This is an optimization exercise on Yosys and OpenROAD, whose aim is small area, not a production implementation. Only simulation tests tie the RTL to the original design; equivalence was not proved. Some runs may be left out. An edit can pass the tests and still lose a function that they never use.

===== constraint.sdc =====
create_clock -name core_clock -period 13.5 [get_ports {clk}]
set_input_delay 2.7000 -clock core_clock [delete_from_list [all_inputs] [get_ports {clk}]]
set_output_delay 2.7000 -clock core_clock [all_outputs]
set_load 0.01 [all_outputs]

===== design.v =====
module fz80wide(clk, reset, pc_out, insn_in, adr_out, data_in, data_out,
	mw_l, mw_u, iord, iowr, intreq, intack, nmireq, nmiack, busreq, busack);
input clk, reset, intreq, nmireq, busreq;
input [31:0] insn_in;
input [15:0] data_in;
output [15:0] pc_out, adr_out, data_out;
output mw_l, mw_u, iord, iowr, intack, nmiack, busack;
reg [15:0] pc, sp;
reg [7:0] rb[0:1], rc[0:1], rd[0:1], re[0:1], rh[0:1], rl[0:1];
reg [7:0] ra[0:1], rf[0:1];
reg [7:0] ixl, ixh, iyl, iyh, ri, rr;
reg [1:0] intmode;
reg iff1, iff2, intack, nmiack;
reg sel_bcdehl, sel_af;
wire [7:0] b = rb[sel_bcdehl];
wire [7:0] c = rc[sel_bcdehl];
wire [7:0] d = rd[sel_bcdehl];
wire [7:0] e = re[sel_bcdehl];
wire [7:0] h = rh[sel_bcdehl];
wire [7:0] l = rl[sel_bcdehl];
wire [7:0] a = ra[sel_af];
wire [7:0] f = rf[sel_af];
wire [15:0] ix = { ixh, ixl };
wire [15:0] iy = { iyh, iyl };
function [7:0] sel4x8;
	input [1:0] sel;
	input [31:0] a;
	begin
		case (sel)
			2'b00: sel4x8 = a[7:0];
			2'b01: sel4x8 = a[15:8];
			2'b10: sel4x8 = a[23:16];
			2'b11: sel4x8 = a[31:24];
		endcase
	end
endfunction
function [7:0] sel8x8;
	input [2:0] sel;
	input [63:0] a;
	begin
		case (sel)
			3'b000: sel8x8 = a[7:0];
			3'b001: sel8x8 = a[15:8];
			3'b010: sel8x8 = a[23:16];
			3'b011: sel8x8 = a[31:24];
			3'b100: sel8x8 = a[39:32];
			3'b101: sel8x8 = a[47:40];
			3'b110: sel8x8 = a[55:48];
			3'b111: sel8x8 = a[63:56];
		endcase
	end
endfunction
function [15:0] sel4x16;
	input [1:0] sel;
	input [63:0] a;
	begin
		case (sel)
			2'b00: sel4x16 = a[15:0];
			2'b01: sel4x16 = a[31:16];
			2'b10: sel4x16 = a[47:32];
			2'b11: sel4x16 = a[63:48];
		endcase
	end
endfunction
wire accept = ~(dbl_state & ~state) & ~exec_ret;
reg busack, busack1;
always @(posedge clk) begin
	if (reset | ~busreq) busack <= 1'b0;
	else if (busreq & accept) busack <= 1'b1;
	if (reset) busack1 <= 1'b0;
	else busack1 <= busack;
end
wire clken = ~busack;
reg [31:0] insn_in_l;
reg [15:0] data_in_l;
always @(posedge clk)
	if (~busack1) begin
		insn_in_l <= insn_in;
		data_in_l <= data_in;
	end
wire [31:0] insn_t = busack1 ? insn_in_l : insn_in;
wire [15:0] data = busack1 ? data_in_l : data_in;
wire force_nop;
wire [7:0] p0 = sel4x8(pc[1:0], insn_t);
wire [7:0] s = sel4x8(pc[1:0], { insn_t[7:0], insn_t[31:8] });
wire multi_pre = &p0[7:6] & p0[4:0] == 5'b11101 & &s[7:6] & s[4:0] == 5'b11101;
wire [7:0] pt = p0 & {8{ ~force_nop & ~multi_pre & ~nmiack }};
wire halt = pt == 8'h76;
wire [7:0] p = pt | {8{ intmode == 2'b10 & intack }};
wire [31:0] insn = {
	sel4x8(pc[1:0], { insn_t[23:0], insn_t[31:24] }),
	sel4x8(pc[1:0], { insn_t[15:0], insn_t[31:16] }),
	s,
	p
};
wire preIndex = &p[7:6] & p[4:0] == 5'b11101;
wire preIndexCB = preIndex & s == 8'hcb;
wire preCB = p == 8'hcb | preIndexCB;  
wire preED = p == 8'hed;
wire nopre = ~(preCB | preED | preIndex);
wire preNI = nopre | preIndex & s != 8'hcb;
wire indexSw = p[5];
wire [7:0] o = preIndexCB ? insn[31:24] : preIndex | preCB | preED ? s : p;
localparam LDSSNN = 0;  
localparam LDAIR = 1;
localparam LDIA = 2;
localparam LDRA = 3;
localparam PUSHPOP = 4;
localparam EXDEHL = 5;
localparam EXSPHL = 6;
localparam ARITH8CP = 7;  
localparam INCDEC8 = 8;
localparam ADD16 = 9;
localparam ADCSBC16 = 10; 
localparam DAA = 11;
localparam DJNZ = 12;
localparam BLOCK = 13;
localparam LDX = 14;
localparam CPX = 15;
localparam IOX = 16;
localparam SRALL = 17;
localparam RLDRRD = 18;
localparam BIT = 19;  
localparam CPL = 20;
localparam CCF = 21;
localparam SCF = 22;
localparam RETIN = 23;
localparam EIDI = 24;
localparam IM = 25;
localparam I1MAX = 25;
localparam LDRR = 26;  
localparam LDRN = 27;  
localparam LDRM = 28;  
localparam LDMR = 29;  
localparam LDMN = 30;  
localparam LDHL_NN = 31;  
localparam LDSS_NN = 32;  
localparam LDA_BC_A = 33;  
localparam LDA_DE_A = 34;  
localparam LDA_BCDENN = 35;  
localparam LD_BCDENNA = 36;  
localparam LDHL_NN_HL = 37;  
localparam LD_NNHL = 38;  
localparam LD_NNSS = 39;  
localparam LDSPHL = 40;  
localparam PUSH = 41;
localparam POP = 42;
localparam ADDADC8 = 43;  
localparam ARITH8 = 44;  
localparam NEG = 45;
localparam INCDEC16 = 46;
localparam LAL8 = 47;  
localparam AND = 48;
localparam XOR = 49;
localparam OR = 50;
localparam LOGIC = 51;  
localparam RA = 52;  
localparam SRCB = 53;  
localparam SETRES = 54;
localparam EXCBIT = 55;  
localparam INAN = 56;
localparam INRC = 57;
localparam OUTNA = 58;
localparam OUTCR = 59;
localparam IOCR = 60;  
localparam JP = 61;
localparam JR = 62;
localparam CALL = 63;
localparam RST = 64;
localparam RET = 65;
localparam JPHL = 66;
localparam IMAX = 66;
wire [IMAX:0] i;
assign i[LDRN] = ~|o[7:6] & o[2:0] == 3'b110 & preNI;
assign i[LDHL_NN] = o == 8'h2a & preNI;
assign i[LD_NNHL] = o == 8'h22 & preNI;
assign i[LD_NNSS] = o[7:6] == 2'b01 & o[3:0] == 4'b0011 & preED;
assign i[LDSS_NN] = o[7:6] == 2'b01 & o[3:0] == 4'b1011 & preED;
assign i[LDSPHL] = o == 8'hf9 & preNI;
assign i[PUSHPOP] = &o[7:6] & ~o[3] & o[1:0] == 2'b01 & preNI;
assign i[EXSPHL] = o == 8'he3 & preNI;
assign i[NEG] = preED & s == 8'h44;
assign i[ARITH8] = o[7:5] == 3'b100 & preNI |
	p[7:5] == 3'b110 & p[2:0] == 3'b110 |
	i[NEG];
assign i[ARITH8CP] = o[7:6] == 2'b10 & (~o[5] | &o[4:3]) & preNI |
	p[7:5] == 3'b110 & p[2:0] == 3'b110 |
	i[NEG] |
	p == 8'hfe;
assign i[ADD16] = ~|o[7:6] & o[3:0] == 4'b1001 & preNI;
assign i[ADCSBC16] = s[7:6] == 2'b01 & s[2:0] == 3'b010 & preED;
assign i[INCDEC8] = ~|o[7:6] & o[2:1] == 2'b10 & preNI;
assign i[INCDEC16] = ~|o[7:6] & o[2:0] == 3'b011 & preNI;
assign i[AND] = o[7:3] == 5'b10100 & preNI | p == 8'he6;
assign i[XOR] = o[7:3] == 5'b10101 & preNI | p == 8'hee;
assign i[OR] = o[7:3] == 5'b10110 & preNI | p == 8'hf6;
assign i[LOGIC] = o[7:5] == 3'b101 & ~&o[4:3] & preNI |
	&p[7:5] & ~&p[4:3] & p[2:0] == 3'b110;
assign i[CPL] = p == 8'h2f;
assign i[RLDRRD] = o[7:4] == 4'b0110 & &o[2:0] & preED;
assign i[DJNZ] = p == 8'h10;
assign i[INAN] = p == 8'hdb;
assign i[INRC] = s[7:6] == 2'b01 & ~|s[2:0] & preED;
assign i[OUTNA] = p == 8'hd3;
assign i[OUTCR] = s[7:6] == 2'b01 & s[2:0] == 3'b001 & preED;
assign i[CALL] = p == 8'hcd | &p[7:6] & p[2:0] == 3'b100;
assign i[RST] = &p[7:6] & &p[2:0];
assign i[RET] = p == 8'hc9 | &p[7:6] & ~|p[2:0];
assign i[RETIN] = s[7:4] == 4'b0100 & s[2:0] == 3'b101 & preED;
assign i[DAA] = p == 8'h27;
assign i[BLOCK] = s[7:5] == 3'b101 & ~s[2] & preED;
assign i[LDX] = i[BLOCK] & ~|s[1:0];
assign i[CPX] = i[BLOCK] & s[1:0] == 2'b01;
assign i[IOX] = i[BLOCK] & s[1];
assign i[LDIA] = s == 8'h47 & preED;
assign i[LDRA] = s == 8'h4f & preED;
assign i[RA] = ~|p[7:5] & &p[2:0];
assign i[SRCB] = ~|o[7:6] & preCB;
assign i[SETRES] = o[7] & preCB;
assign i[SRALL] = i[RA] | i[SRCB];
assign i[BIT] = o[7:6] == 2'b01 & preCB;
assign i[EXCBIT] = o[7:6] != 2'b01 & preCB;
assign i[SCF] = p == 8'h37;
assign i[CCF] = p == 8'h3f;
assign i[LDRR] = o[7:6] == 2'b01 & preNI;
assign i[LDSSNN] = ~|o[7:6] & o[3:0] == 4'b0001 & preNI;
assign i[EXDEHL] = p == 8'heb;
assign i[LDRM] = o[7:6] == 2'b01 & o[2:0] == 3'b110 & preNI;
assign i[PUSH] = i[PUSHPOP] & o[2];
assign i[POP] = i[PUSHPOP] & ~o[2];
assign i[LDAIR] = s[7:4] == 4'b0101 & &s[2:0] & preED;
assign i[LDA_BCDENN] = ~|p[7:6] & p[5:4] != 2'b10 & p[3:0] == 4'b1010;
assign i[LD_BCDENNA] = ~|p[7:6] & p[5:4] != 2'b10 & p[3:0] == 4'b0010;
assign i[ADDADC8] = o[7:4] == 4'b1000 & preNI |
	p[7:4] == 4'b1100 & p[2:0] == 3'b110;
assign i[LAL8] = ^o[7:6] & preNI;
assign i[LDMR] = o[7:3] == 5'b01110 & o[2:0] != 3'b110 & preNI;
assign i[LDMN] = o == 8'h36 & preNI;
assign i[LDA_BC_A] = ~|p[7:4] & p[2:0] == 3'b010;
assign i[LDA_DE_A] = p[7:4] == 4'b0001 & p[2:0] == 3'b010;
assign i[IOCR] = s[7:6] == 2'b01 & ~|s[2:1] & preED;
assign i[LDHL_NN_HL] = o[7:5] == 3'b001 & o[2:0] == 3'b010 & preNI;
assign i[JP] = p == 8'hc3 | &p[7:6] & ^p[2:1] & ~p[0];
assign i[JR] = p == 8'h18 | p[7:5] == 3'b001 & ~|p[2:0];
assign i[JPHL] = o == 8'he9 & preNI;
assign i[EIDI] = &p[7:4] & p[2:0] == 3'b011;
assign i[IM] = s[7:5] == 3'b010 & s[2:0] == 3'b110 & preED;
wire b_prim2 = ~^p[7:6] & p[2:0] == 3'b110 |
	~|p[7:6] & |p[5:4] & ~|p[2:0] |
	p[7:4] == 4'b1101 & p[2:0] == 3'b011;
wire b_prim3 = ~|p[7:6] & p[3:0] == 4'b0001 |
	p[7:5] == 3'b001 & p[2:0] == 3'b010 |
	&p[7:6] & ^p[2:1] & ~p[0] |
	p[7:4] == 4'b1100 & (p[3:1] == 3'b001 | p[3:1] == 3'b110) & p[0];
wire [1:0] b_prim = { b_prim2 | b_prim3, ~b_prim2 };
wire b_index3 = s[2:0] == 3'b110 & ~(~s[7] & s[5:3] == 3'b110) |
	s[7:3] == 5'b01110 & s[2:0] != 3'b110 |
	s[7:1] == 7'b0011010;
wire b_index4 = s == 8'h21 |
	s[7:4] == 4'b0010 & s[2:0] == 3'b010 |
	s == 8'h36;
wire [1:0] b_index = { ~b_index4, b_index3 };
wire [1:0] b_ed = { ~(s[7:6] == 2'b01 & s[2:0] == 3'b011), 1'b0 };
wire [1:0] t_bytes = preCB | preIndex ?
	preNI ? b_index : { ~preIndexCB, 1'b0 } :
	preED ? b_ed : b_prim;
wire [2:0] bytes = { ~|t_bytes[1:0], t_bytes };
wire dbl_state = i[EXSPHL] | i[RLDRRD] | i[LDX] | i[IOX] |
	i[INCDEC8] & o[5:3] == 3'b110 |
	(i[SRCB] | i[SETRES]) & o[2:0] == 3'b110;
reg state;
always @(posedge clk)
	if (reset) state <= 1'b0;
	else if (clken)
		if (state) state <= 1'b0;
		else if (dbl_state) state <= 1'b1;
wire exit8 = fwd_b == 8'h01;
wire exit16 = ~|fwd_b & fwd_c == 8'h01;
wire [3:0] cond = { fwd_f[7], fwd_f[2], fwd_f[0], fwd_f[6] };
wire cond_ok = cond[p[5:4]] ~^ p[3] | p[0];
wire cond_ok_jr = cond[{ 1'b0, p[4] }] ~^ p[3] | ~p[5];
wire exec_jp = i[JP] & cond_ok;
wire exec_jr = i[JR] & cond_ok_jr | i[DJNZ] & ~exit8;
wire exec_call = i[CALL] & cond_ok;
wire exec_ret = i[RET] & cond_ok | i[RETIN];
wire [15:0] nextpc_normal = pc + bytes;
reg exec_ret1;
always @(posedge clk)
	if (reset) exec_ret1 <= 0;
	else if (clken) exec_ret1 <= exec_ret;
wire [15:0] wd_hl;
wire [15:0] nextpc_imm = nmiack ?  16'h0066 :
	i[RST] ? { insn[5:3], 3'b000 } : insn[23:8];
wire [15:0] nextpc_s = exec_ret1 ? data : nextpc_imm;
wire [15:0] nextpc_rel = nextpc_normal + { {8{ insn[15] }}, insn[15:8] };
wire [15:0] nextpc = exec_jr ? nextpc_rel : i[JPHL] ? wd_hl :
	exec_jp | exec_call | i[RST] | exec_ret1 | nmiack ?
	nextpc_s : nextpc_normal;
wire alu_y_is0;
wire match = i1[CPX] & alu_y_is0;
reg match1;
always @(posedge clk)
	if (reset) match1 <= 1'b0;
	else if (clken) match1 <= match;
wire stay = halt & ~(intack | nmiack) |
	s[4] & ((i[LDX] | i[CPX] & ~match) & ~exit16 | i[IOX] & ~exit8);
reg active;
always @(posedge clk)
	if (reset) active <= 0;
	else if (clken) active <= 1;
assign pc_out = active & ~stay & ~(dbl_state & ~state) ? nextpc : pc;
always @(posedge clk)
	if (reset) pc <= 16'h0;
	else if (clken) pc <= pc_out;
assign force_nop = exec_ret1;
always @(posedge clk)
	if (reset) sel_af <= 0;
	else if (clken & p == 8'h08) sel_af <= ~sel_af;
always @(posedge clk)
	if (reset) sel_bcdehl <= 0;
	else if (clken & p == 8'hd9) sel_bcdehl <= ~sel_bcdehl;
wire sel_adr_bc = i[LDA_BC_A] | i[IOCR] | i[IOX] & ~s[2] & (s[0] ~^ state);
wire sel_adr_de = i[LDA_DE_A] | i[LDX] & state;
wire sel_adr_sp = i[EXSPHL] | i[PUSHPOP] |
	i[CALL] | i[RST] | i[RET] | i[RETIN] | nmiack;
wire [1:0] sel_adr = { sel_adr_bc | sel_adr_sp, sel_adr_de | sel_adr_sp };
wire sel_adr_imm = i[LDHL_NN_HL] | i[INAN] | i[OUTNA] | i[LDSS_NN] | i[LD_NNSS];
wire [7:0] fwd_b, fwd_c, fwd_d, fwd_e, fwd_h, fwd_l, fwd_f, fwd_a;
wire [7:0] fwd_ixh, fwd_ixl, fwd_iyh, fwd_iyl;
wire [15:0] fwd_ix = { fwd_ixh, fwd_ixl };
wire [15:0] fwd_iy = { fwd_iyh, fwd_iyl };
wire [15:0] fwd_sp;
wire [15:0] disp = { {8{ insn[23] }}, insn[23:16] };
wire [15:0] index_w_ofs = (indexSw ? fwd_iy : fwd_ix) + disp;
wire [15:0] hl_adr = preIndex ? index_w_ofs : { fwd_h, fwd_l };
wire [15:0] sp_adr = { fwd_sp[15:1] - (i[PUSH] | i[CALL] | i[RST] | nmiack), fwd_sp[0] };
wire [15:0] adr_r = sel4x16(sel_adr,
	{ sp_adr, fwd_b, fwd_c, fwd_d, fwd_e, hl_adr });
wire [15:0] imm16_s = nopre ? insn[23:8] : insn[31:16];
assign adr_out = sel_adr_imm ?
	{ i[INAN] | i[OUTNA] ? fwd_a : imm16_s[15:8], imm16_s[7:0] } : adr_r;
wire [2:0] sel_wd_r8 = (i[OUTCR] ? o[5:3] : o[2:0]) |
	{3{ ~(i[LDMR] | i[OUTCR]) }};
wire [7:0] wd_r8 = sel8x8(sel_wd_r8,
	{ fwd_a, 8'h00, fwd_l, fwd_h, fwd_e, fwd_d, fwd_c, fwd_b });
wire [7:0] wd_i = preIndex ? insn[31:24] : insn[15:8];
wire [7:0] wd8 = i[LDMN] ? wd_i : wd_r8;
assign wd_hl = preIndex ? indexSw ? fwd_iy : fwd_ix : { fwd_h, fwd_l };
wire [15:0] wd_spaf = i[PUSH] ? { fwd_a, fwd_f } : sp;
wire [15:0] wd_r16 = sel4x16(o[5:4],
	{ wd_spaf, wd_hl, fwd_d, fwd_e, fwd_b, fwd_c });
wire [15:0] wd16 = i[CALL] | i[RST] | nmiack ?
	(intack | nmiack) & ~halt ? pc : nextpc_normal : wd_r16;
wire mw_s0_u = ~state & (i[LD_NNHL] | i[LD_NNSS] | i[PUSH] | exec_call | i[RST] | nmiack);
wire mw_s0_l = ~state & (i[LDMR] | i[LDMN] | i[LD_BCDENNA]);
reg iord;
always @(posedge clk)
	if (reset) iord <= 1'b0;
	else if (clken) iord <= ~state & (i[INAN] | i[INRC] | i[IOX] & ~s[0]);
wire iowr_s0 = ~state & (i[OUTNA] | i[OUTCR]);
wire [15:0] wd_s0 = { wd16[15:8], mw_s0_u ? wd16[7:0] : wd8 };
reg [31:0] insn1;
reg [7:0] o1;
reg [I1MAX:0] i1;
reg preCB1, preIndex1, indexSw1, dbl_state1;
always @(posedge clk) if (clken) begin
	insn1 <= insn;
	i1 <= i[I1MAX:0];
	o1 <= o;
	preCB1 <= preCB;
	preIndex1 <= preIndex;
	indexSw1 <= indexSw;
	dbl_state1 <= dbl_state;
end
wire t_data = i[LDA_BCDENN] | i[LDHL_NN] | i[INAN] | i[INRC] | i[BLOCK];
wire [2:0] t_sel_alu_r = i[INCDEC8] | i[LAL8] | preCB ?
	i[INCDEC8] ? o[5:3] : o[2:0] :
	{ 2'b11, ~t_data };
reg [2:0] sel_alu_r;
always @(posedge clk)
	if (clken) sel_alu_r <= t_sel_alu_r & {3{ ~(i[DJNZ] | i[IOX]) }};
wire [15:0] hl_alu = preIndex1 ? indexSw1 ? iy : ix : { h, l };
wire [7:0] alu_r = sel8x8(sel_alu_r,
	{ a, data[7:0], hl_alu[7:0], hl_alu[15:8], e, d, c, b });
wire sel_by54 = i[LDSSNN] | i[LDSS_NN] | i[LD_NNSS] | i[PUSHPOP] |
	i[ADD16] | i[ADCSBC16] | i[INCDEC16];
reg [1:0] sel16;
always @(posedge clk)
	if (clken) sel16 <= { ~sel_by54 | o[5], sel_by54 & o[4] } & {2{ ~(i[LDX] | i[CPX]) }};
wire [15:0] spaf = i1[PUSHPOP] ? { a, f } : sp;
wire [15:0] alu16_b = sel4x16(sel16, { spaf, hl_alu, d, e, b, c });
wire imm34 = ~|s[7:6] & s[2:0] == 3'b110 & preIndex;
wire imm2 = ~^p[7:6] & p[2:0] == 3'b110;
wire imm4 = imm34 & s[5:3] == 3'b110;
reg [1:0] sel_i_sel;
always @(posedge clk)
	if (clken) sel_i_sel <= { imm34, imm4 | imm2 };
wire daa_l = f[4] | a[3:0] >= 4'b1010;
wire daa_u = f[0] | (a[7:4] >= 4'b1010 | a[7:4] == 4'b1001 & a[3:0] >= 4'b1010);
wire [7:0] daa_adj = { 1'b0, daa_u, daa_u, 2'b00, daa_l, daa_l, 1'b0 };
wire [7:0] sel_i = sel4x8(sel_i_sel, { insn1[31:8], daa_adj });
wire [7:0] alu_b = |sel_i_sel ? sel_i : alu_r;
reg t_isadd8, add_a_valid, add_a_ff, withCy8, cy8_1;
always @(posedge clk) if (clken) begin
	t_isadd8 <= i[INCDEC8] | i[DJNZ] | i[IOX] | i[ADDADC8];
	add_a_valid <= ~(i[CPL] | i[NEG] | i[INCDEC8] | i[DJNZ] | i[IOX]);
	add_a_ff <= i[INCDEC8] & o[0] | i[DJNZ] | i[IOX];
	withCy8 <= i[ARITH8] & o[3];
	cy8_1 <= i[NEG] | i[INCDEC8] & ~o[0];
end
wire isadd8 = t_isadd8 | i1[DAA] & ~f[1];
wire [7:0] add_a = a & {8{ add_a_valid }} | {8{ add_a_ff }};
wire [7:0] add_b = alu_b ~^ {8{ isadd8 }};
wire add_c = (withCy8 & f[0] ~^ isadd8) & ~i1[CPL] | cy8_1;
wire [8:0] add_y = add_a + add_b + add_c;
reg add16_a_valid, issub16, add16_a_ffff, cy16_1;
always @(posedge clk) if (clken) begin
	add16_a_valid <= i[ADD16] | i[ADCSBC16];
	issub16 <= i[ADCSBC16] & ~o[3];
	add16_a_ffff <= i[INCDEC16] & o[3] | i[LDX] | i[CPX];
	cy16_1 <= i[INCDEC16] & ~o[3];
end
wire [15:0] add16_a = hl_alu & {16{ add16_a_valid }} | {16{ add16_a_ffff }};
wire [15:0] add16_b = alu16_b ^ {16{ issub16 }};
wire add16_c = (i1[ADCSBC16] & f[0]) ^ issub16 | cy16_1;
wire [16:0] add16_y = add16_a + add16_b + add16_c;
wire l_and = i[AND] | ^o[7:6] & preCB;
wire l_or = i[OR] | &o[7:6] & preCB;
reg [1:0] sel_logic;
reg [7:0] logic_m;
always @(posedge clk) if (clken) begin
	sel_logic <= { i[XOR] | l_or , i[XOR] | l_and };
	logic_m <= 8'h01 << o[5:3] ^ {8{o[7:6] == 2'b10}};
end
wire [7:0] logic_a = preCB1 ? logic_m : a;
wire [7:0] logic_y = sel4x8(sel_logic,
	{ logic_a ^ alu_b, logic_a | alu_b, logic_a & alu_b, alu_b });
reg t_arith, t_left;
reg [1:0] sel_sftrot;
always @(posedge clk) if (clken) begin
	t_arith <= i[ARITH8CP] | i[INCDEC8] | i[DAA] | i[NEG] |
		i[CPL] | i[CPX] | i[DJNZ] | i[IOX];
	t_left <= i[SRALL] & ~o[3];
	sel_sftrot <= { preCB & o[5], o[4] };
end
wire [3:0] left0_a = { 2'b10, f[0], alu_r[7] };
wire [3:0] right7_a = { 1'b0, alu_r[7], f[0], alu_r[0] };
wire [7:0] alu_y = i1[SRALL] ?
	t_left ? { alu_r[6:0], left0_a[sel_sftrot] } :
		{ right7_a[sel_sftrot], alu_r[7:1] } :
	t_arith ? add_y[7:0] : logic_y;
assign alu_y_is0 = ~|alu_y;
reg sel_data16;
reg [15:0] imm16;
always @(posedge clk) if (clken) begin
	sel_data16 <= i[LDHL_NN] | i[LDSS_NN] | i[PUSHPOP] | i[EXSPHL];
	imm16 <= imm16_s;
end
wire [15:0] alu16_y = i1[LDSSNN] ? imm16 : sel_data16 ? data : add16_y[15:0];
wire alu16_y_is0 = ~|alu16_y;
wire [3:0] rldrrd_au = a[7:4];
wire [3:0] rldrrd_al = o1[3] ? data[7:4] : data[3:0];
wire [3:0] rldrrd_mu = o1[3] ? data[3:0] : a[3:0];
wire [3:0] rldrrd_ml = o1[3] ? a[3:0] : data[7:4];
wire [7:0] wd_a = i1[RLDRRD] ? { rldrrd_au, rldrrd_al } : alu_y;
reg sel_alu16, t_mw_s1_l;
always @(posedge clk) if (clken) begin
	sel_alu16 <= i[BLOCK] |
		i[LDHL_NN] | i[LD_NNHL] | i[LDSSNN] | i[LDSS_NN] | i[LDSPHL] |
		i[EXSPHL] | i[PUSHPOP] | i[ADD16] | i[ADCSBC16] | i[INCDEC16];
	t_mw_s1_l <= dbl_state & ~i[IOX];
end
wire mw_s1_l = state & t_mw_s1_l;
wire mw_s1_u = state & i1[EXSPHL];
wire iowr_s1 = state & i1[IOX] & o1[0];
wire [7:0] wd_s1_l = i1[RLDRRD] ? { rldrrd_mu, rldrrd_ml } :
	sel_alu16 ? alu16_y[7:0] : alu_y;
wire [15:0] wd_s1 = { alu16_y[15:8], wd_s1_l };
assign mw_u = ~busack & (mw_s0_u | mw_s1_u);
assign mw_l = ~busack & (mw_s0_l | mw_s1_l | mw_s0_u | mw_s1_u);
assign iowr = iowr_s0 | iowr_s1;
assign data_out = i1[LDX] & state ? data :
	i1[EXSPHL] & state ? hl_alu : mw_s1_l | mw_s1_u ? wd_s1 : wd_s0;
wire load8 = i[LDRR] | i[LDRN] | i[INCDEC8] | i[INRC] | i[EXCBIT];
wire [2:0] sel_load = preCB ? o[2:0] : o[5:3];
wire t_load16 = i[LDSSNN] | i[LDSS_NN] | i[INCDEC16];
wire load16 = t_load16 | i[POP];
wire loadaf = i[POP] & &o[5:4];
wire load_hl = i[LDHL_NN] | i[ADD16] | i[ADCSBC16] | i[EXSPHL] & ~state;
wire l_index = preIndex & ~(i[LDRM] & o[5:4] == 2'b10); 
wire match01 = match | match1;
reg load16_1, loadaf1, load16_hl1, l_index1, fsw_hl1, fsw_ix1, fsw_iy1, sp_sub1;
always @(posedge clk) if (clken) begin
	load16_1 <= load16;
	loadaf1 <= loadaf;
	load16_hl1 <= load16 | load_hl;
	l_index1 <= l_index;
	fsw_hl1 <= ~i[BLOCK] & ~l_index;
	fsw_ix1 <= l_index & ~indexSw;
	fsw_iy1 <= l_index &  indexSw;
	sp_sub1 <= o[2] & ~preED | nmiack;
end
wire [15:0] de_d = { d, e } + { {15{ o1[3] }}, 1'b1 };
wire [15:0] hl_d = { h, l } + { {15{ o1[3] }}, 1'b1 };
wire [15:0] sp_d = { sp[15:1] + { {14{ sp_sub1 }}, 1'b1 }, sp[0] };
wire ren = clken & (~dbl_state1 | state);
reg load_a1;
always @(posedge clk)
	if (clken) load_a1 <= i[LDA_BCDENN] | i[LDAIR] | i[ARITH8] | i[DAA] |
		i[LOGIC] | i[RA] | i[CPL] | i[INAN] |
		i[RLDRRD] & ~state |
		load8 & &sel_load |
		loadaf;
wire [7:0] r_or_i = o1[3] ? rr : ri;
assign fwd_a = load_a1 ?
	i1[LDAIR] ? r_or_i : load16_1 ? alu16_y[15:8] : wd_a : a;
always @(posedge clk)
	if (reset) begin
		ra[0] <= 8'hff;
		ra[1] <= 8'hff;
	end
	else if (ren & load_a1)
		ra[sel_af] <= fwd_a;
reg t_load_b1;
always @(posedge clk)
	if (clken) t_load_b1 <= i[DJNZ] | i[LDX] | i[CPX] & ~exit16 |
		load8 & sel_load == 3'b000 |
		load16 & o[5:4] == 2'b00;
wire load_b1 = t_load_b1 & ~match01;
assign fwd_b = load_b1 & ~i1[BLOCK] ? load16_1 ? alu16_y[15:8] : alu_y : b;
always @(posedge clk)
	if (reset) begin
		rb[0] <= 8'h00;
		rb[1] <= 8'h00;
	end
	else if (ren & load_b1)
		rb[sel_bcdehl] <= i1[BLOCK] ? alu16_y[15:8] : fwd_b;
reg t_load_c1;
always @(posedge clk)
	if (clken) t_load_c1 <= i[LDX] | i[CPX] & ~exit16 |
		load8 & sel_load == 3'b001 |
		load16 & o[5:4] == 2'b00;
wire load_c1 = t_load_c1 & ~match01;
assign fwd_c = load_c1 & ~i1[BLOCK] ? load16_1 ? alu16_y[7:0] : alu_y : c;
always @(posedge clk)
	if (reset) begin
		rc[0] <= 8'h00;
		rc[1] <= 8'h00;
	end
	else if (ren & load_c1)
		rc[sel_bcdehl] <= i1[BLOCK] ? alu16_y[7:0] : fwd_c;
reg load_d1;
always @(posedge clk)
	if (clken) load_d1 <= i[EXDEHL] | i[LDX] |
		load8 & sel_load == 3'b010 |
		load16 & o[5:4] == 2'b01;
assign fwd_d = load_d1 & ~i1[BLOCK] ?
	i1[EXDEHL] ? h : load16_1 ? alu16_y[15:8] : alu_y : d;
always @(posedge clk)
	if (reset) begin
		rd[0] <= 8'h00;
		rd[1] <= 8'h00;
	end
	else if (ren & load_d1)
		rd[sel_bcdehl] <= i1[BLOCK] ? de_d[15:8] : fwd_d;
reg load_e1;
always @(posedge clk)
	if (clken) load_e1 <= i[EXDEHL] | i[LDX] |
		load8 & sel_load == 3'b011 |
		load16 & o[5:4] == 2'b01;
assign fwd_e = load_e1 & ~i1[BLOCK] ?
	i1[EXDEHL] ? l : load16_1 ? alu16_y[7:0] : alu_y : e;
always @(posedge clk)
	if (reset) begin
		re[0] <= 8'h00;
		re[1] <= 8'h00;
	end
	else if (ren & load_e1)
		re[sel_bcdehl] <= i1[BLOCK] ? de_d[7:0] : fwd_e;
reg t_load_h1;
always @(posedge clk)
	if (clken) t_load_h1 <= i[EXDEHL] | i[LDX] | i[CPX] & ~exit16 |
		load_hl |
		load8 & sel_load == 3'b100 |
		load16 & o[5:4] == 2'b10;
wire [7:0] fwd_ht = i1[EXDEHL] ? d : load16_hl1 ? alu16_y[15:8] : alu_y;
assign fwd_h = t_load_h1 & ~match01 & fsw_hl1 ? fwd_ht : h;
assign fwd_ixh = t_load_h1 & fsw_ix1 ? fwd_ht : ixh;
assign fwd_iyh = t_load_h1 & fsw_iy1 ? fwd_ht : iyh;
always @(posedge clk)
	if (reset) begin
		rh[0] <= 8'h00;
		rh[1] <= 8'h00;
		ixh <= 8'h00;
		iyh <= 8'h00;
	end
	else if (ren)
		if (l_index1) begin
			if (t_load_h1)
				if (indexSw1) iyh <= fwd_iyh;
				else ixh <= fwd_ixh;
		end
		else if (t_load_h1 & ~match01)
			rh[sel_bcdehl] <= i1[BLOCK] ? hl_d[15:8] : fwd_h;
reg t_load_l1;
always @(posedge clk)
	if (clken) t_load_l1 <= i[EXDEHL] | i[LDX] | i[CPX] & ~exit16 |
		load_hl |
		load8 & sel_load == 3'b101 |
		load16 & o[5:4] == 2'b10;
wire [7:0] fwd_lt = i1[EXDEHL] ? e : load16_hl1 ? alu16_y[7:0] : alu_y;
assign fwd_l = t_load_l1 & ~match01 & fsw_hl1 ? fwd_lt : l;
assign fwd_ixl = t_load_l1 & fsw_ix1 ? fwd_lt : ixl;
assign fwd_iyl = t_load_l1 & fsw_iy1 ? fwd_lt : iyl;
always @(posedge clk)
	if (reset) begin
		rl[0] <= 8'h00;
		rl[1] <= 8'h00;
		ixl <= 8'h00;
		iyl <= 8'h00;
	end
	else if (ren)
		if (l_index1) begin
			if (t_load_l1)
				if (indexSw1) iyl <= fwd_iyl;
				else ixl <= fwd_ixl;
		end
		else if (t_load_l1 & ~match01)
			rl[sel_bcdehl] <= i1[BLOCK] ? hl_d[7:0] : fwd_l;
wire sp_addsub = exec_call | i[RST] | exec_ret | i[PUSHPOP] | nmiack;
reg load_sp1, sp_addsub1;
always @(posedge clk) if (clken) begin
	load_sp1 <= t_load16 & &o[5:4] | i[LDSPHL] | sp_addsub;
	sp_addsub1 <= sp_addsub;
end
assign fwd_sp = load_sp1 ? sp_addsub1 ? sp_d : alu16_y : sp;
always @(posedge clk)
	if (reset)
		sp <= 16'hffff;
	else if (ren & load_sp1)
		sp <= fwd_sp;
reg f_n1, f_h1, f_h16_1, f_ho1, f_p1, f_zs1;
always @(posedge clk) if (clken) begin
	f_n1 <= i[CPL] | i[NEG] | i[IOX];
	f_h1 <= i[ARITH8CP] | i[DAA];
	f_h16_1 <= i[ADD16] | i[ADCSBC16];
	f_ho1 <= i[AND] | i[CPL] | i[BIT];
	f_p1 <= i[LOGIC] | i[SRCB] | i[DAA] | i[INRC];
	f_zs1 <= i[ARITH8CP] | i[INCDEC8] | i[DAA] | i[LOGIC] | i[SRCB] | i[CPX] | i[INRC];
end
wire c3add = add_a[3] & alu_b[3] | alu_b[3] & ~add_y[3] | ~add_y[3] & add_a[3];
wire c3sub = ~add_a[3] & alu_b[3] | alu_b[3] & add_y[3] | add_y[3] & ~add_a[3];
wire v7 = add_a[7] & add_b[7] & ~add_y[7] | ~add_a[7] & ~add_b[7] & add_y[7];
wire c11add = add16_a[11] & alu16_b[11] | alu16_b[11] & ~add16_y[11] | ~add16_y[11] & add16_a[11];
wire c11sub = ~add16_a[11] & alu16_b[11] | alu16_b[11] & add16_y[11] | add16_y[11] & ~add16_a[11];
wire v15 = add16_a[15] & add16_b[15] & ~add16_y[15] | ~add16_a[15] & ~add16_b[15] & add16_y[15];
wire t_c = (i1[ARITH8CP] | i1[DAA]) & (isadd8 ~^ add_y[8]) |
	i1[ADCSBC16] & (issub16 ^ add16_y[16]) |
	i1[ADD16] & add16_y[16] |
	i1[SRALL] & (o1[3] ? alu_r[0] : alu_r[7]) |
	i1[CCF] & ~f[0] |
	i1[SCF];
wire t_n = i1[ARITH8CP] & ~isadd8 |
	i1[INCDEC8] & o1[0] |
	i1[ADCSBC16] & issub16 |
	f_n1;
wire t_p = (i1[ARITH8CP] | i1[INCDEC8]) & v7 |
	i1[ADCSBC16] & v15 |
	f_p1 & ~^alu_y |
	i1[BIT] & alu_y_is0 |
	(i1[LDX] | i1[CPX]) & ~exit16 | i1[LDAIR] & iff2;
wire t_h = f_h1 & (t_n ? c3sub : c3add) |
	f_h16_1 & (t_n ? c11sub : c11add) |
	i1[INCDEC8] & (t_n ? add_y[3] & ~alu_b[3] : ~add_y[3] & alu_b[3]) |
	f_ho1;
wire t_z = (f_zs1 | i1[BIT]) & alu_y_is0 |
	i1[ADCSBC16] & alu16_y_is0 |
	i1[IOX] & exit8 |
	i1[LDAIR] & ~|r_or_i;
wire t_s = f_zs1 & alu_y[7] |
	i1[ADCSBC16] & add16_y[15] |
	i1[LDAIR] & r_or_i[7];
wire f_all = i[ARITH8CP] | i[ADCSBC16] | i[LOGIC] | i[SRCB] & ~state;
wire f_szhpn = i[INCDEC8] & ~state | i[INRC] | i[CPX] | i[LDAIR];
reg update_c, update_n, update_p, update_h, update_z, update_s;
always @(posedge clk) if (clken) begin
	update_c <= f_all | i[ADD16] | i[RA] | i[DAA] | i[CCF] | i[SCF];
	update_n <= f_all | f_szhpn | i[ADD16] | i[RA] | i[CPL] | i[CCF] | i[SCF] | i[BIT] | (i[LDX] | i[IOX]) & ~state;
	update_p <= f_all | f_szhpn | i[DAA] | i[BIT] | i[LDX] & ~state;
	update_h <= f_all | f_szhpn | i[ADD16] | i[RA] | i[DAA] | i[CPL] | i[SCF] | i[LDX] & ~state;
	update_z <= f_all | f_szhpn | i[DAA] | i[BIT] | i[IOX] & ~state;
	update_s <= f_all | f_szhpn | i[DAA];
end
assign fwd_f = loadaf1 ? alu16_y[7:0] : {
	update_s ? t_s : f[7],
	update_z ? t_z : f[6],
	f[5],
	update_h ? t_h : f[4],
	f[3],
	update_p ? t_p : f[2],
	update_n ? t_n : f[1],
	update_c ? t_c : f[0]
};
always @(posedge clk)
	if (reset) begin
		rf[0] <= 8'hff;
		rf[1] <= 8'hff;
	end
	else if (ren & ~match1) rf[sel_af] <= fwd_f;
always @(posedge clk)
	if (ren & i1[LDIA]) ri <= a;
wire ren_r = clken & active & ~force_nop & (~dbl_state | state);
wire [6:0] t_r = rr[6:0] + { 5'b00000, ~nopre, nopre };
wire [7:0] fwd_r = { rr[7], t_r };
always @(posedge clk)
	if (reset) rr <= 0;
	else if (ren_r)
		if (i1[LDRA]) rr <= a;
		else if (~(i[CPX] & ~i1[CPX])) rr[6:0] <= t_r;
always @(posedge clk)
	if (reset) intmode <= 2'b00;
	else if (ren & i1[IM]) intmode <= o1[4:3];
reg nmireq1;
always @(posedge clk)
	if (reset) nmireq1 <= 1'b0;
	else nmireq1 <= nmireq;
reg nmiedge;
always @(posedge clk)
	if (reset) nmiedge <= 1'b0;
	else if (nmireq & ~nmireq1) nmiedge <= 1'b1;
	else if (nmiedge & nmiack) nmiedge <= 1'b0;
always @(posedge clk)
	if (reset) begin
		iff1 <= 1'b0;
		iff2 <= 1'b0;
	end
	else if (nmiedge & accept) begin
		iff1 <= 1'b0;
		if (i1[EIDI]) iff2 <= o1[3];
	end
	else if (intreq & iff1 & accept) begin
		iff1 <= 1'b0;
		iff2 <= 1'b0;
	end
	else if (i1[EIDI]) begin
		iff1 <= o1[3];
		iff2 <= o1[3];
	end
	else if (i1[RETIN]) iff1 <= iff2;
always @(posedge clk)
	if (reset) nmiack <= 1'b0;
	else if (nmiack) nmiack <= 1'b0;
	else if (nmiedge & accept) nmiack <= 1'b1;
always @(posedge clk)
	if (reset) intack <= 1'b0;
	else if (intack) intack <= 1'b0;
	else if (intreq & iff1 & accept) intack <= 1'b1;
wire [15:0] bc = { fwd_b, fwd_c }, de = { fwd_d, fwd_e }, hl = { fwd_h, fwd_l }, af = { fwd_a, fwd_f };
endmodule

===== run.sh =====
#!/bin/bash
# synth_recipe.tcl (not shown) runs the flow's synth.tcl, then flattens the netlist and writes it again
# the make line also repeats each setting of config.mk as NAME=value (left out here)
make -C /OpenROAD-flow-scripts/flow DESIGN_CONFIG=/design/flow/config.mk WORK_HOME=/design/flow/orfs CLKGATE_MAP_FILE= SYNTH_SCRIPT=/design/flow/synth_recipe.tcl finish

===== config.mk =====
export PLATFORM = sky130hd
export DESIGN_NAME = fz80wide
export DESIGN_NICKNAME = fz80wide
export VERILOG_FILES = /design/flow/design.v
export SDC_FILE = /design/flow/constraint.sdc
export NUM_CORES = 4
export LEC_CHECK = 0
export CAP_MARGIN = 20
export CORE_MARGIN = 2
export CORE_UTILIZATION = 40
export SETUP_SLACK_MARGIN = 0.3
export SLEW_MARGIN = 20

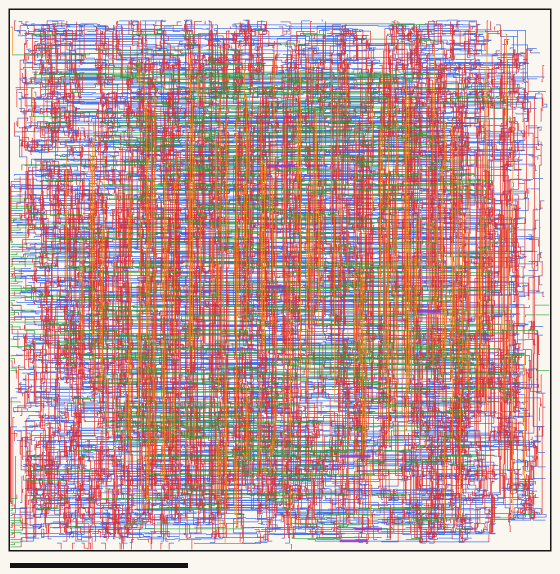
Fig. 1. Routed metal, one color a layer (run 1).
Bar = 100 um.
Blue marks met1, wire length 84.2 mm. Green marks met3, wire length 25.8 mm. Orange marks met4, wire length 14800 um. Purple marks met5, wire length 77.3 um. Red marks met2, wire length 83.3 mm.
final WL: 208000 um
Avg WL per Cell: 34.1 um

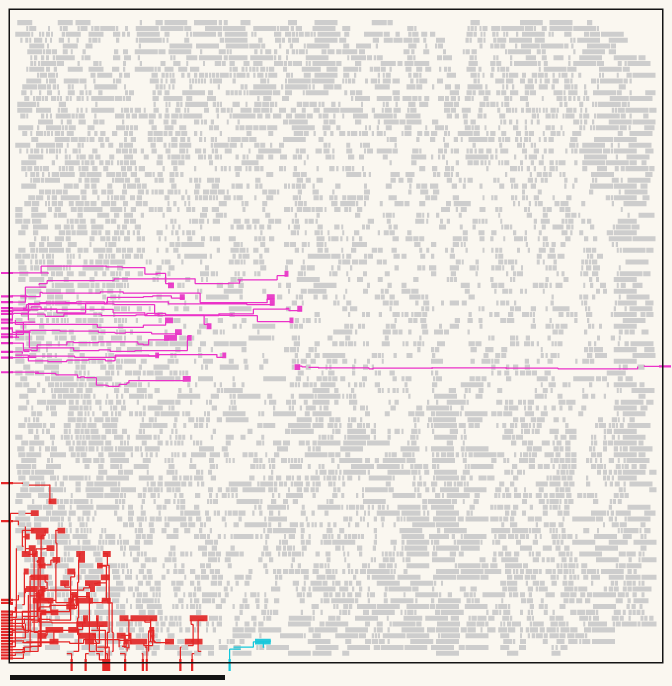
Fig. 2. Nets reached from selected ports (run 1).
Bar = 100 um.
Red marks `insn_in`, bits 32, direction input, edge 21 left, 11 bottom, end cells 64, buffers 38, wire 1390 um. Cyan marks `iord`, bits 1, direction output, edge bottom, end cells 1, buffers 1, wire 33.2 um. Magenta marks `data_out`, bits 16, direction output, edge 15 left, 1 right, end cells 16, buffers 22, wire 1820 um.
port buffer count: 107
Top-Level Pins: 108

==> impl_metrics.toml, run 1 <==
[logic_synthesis]
yosys-top-cells-area = "edfxtp_1 22%, dfxtp_1 7.7%, nor2_1 6.1%"
async_reset_ff_share_pct = 0
synth_nets = 4624
synth.yosys.seq_area_share_pct = 30.1
synth.top_cell.area_share_pct = 22.4
yosysUniqueCellTypes = 130
synth_area_leader_cell = "edfxtp_1"
synth_warnings = 1
synth_area_sq_mm = 0.0359
syn_inst = 4430
ys_seq_elements = 407
syn_avg_cell_area_sq_um = 8.11
ys.flop_type = "edfxtp_1"
synth_edf_count = 268

[setup_path]
cp_max_fo = 8
critical_path_buf_inv_count = 7
crit_arrival_ns = 10.51
cpMostUsedCell = "nand2_1"
slowest_delay_ns = 0.63
rrSetupSlack_ns = 3.91
worstSetupEndpointType = "output pin"
cp_slowest_cell = "or4_4"
critPathRequiredTime_ns = 10.80
crit_family = "simple AND/OR/NAND/NOR gates"
worstSetupPathType = "in -> out"
start_kind = "input pin"

[global_route]
grt_pass1_wl_um = 287000
antenna_found_initial = 13
track_usage_pct = 43.6
grt_pass1_vias = 36637
grt-ovfl-total = 0
grt_max_degree = 74

[timing]
finalSetupViolations = 0
final_max_slew_viol_count = 0
min_period_ns = 13.21
final_hold_viol_count = 0
clock.fmax_ghz = 0.0757
rsz0062_at_grt = "yes"
setup_ws_ns = 0.294
fin_skew_ns = 0.0502
post-route-period-util_pct = 97.8
max_slew_margin_pct = 15.2
tightest_slew_ns = 1.24

[layout]
fin_util_pct = 49.6
multi_input_area_sq_mm = 0.0238
fin_area_sq_mm = 0.0439
fillCellCount = 8756
regArea_sq_mm = 0.0108
nets = 5080
area_delta_synth_final_pct = 22.3
drive_above_1_share_pct = 19.8

[die]
rows = 109
dieArea_sq_mm = 0.0922
die_w_um = 304
core_sq_mm = 0.0886
dieHeight_um = 304
initial_utilization_pct = 40.5

[clock_tree]
path_clk_slew_ns = 0.06
htree_levels = 2
worst_skew_pair.late_latency_ns = 0.70
cts_tree = "yes"
cts_sinks = 407
cts_made_buffers = 50
cts-root-buf = "clkbuf_16"
cts_hold_buf = 0
cts.path.max_buffers = 3

[min_path]
hold_path.class = "reg -> reg"

[detailed_routing]
drt_iter0_drc = 6254
vias = 39870
postRouteAntennaNets = 0
avgViaCountPerCell = 6.54
first_pass_iters = 6
drc = 0

[run]
drv_cap = 0

[placement]
dp.final_hpwl_um = 168000
routabilityCongestion = 1.09
pre_cts_ws_ns = -0.510
placed_cell_area_sq_mm = 0.0413

[status]
run_status = "finished clean"
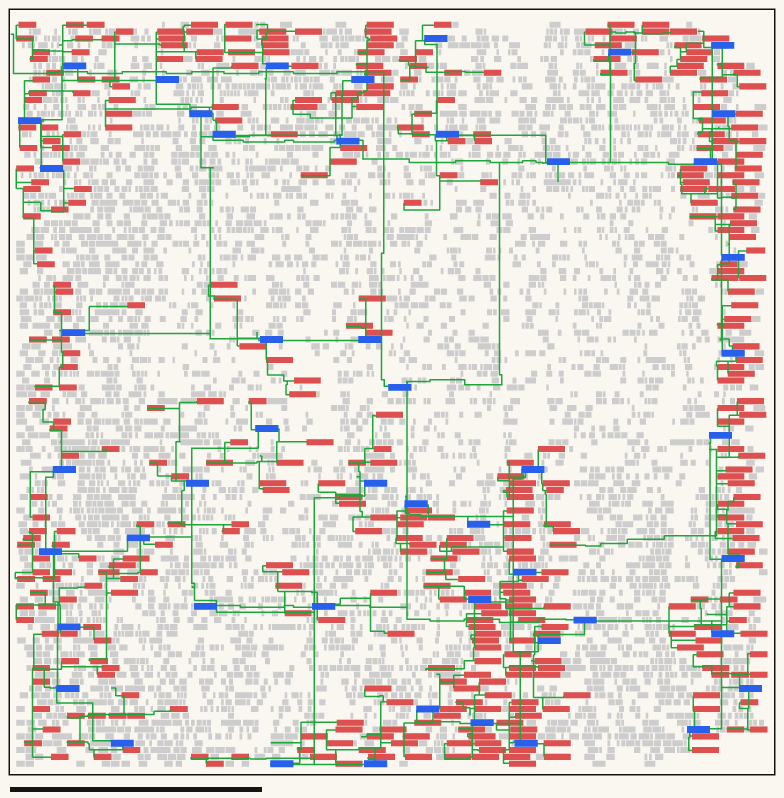
Fig. 3. Routed clock nets over the placement (run 1).
Bar = 100 um.
Red marks flip-flops, count 407. Blue marks cells driving clock nets, count 50. Green marks clock wires, length 6660 um.
Position of the flops: widely spread.

-- run 1: per-layer routing --
layer / GRT usage, % / wire, um / share of wire [%] / up-vias
met1: 58.7 / 84200 / 40 / 19276
met3: 13.1 / 25800 / 12 / 628
met2: 61.6 / 83300 / 40 / 2724
met4: 25.5 / 14800 / 7.1 / 12
li1: - / - / - / 17230
met5: 0 / 77 / 0.037 / -
-- run 1: worst min-delay path, cell delays in order (launching register included) --
cell and delay (ns):
dfxtp_1 0.31, nand2_1 0.05, a21oi_1 0.05
-- run 1: repair_timing --
item / CTS / global route
gates resized for setup: 64 / 109
endpoints found under the setup margin: 32 / 40
setup buffers: 18 / 20
pin swaps: 19 / 60
-- run 1: path summary, 6_finish.rpt --
| path | depth (start not counted) | to | start |
|---|---|---|---|
| worst max-delay path | 36 | adr_out[13] | insn_in[25] |
| worst max register to register | 39 | pc[9] | insn1[5] |
| worst min register to register | 2 | pc[15] | pc[15] |
| worst min-delay path | 2 | pc[15] | pc[15] |
-- run 1: cell usage in the layout, fill, tap and decap left out, types with 66 or more instances in the layout --
cell             netlist  routed
inv_1                193     192
nand3_1              112     105
edfxtp_1             268     268
a211oi_1              76      74
a21oi_1              320     306
xnor2_1               87      85
nor2_1               586     581
nand2_1              512     508
dfxtp_1              139     136
mux2_2                73      73
buf_4                  7     538
mux2i_1              195     186
a21o_1                69      69
o211ai_1              90      90
o21ai_0              240     222
ha_1                 130     124
nor3_1                73      66
clkdlybuf4s50_1        0      78
-- run 1: logic make-up (layout without fill, tap and decap cells) --
family / after synthesis / count (layout) / synth area share [%]
adders and majority gates: 141 / 141 / 5.14
DFF: 407 / 407 / 30.1
AOI/OAI and AO/OA: 1327 / 1327 / 25.1
muxes: 312 / 312 / 9.94
buffers and inverters: 463 / 961 / 5.34
xor gates and xnor gates: 137 / 137 / 3.34
and+or+nand+nor: 1643 / 1643 / 21.0
other: 0 / 4 / 0
-- run 1: cell type report --
cell class	instances	area share [%]
antenna	4	0.0228
multi-input combinational	3560	54.2
clock inverter	25	0.638
timing repair buffer	655	12.0
inverter	212	1.83
sequential	407	24.7
tap	1165	3.32
clock buffer	69	3.30
-- run 1: sequential cells by signal (all words and copies together) (netlist names), 8 cells and up, named ones only --
signal,count
data_in_l,16
i1,25
imm16,16
insn1,25
insn_in_l,32
ixh,8
ixl,8
iyh,8
iyl,8
logic_m,8
pc,16
ra,16
rb,16
rc,16
rd,16
re,16
rf,16
rh,16
ri,8
rl,16
rr,8
sp,16
-- run 1: through the flow --
stage / hold slack [ns] / TNS, ns / std cells
floorplan: 0.436 / 0 / 4430
global placement: 0.442 / -7.27 / 5961
detailed placement: 0.447 / -9.14 / 5961
CTS: 0.455 / 0 / 6073
global route: 0.489 / 0 / 6093
finish: 0.454 / 0 / 6097
-- run 1: synthesized netlist by cell type, types with 44 or more instances --
master	n
ha_1	130
mux2_2	73
a31oi_1	48
mux2i_1	195
o21ai_0	240
dfxtp_1	139
edfxtp_1	268
a21oi_1	320
nor3_1	73
nor2b_1	53
xnor2_1	87
nand2b_1	45
a211oi_1	76
o211ai_1	90
clkbuf_1	173
xor2_1	50
a21o_1	69
o22ai_1	44
inv_1	193
nor2_1	586
nand2_1	512
nand3_1	112
Fig. 4: run 1, routing congestion
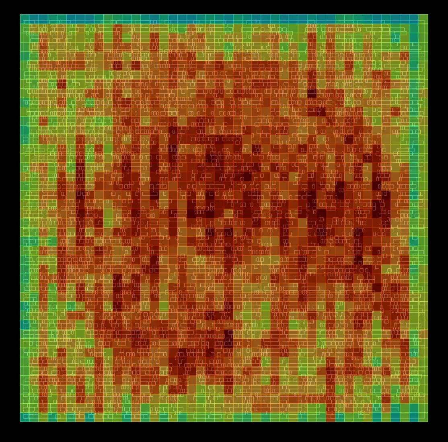

--- run 2: outline of the changes from run 1 ---
design.v: 759 -> 831 lines; modules unchanged: 0
  fz80wide: edited, 759 -> 831 lines
--- a/config.mk
+++ b/config.mk
@@ -6,7 +6,8 @@
 export NUM_CORES = 4
 export LEC_CHECK = 0
+export ABC_AREA = 1
 export CAP_MARGIN = 20
 export CORE_MARGIN = 2
-export CORE_UTILIZATION = 40
+export CORE_UTILIZATION = 55
 export SETUP_SLACK_MARGIN = 0.3
 export SLEW_MARGIN = 20
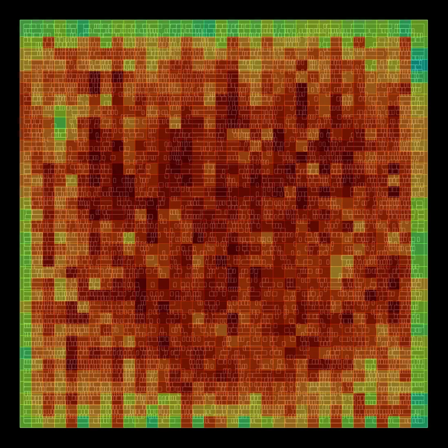
Fig. 5. Routing congestion (run 2).
GRT met2 Usage: 78.8%
fin util: 62.6%
met3 Usage GRT: 22.1%
Avg WL per Cell: 27.8 um
Total GRT Usage: 55.2%

==> run 2 against run 1 <==
Effect of this change: core utilization is 13 points higher; still clean on timing, DRC and antenna; register-to-register slack about the same; die area is 35% lower.
==> impl_metrics.toml, run 2 <==
[logic_synthesis]
synth_top_family_by_area = "simple AND/OR/NAND/NOR gates"
yosysUniqueCellTypes = 75
synthSimpleGateAreaFrac_pct = 31.0
synth_nets = 5458
async_reset_ff_share_pct = 0
yosys.area_share.adder_pct = 5.27
muxShareOfSynthArea_pct = 0.472
syn_inst = 5277
synth_area_sq_mm = 0.0318
synth_commonest_cells = "1140 x nand2_1, 693 x o21ai_0, 654 x inv_1"
yosys-top-cells-area = "dfxtp_1 17%, nand2_1 13%, o21ai_0 11%"
synth_compound_area_share_pct = 26.6
synth_warnings = 1
ys_seq_elements = 315
syn_avg_cell_area_sq_um = 6.03
ys.flop_type = "dfxtp_1"
synth_edf_count = 50
synth.yosys.seq_area_share_pct = 21.4
synth_most_common_cell = "nand2_1"
yosys.area_share.xor_xnor_pct = 3.58
synth_area_leader_cell = "dfxtp_1"

[detailed_routing]
vias = 41157
top_layer = "met5"
met3WireLength_um = 27600
wl_met2_um = 67600
drc = 0
drt-total-wl_um = 172000
avgViaCountPerCell = 6.65
first_pass_iters = 14
drt-met1-wl_um = 59700
drt_iter0_drc = 6904

[timing]
tightest_slew_ns = 1.30
final_hold_viol_count = 0
rsz0062_at_grt = "yes"
clock.fmax_ghz = 0.0760
post-route-period-util_pct = 97.4
final_max_slew_viol_count = 0
min_period_ns = 13.16
finalSetupViolations = 0
max_slew_margin_pct = 12.4
fin_skew_ns = 0.0385
setup_ws_ns = 0.345

[clock_tree]
cts_tree = "yes"
cts-root-buf = "clkbuf_16"
cts.path.max_buffers = 3
path_clk_slew_ns = 0.06
cts_sinks = 315
cts_made_buffers = 37
htree_levels = 2

[placement]
routabilityCongestion = 1.14
dp.final_hpwl_um = 134000
port_buffers = 107
placed_cell_area_sq_mm = 0.0342
dpl.cell_count = 6103
pre_cts_ws_ns = 0.275

[run]
drv_cap = 0

[layout]
registers.top_by_ff_count = "insn_in_l"
largestRegisters = "insn_in_l: 32 flops, insn1: 25 flops"
layout_common_cells = "1123 x nand2_1, 652 x o21ai_0, 645 x inv_1"
stdcell_count = 6193
largest_register_ffs = 32
fin_area_sq_mm = 0.0360
layout_commonest_cell = "nand2_1"

[global_route]
grt_pass1_vias = 36560
antenna_found_initial = 12
grt_max_degree = 82

[setup_path]
start_kind = "register"
r2r-start = "o_e[0]"
cp_max_fo = 29
cp_slowest_cell = "xor2_1"
rrSetupSlack_ns = 3.90
critPathRequiredTime_ns = 10.80
crit_arrival_ns = 10.46
worstSetupPathType = "reg -> out"
r2r_end = "load_sp1"

[die]
dieHeight_um = 244
initial_utilization_pct = 55.3
rows = 88
die_w_um = 244
io_pins = 108
core_sq_mm = 0.0575

[status]
run_status = "finished clean"

[min_path]
whs_path_depth = 1
holdCritStartpoint = "nmireq1"
whs_endpoint = "nmiedge"
hold_path.class = "reg -> reg"
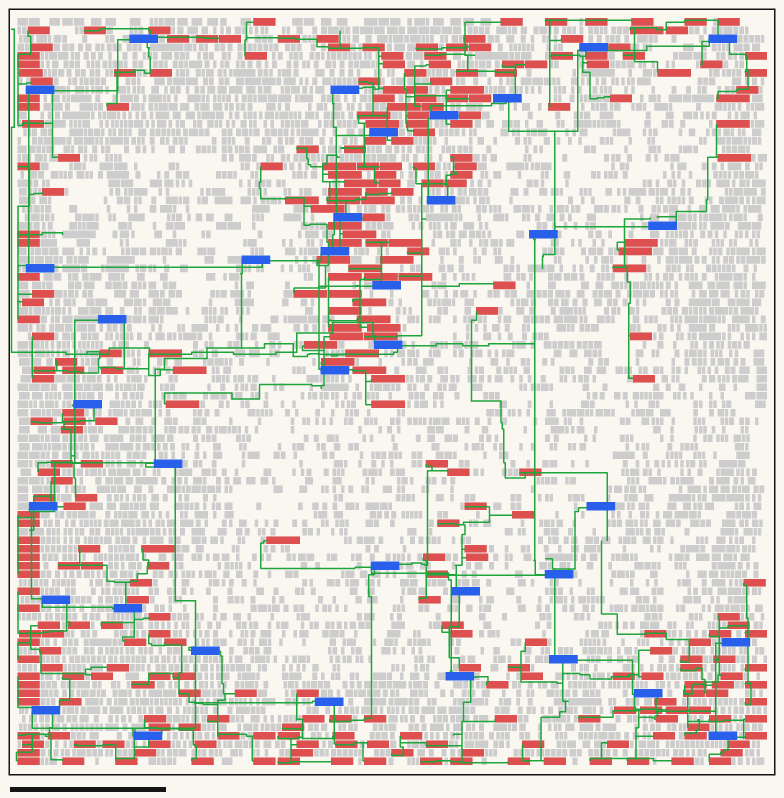
Fig. 6. Routed clock nets over the placement (run 2).
Bar = 50 um.
Green marks clock wires, length 5130 um. Blue marks cells driving clock nets, count 37. Red marks flip-flops, count 315.
Position of the flops: widely spread. There are 38 routed clock nets.
Skew-Pair Late Insertion Delay: 0.60 ns

run 2: cell types whose count changed in the layout (fill, tap and decap cells not counted), moves of 60 or more:
cell and delta:
a211oi_1 -60, a21o_1 -64, a21oi_1 +136, buf_4 -337, dfxtp_1 +127, edfxtp_1 -218, inv_1 +453, mux2_2 -73
mux2i_1 -171, nand2_1 +615, nand3_1 +190, nor2_1 -126, o21ai_0 +430
run 2: per-stage QoR:
step	hold WS, ns
after floorplan	0.395
after global placement	0.404
after detailed placement	0.431
after CTS	0.442
after global routing	0.440
final	0.448
run 2: cells by family (layout without fill, tap and decap cells):
kind of cell             Yosys count  in the layout
XOR/XNOR                         130            130
adder cells (fa/ha/maj)          128            128
multiplexers                      15             15
other                              0              9
AO/OA/AOI/OAI                   1511           1511
buffers and inverters            936           1078
AND/OR/NAND/NOR                 2242           2242
flip-flops                       315            315
run 2: how the worst max path moves through the flow:
stage	from	slack, ns	end
6_report	o_e[3]	0.34	adr_out[15]
3_3_place_gp	insn_in[24]	0.44	pc_out[15]
3_5_place_dp	insn_in[22]	0.28	pc_out[15]
2_1_floorplan	insn_in[16]	1.75	pc_out[15]
5_1_grt	data_in[0]	-0.02	adr_out[15]
4_1_cts	insn_in[3]	0.29	pc_out[15]
run 2: worst max-delay path, delay by kind of cell (launching register included):
family	cells	cell delay (ns)
xor gates and xnor gates	4	1.11
AOI/OAI and AO/OA	11	2.32
and+or+nand+nor	19	2.85
buffers and inverters	9	1.85
DFF	1	0.36
adders and majority gates	3	1.31
run 2: area by class of cell:
type	count	area, sq um
multi-input combinational	4026	21600
fill	5481	21500
sequential	315	6810
inverter	704	2650
timing repair buffer	310	2610
clock buffer	47	1060
tap	765	957
clock inverter	17	231
antenna	9	22.5
run 2: what timing repair did:
action                                  in CTS  in global routing
buffers inserted                             0                 15
pin swaps                                    0                 23
endpoints found under the setup margin       2                 34
hold buffers                                 0                  0
resized for setup                            6                 94
run 2: layer usage:
layer | track usage [%] | up-vias
met2 | 78.8 | 3604
met3 | 22.1 | 1011
li1 | - | 17909
met1 | 66.3 | 18623
met4 | 41.6 | 10
met5 | 0 | -
Fig. 7: run 2, cell classes on the final placement
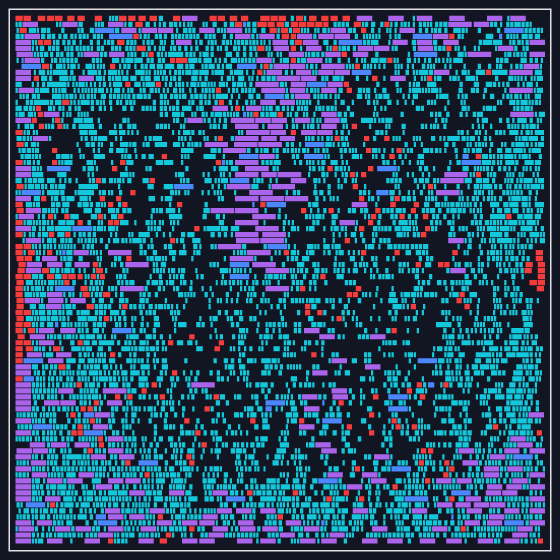

## Run 3: what changed since run 2
==> flow/run.sh (new file) <==
#!/bin/bash
# The standard layout (standard.sh, ORFS steps unchanged) with two changes:
#  - synthesis is synth_recipe.tcl with only its ABC mapping script replaced
#    (flow/abc_synth.tcl, flow/map.abc);
#  - the port buffers that ORFS inserts at global placement are sky130_fd_sc_hd__buf_2
#    instead of the default delay-cell buffer.
# The full make output goes to flow_make.log here; each ORFS step also keeps its own log
# under orfs/logs/.
set -euo pipefail
WORK=$(pwd)
export FLOW_SYNTH_TCL=$WORK/synth_recipe.tcl
export ABC_SCRIPT_FILE=$WORK/flow/map.abc
bash standard.sh "SYNTH_SCRIPT=$WORK/flow/abc_synth.tcl" \
  "BUFFER_PORTS_ARGS=-buffer_cell sky130_fd_sc_hd__buf_2" finish > flow_make.log 2>&1
==> flow/abc_synth.tcl (new file) <==
# The standard synthesis script (synth_recipe.tcl, sourced unchanged), except for the
# technology-mapping ABC call: it runs the ABC script flow/map.abc (yosys's built-in
# liberty-mapping script without ABC's own buffering and gate sizing, which the layout
# flow's repair steps do instead). Flip-flops are mapped by dfflibmap before this call,
# so the registers (names, count, cell types) are those of the standard synthesis.
proc abc {args} {
  set i [lsearch -exact $args -script]
  if {$i >= 0} { set args [lreplace $args $i [expr {$i + 1}]] }
  set j [lsearch -exact $args -D]
  if {$j >= 0} { set args [lreplace $args $j [expr {$j + 1}]] }
  set args [linsert $args 0 -script $::env(ABC_SCRIPT_FILE)]
  lappend args -D 5000
  puts "abc $args"
  yosys abc {*}$args
}
source $::env(FLOW_SYNTH_TCL)
==> flow/map.abc (new file) <==
strash
&get -n
&fraig -x
&put
scorr
dc2
dretime
strash
&get -n
&dch -f
&nf -D 5000
&put
stime -p
==> standard.sh (new file) <==
#!/bin/bash
# synth_recipe.tcl (not shown) runs the flow's synth.tcl, then flattens the netlist and writes it again
# the make line also repeats each setting of config.mk as NAME=value (left out here)
make -C /OpenROAD-flow-scripts/flow DESIGN_CONFIG=/design/flow/config.mk WORK_HOME=/design/flow/orfs CLKGATE_MAP_FILE= SYNTH_SCRIPT=/design/flow/synth_recipe.tcl "${@:-finish}"
--- a/config.mk
+++ b/config.mk
@@ -5,9 +5,8 @@
 export SDC_FILE = /design/flow/constraint.sdc
 export NUM_CORES = 4
 export LEC_CHECK = 0
-export ABC_AREA = 1
 export CAP_MARGIN = 20
 export CORE_MARGIN = 2
-export CORE_UTILIZATION = 55
+export CORE_UTILIZATION = 60
 export SETUP_SLACK_MARGIN = 0.3
 export SLEW_MARGIN = 20
removed: run.sh
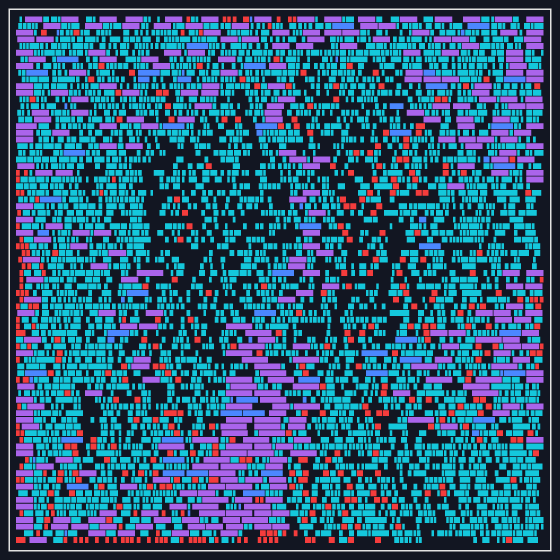
Fig. 8. Cell classes on the final placement (run 3).
Blue marks clock drivers and dummy loads, cells 69. Red marks other buffers and delay cells, cells 376. Cyan marks all other logic, cells 3641. Purple marks flops, cells 315.

==> run 3 against run 2 <==
Effect of this change: synthesized area decreased by 12%; flip-flop and latch count unchanged; non-clock buffer count rose by 66; worst hold slack lost 0.024 ns.
==> impl_metrics.toml, run 3 <==
[detailed_routing]
wl_met2_um = 54400
drt_iter0_drc = 8203
top_layer = "met5"
drt-met1-wl_um = 49900

[logic_synthesis]
synth_most_common_cell = "nor2_1"
ys_seq_elements = 315
synth.yosys.seq_area_share_pct = 24.3
synth_compound_area_share_pct = 33.1
ys.flop_type = "dfxtp_1"
synth_area_leader_cell = "dfxtp_1"
yosysUniqueCellTypes = 70
synth_nets = 4137
async_reset_ff_share_pct = 0
synthSimpleGateAreaFrac_pct = 24.6
synth_top_family_by_area = "compound AO/OA/AOI/OAI gates"
synth_area_sq_mm = 0.0280
yosys.area_share.xor_xnor_pct = 3.28
syn_avg_cell_area_sq_um = 7.08
yosys.area_share.adder_pct = 5.99
syn_inst = 3956

[clock_tree]
htree_levels = 2
path_clk_slew_ns = 0.06
cts.path.max_buffers = 3
worst_skew_pair.late_latency_ns = 0.62
cts_made_buffers = 38
cts_hold_buf = 0

[global_route]
grt_pass1_vias = 32541
antenna_found_initial = 6
grt_max_degree = 123

[setup_path]
cp_max_fo = 9
critPathRequiredTime_ns = 10.80
crit_arrival_ns = 10.48
worstSetupPathType = "reg -> out"
start_kind = "register"

[die]
io_pins = 108
dieHeight_um = 220

[timing]
max_slew_margin_pct = 3.11
setup_ws_ns = 0.322
rsz0062_at_grt = "yes"
clock.fmax_ghz = 0.0759
post-route-period-util_pct = 97.6

[layout]
largestRegisters = "insn_in_l: 32 flops, insn1: 25 flops"
layout_common_cells = "574 x nor2_1, 447 x a21oi_1, 446 x nand2_1"
registers.top_by_ff_count = "insn_in_l"
fillCellCount = 3879

[status]
run_status = "finished clean"

[placement]
routabilityCongestion = 1.27
pre_cts_ws_ns = 0.0673
dp.final_hpwl_um = 111000

[power]
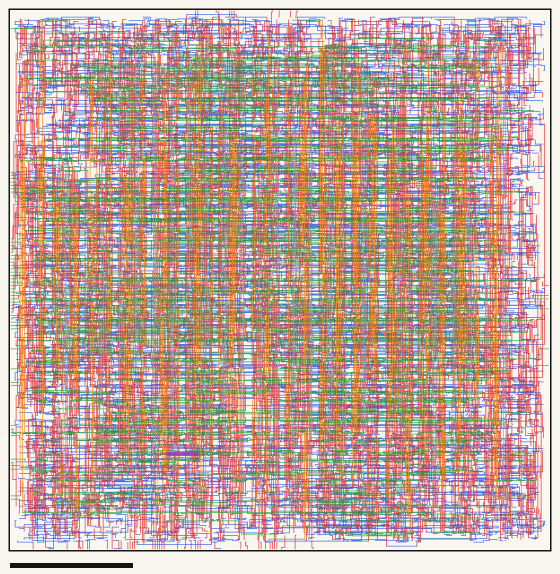
Fig. 9. Routed metal, one color a layer (run 3).
Bar = 50 um.
Orange marks met4, wire length 16700 um. Purple marks met5, wire length 11.0 um. Red marks met2, wire length 54.4 mm. Blue marks met1, wire length 49.9 mm. Green marks met3, wire length 28.1 mm.
Vias: 37226
Total GRT Usage: 58.8%
final WL: 149000 um
Avg WL per Cell: 29.7 um

## run 3: cell count changes after synthesis, moves of 49 or more
| cell | previous run | this run |
|---|---|---|
| nand2_1 | 1140 | 455 |
| inv_1 | 654 | 0 |
| o21ai_0 | 693 | 396 |
| nand3_1 | 297 | 94 |
| clkinv_1 | 14 | 190 |
| clkbuf_1 | 156 | 0 |
| nor2_1 | 465 | 594 |
| a211oi_1 | 15 | 111 |
| mux2i_1 | 15 | 108 |
| nor3_1 | 59 | 151 |
| xor2_1 | 103 | 37 |
| mux2_1 | 0 | 58 |
| nand4_1 | 79 | 29 |
| o21ai_1 | 49 | 0 |
## run 3: worst max-delay path: cells and delay by family (launching register included)
| kind | cells | cell delay (ns) |
|---|---|---|
| AND/OR/NAND/NOR | 18 | 2.94 |
| adder cells (fa/ha/maj) | 3 | 0.58 |
| XOR/XNOR | 2 | 0.40 |
| buffers and inverters | 9 | 1.43 |
| flip-flops | 1 | 0.51 |
| AO/OA/AOI/OAI | 19 | 4.01 |
## run 3: logic make-up (layout without fill, tap and decap cells)
group / count (synthesis) / in the layout
other: 0 / 4
XOR/XNOR: 105 / 105
buffers and inverters: 190 / 635
adder cells (fa/ha/maj): 128 / 128
multiplexers: 166 / 166
AND/OR/NAND/NOR: 1559 / 1559
AO/OA/AOI/OAI: 1493 / 1493
flip-flops: 315 / 315
## run 3: area by class of cell
type	instances	area, sq um	area share [%]
Sequential cell	315	6810	20.4
Tap cell	607	759	2.27
Timing Repair Buffer	376	2590	7.74
Clock buffer	54	1100	3.31
Clock inverter	15	138	0.412
Inverter	190	717	2.15
Antenna cell	4	10.0	0.0300
Multi-Input combinational cell	3451	21300	63.7
## run 3: stage by stage
step / cell area [sq um] / instances
final: 33400 / 5012
after global routing: 33400 / 5008
after CTS: 32600 / 4986
after detailed placement: 31200 / 4912
after global placement: 31200 / 4912
after floorplan: 28000 / 3956
## run 3: worst paths after layout
kind / slack, ns / to / depth (start not counted) / start
worst max-delay path: 0.32 / pc_out[10] / 51 / preIndex_e
worst min register to register: 0.42 / nmiedge / 1 / nmireq1
worst min-delay path: 0.42 / nmiedge / 1 / nmireq1
worst max register to register: 3.47 / pc[2] / 51 / preIndex_e
## run 3: what timing repair did
item                                    4_1_cts  5_1_grt
gates resized for setup                      26      177
buffers inserted                              5       20
endpoints found under the setup margin       19       32
hold endpoints to repair                      0        0
pin swaps                                     2       51
gates cloned                                  0        0
## run 3: metal layers
| layer | up-vias | GRT usage [%] |
|---|---|---|
| li1 | 15666 | - |
| met1 | 16609 | 70.2 |
| met2 | 3759 | 77.7 |
| met3 | 1190 | 30.5 |
| met4 | 2 | 47.3 |
| met5 | - | 0 |

-- static timing again, ports no longer ideal --
Ports are ideal in the flow. The routed layouts listed here were re-timed in OpenROAD. Step 1 assumes that a clkbuf_16 drives the clock port and a buf_2 every other input. Step 2 times the ports against the registers' clock, not the clock port: input delays grow and output delays shrink by t, the midpoint of the rising clock arrivals with the driver on. a / b / c = ideal / step 1 / step 2; a / b = the first two.
run | t, ns | slack for setup (ns) | worst hold slack (ns) | latest minus earliest clock arrival (ns) | pins driven straight from the clock port
run 1 | 0.745 | 0.294 / 0.269 / 0.269 | 0.454 / 0.454 / 0.454 | 0.052 / 0.052 | 1
run 2 | 0.651 | 0.345 / 0.276 / 0.495 | 0.448 / 0.448 / 0.448 | 0.038 / 0.038 | 1
run 3 | 0.663 | 0.322 / 0.258 / 0.319 | 0.424 / 0.424 / 0.424 | 0.035 / 0.035 | 1
After both steps setup and hold are still met in every run listed. The setup slack of run 1, which loses most, moves by -0.025 ns with the drivers and by -0.025 ns with both steps.
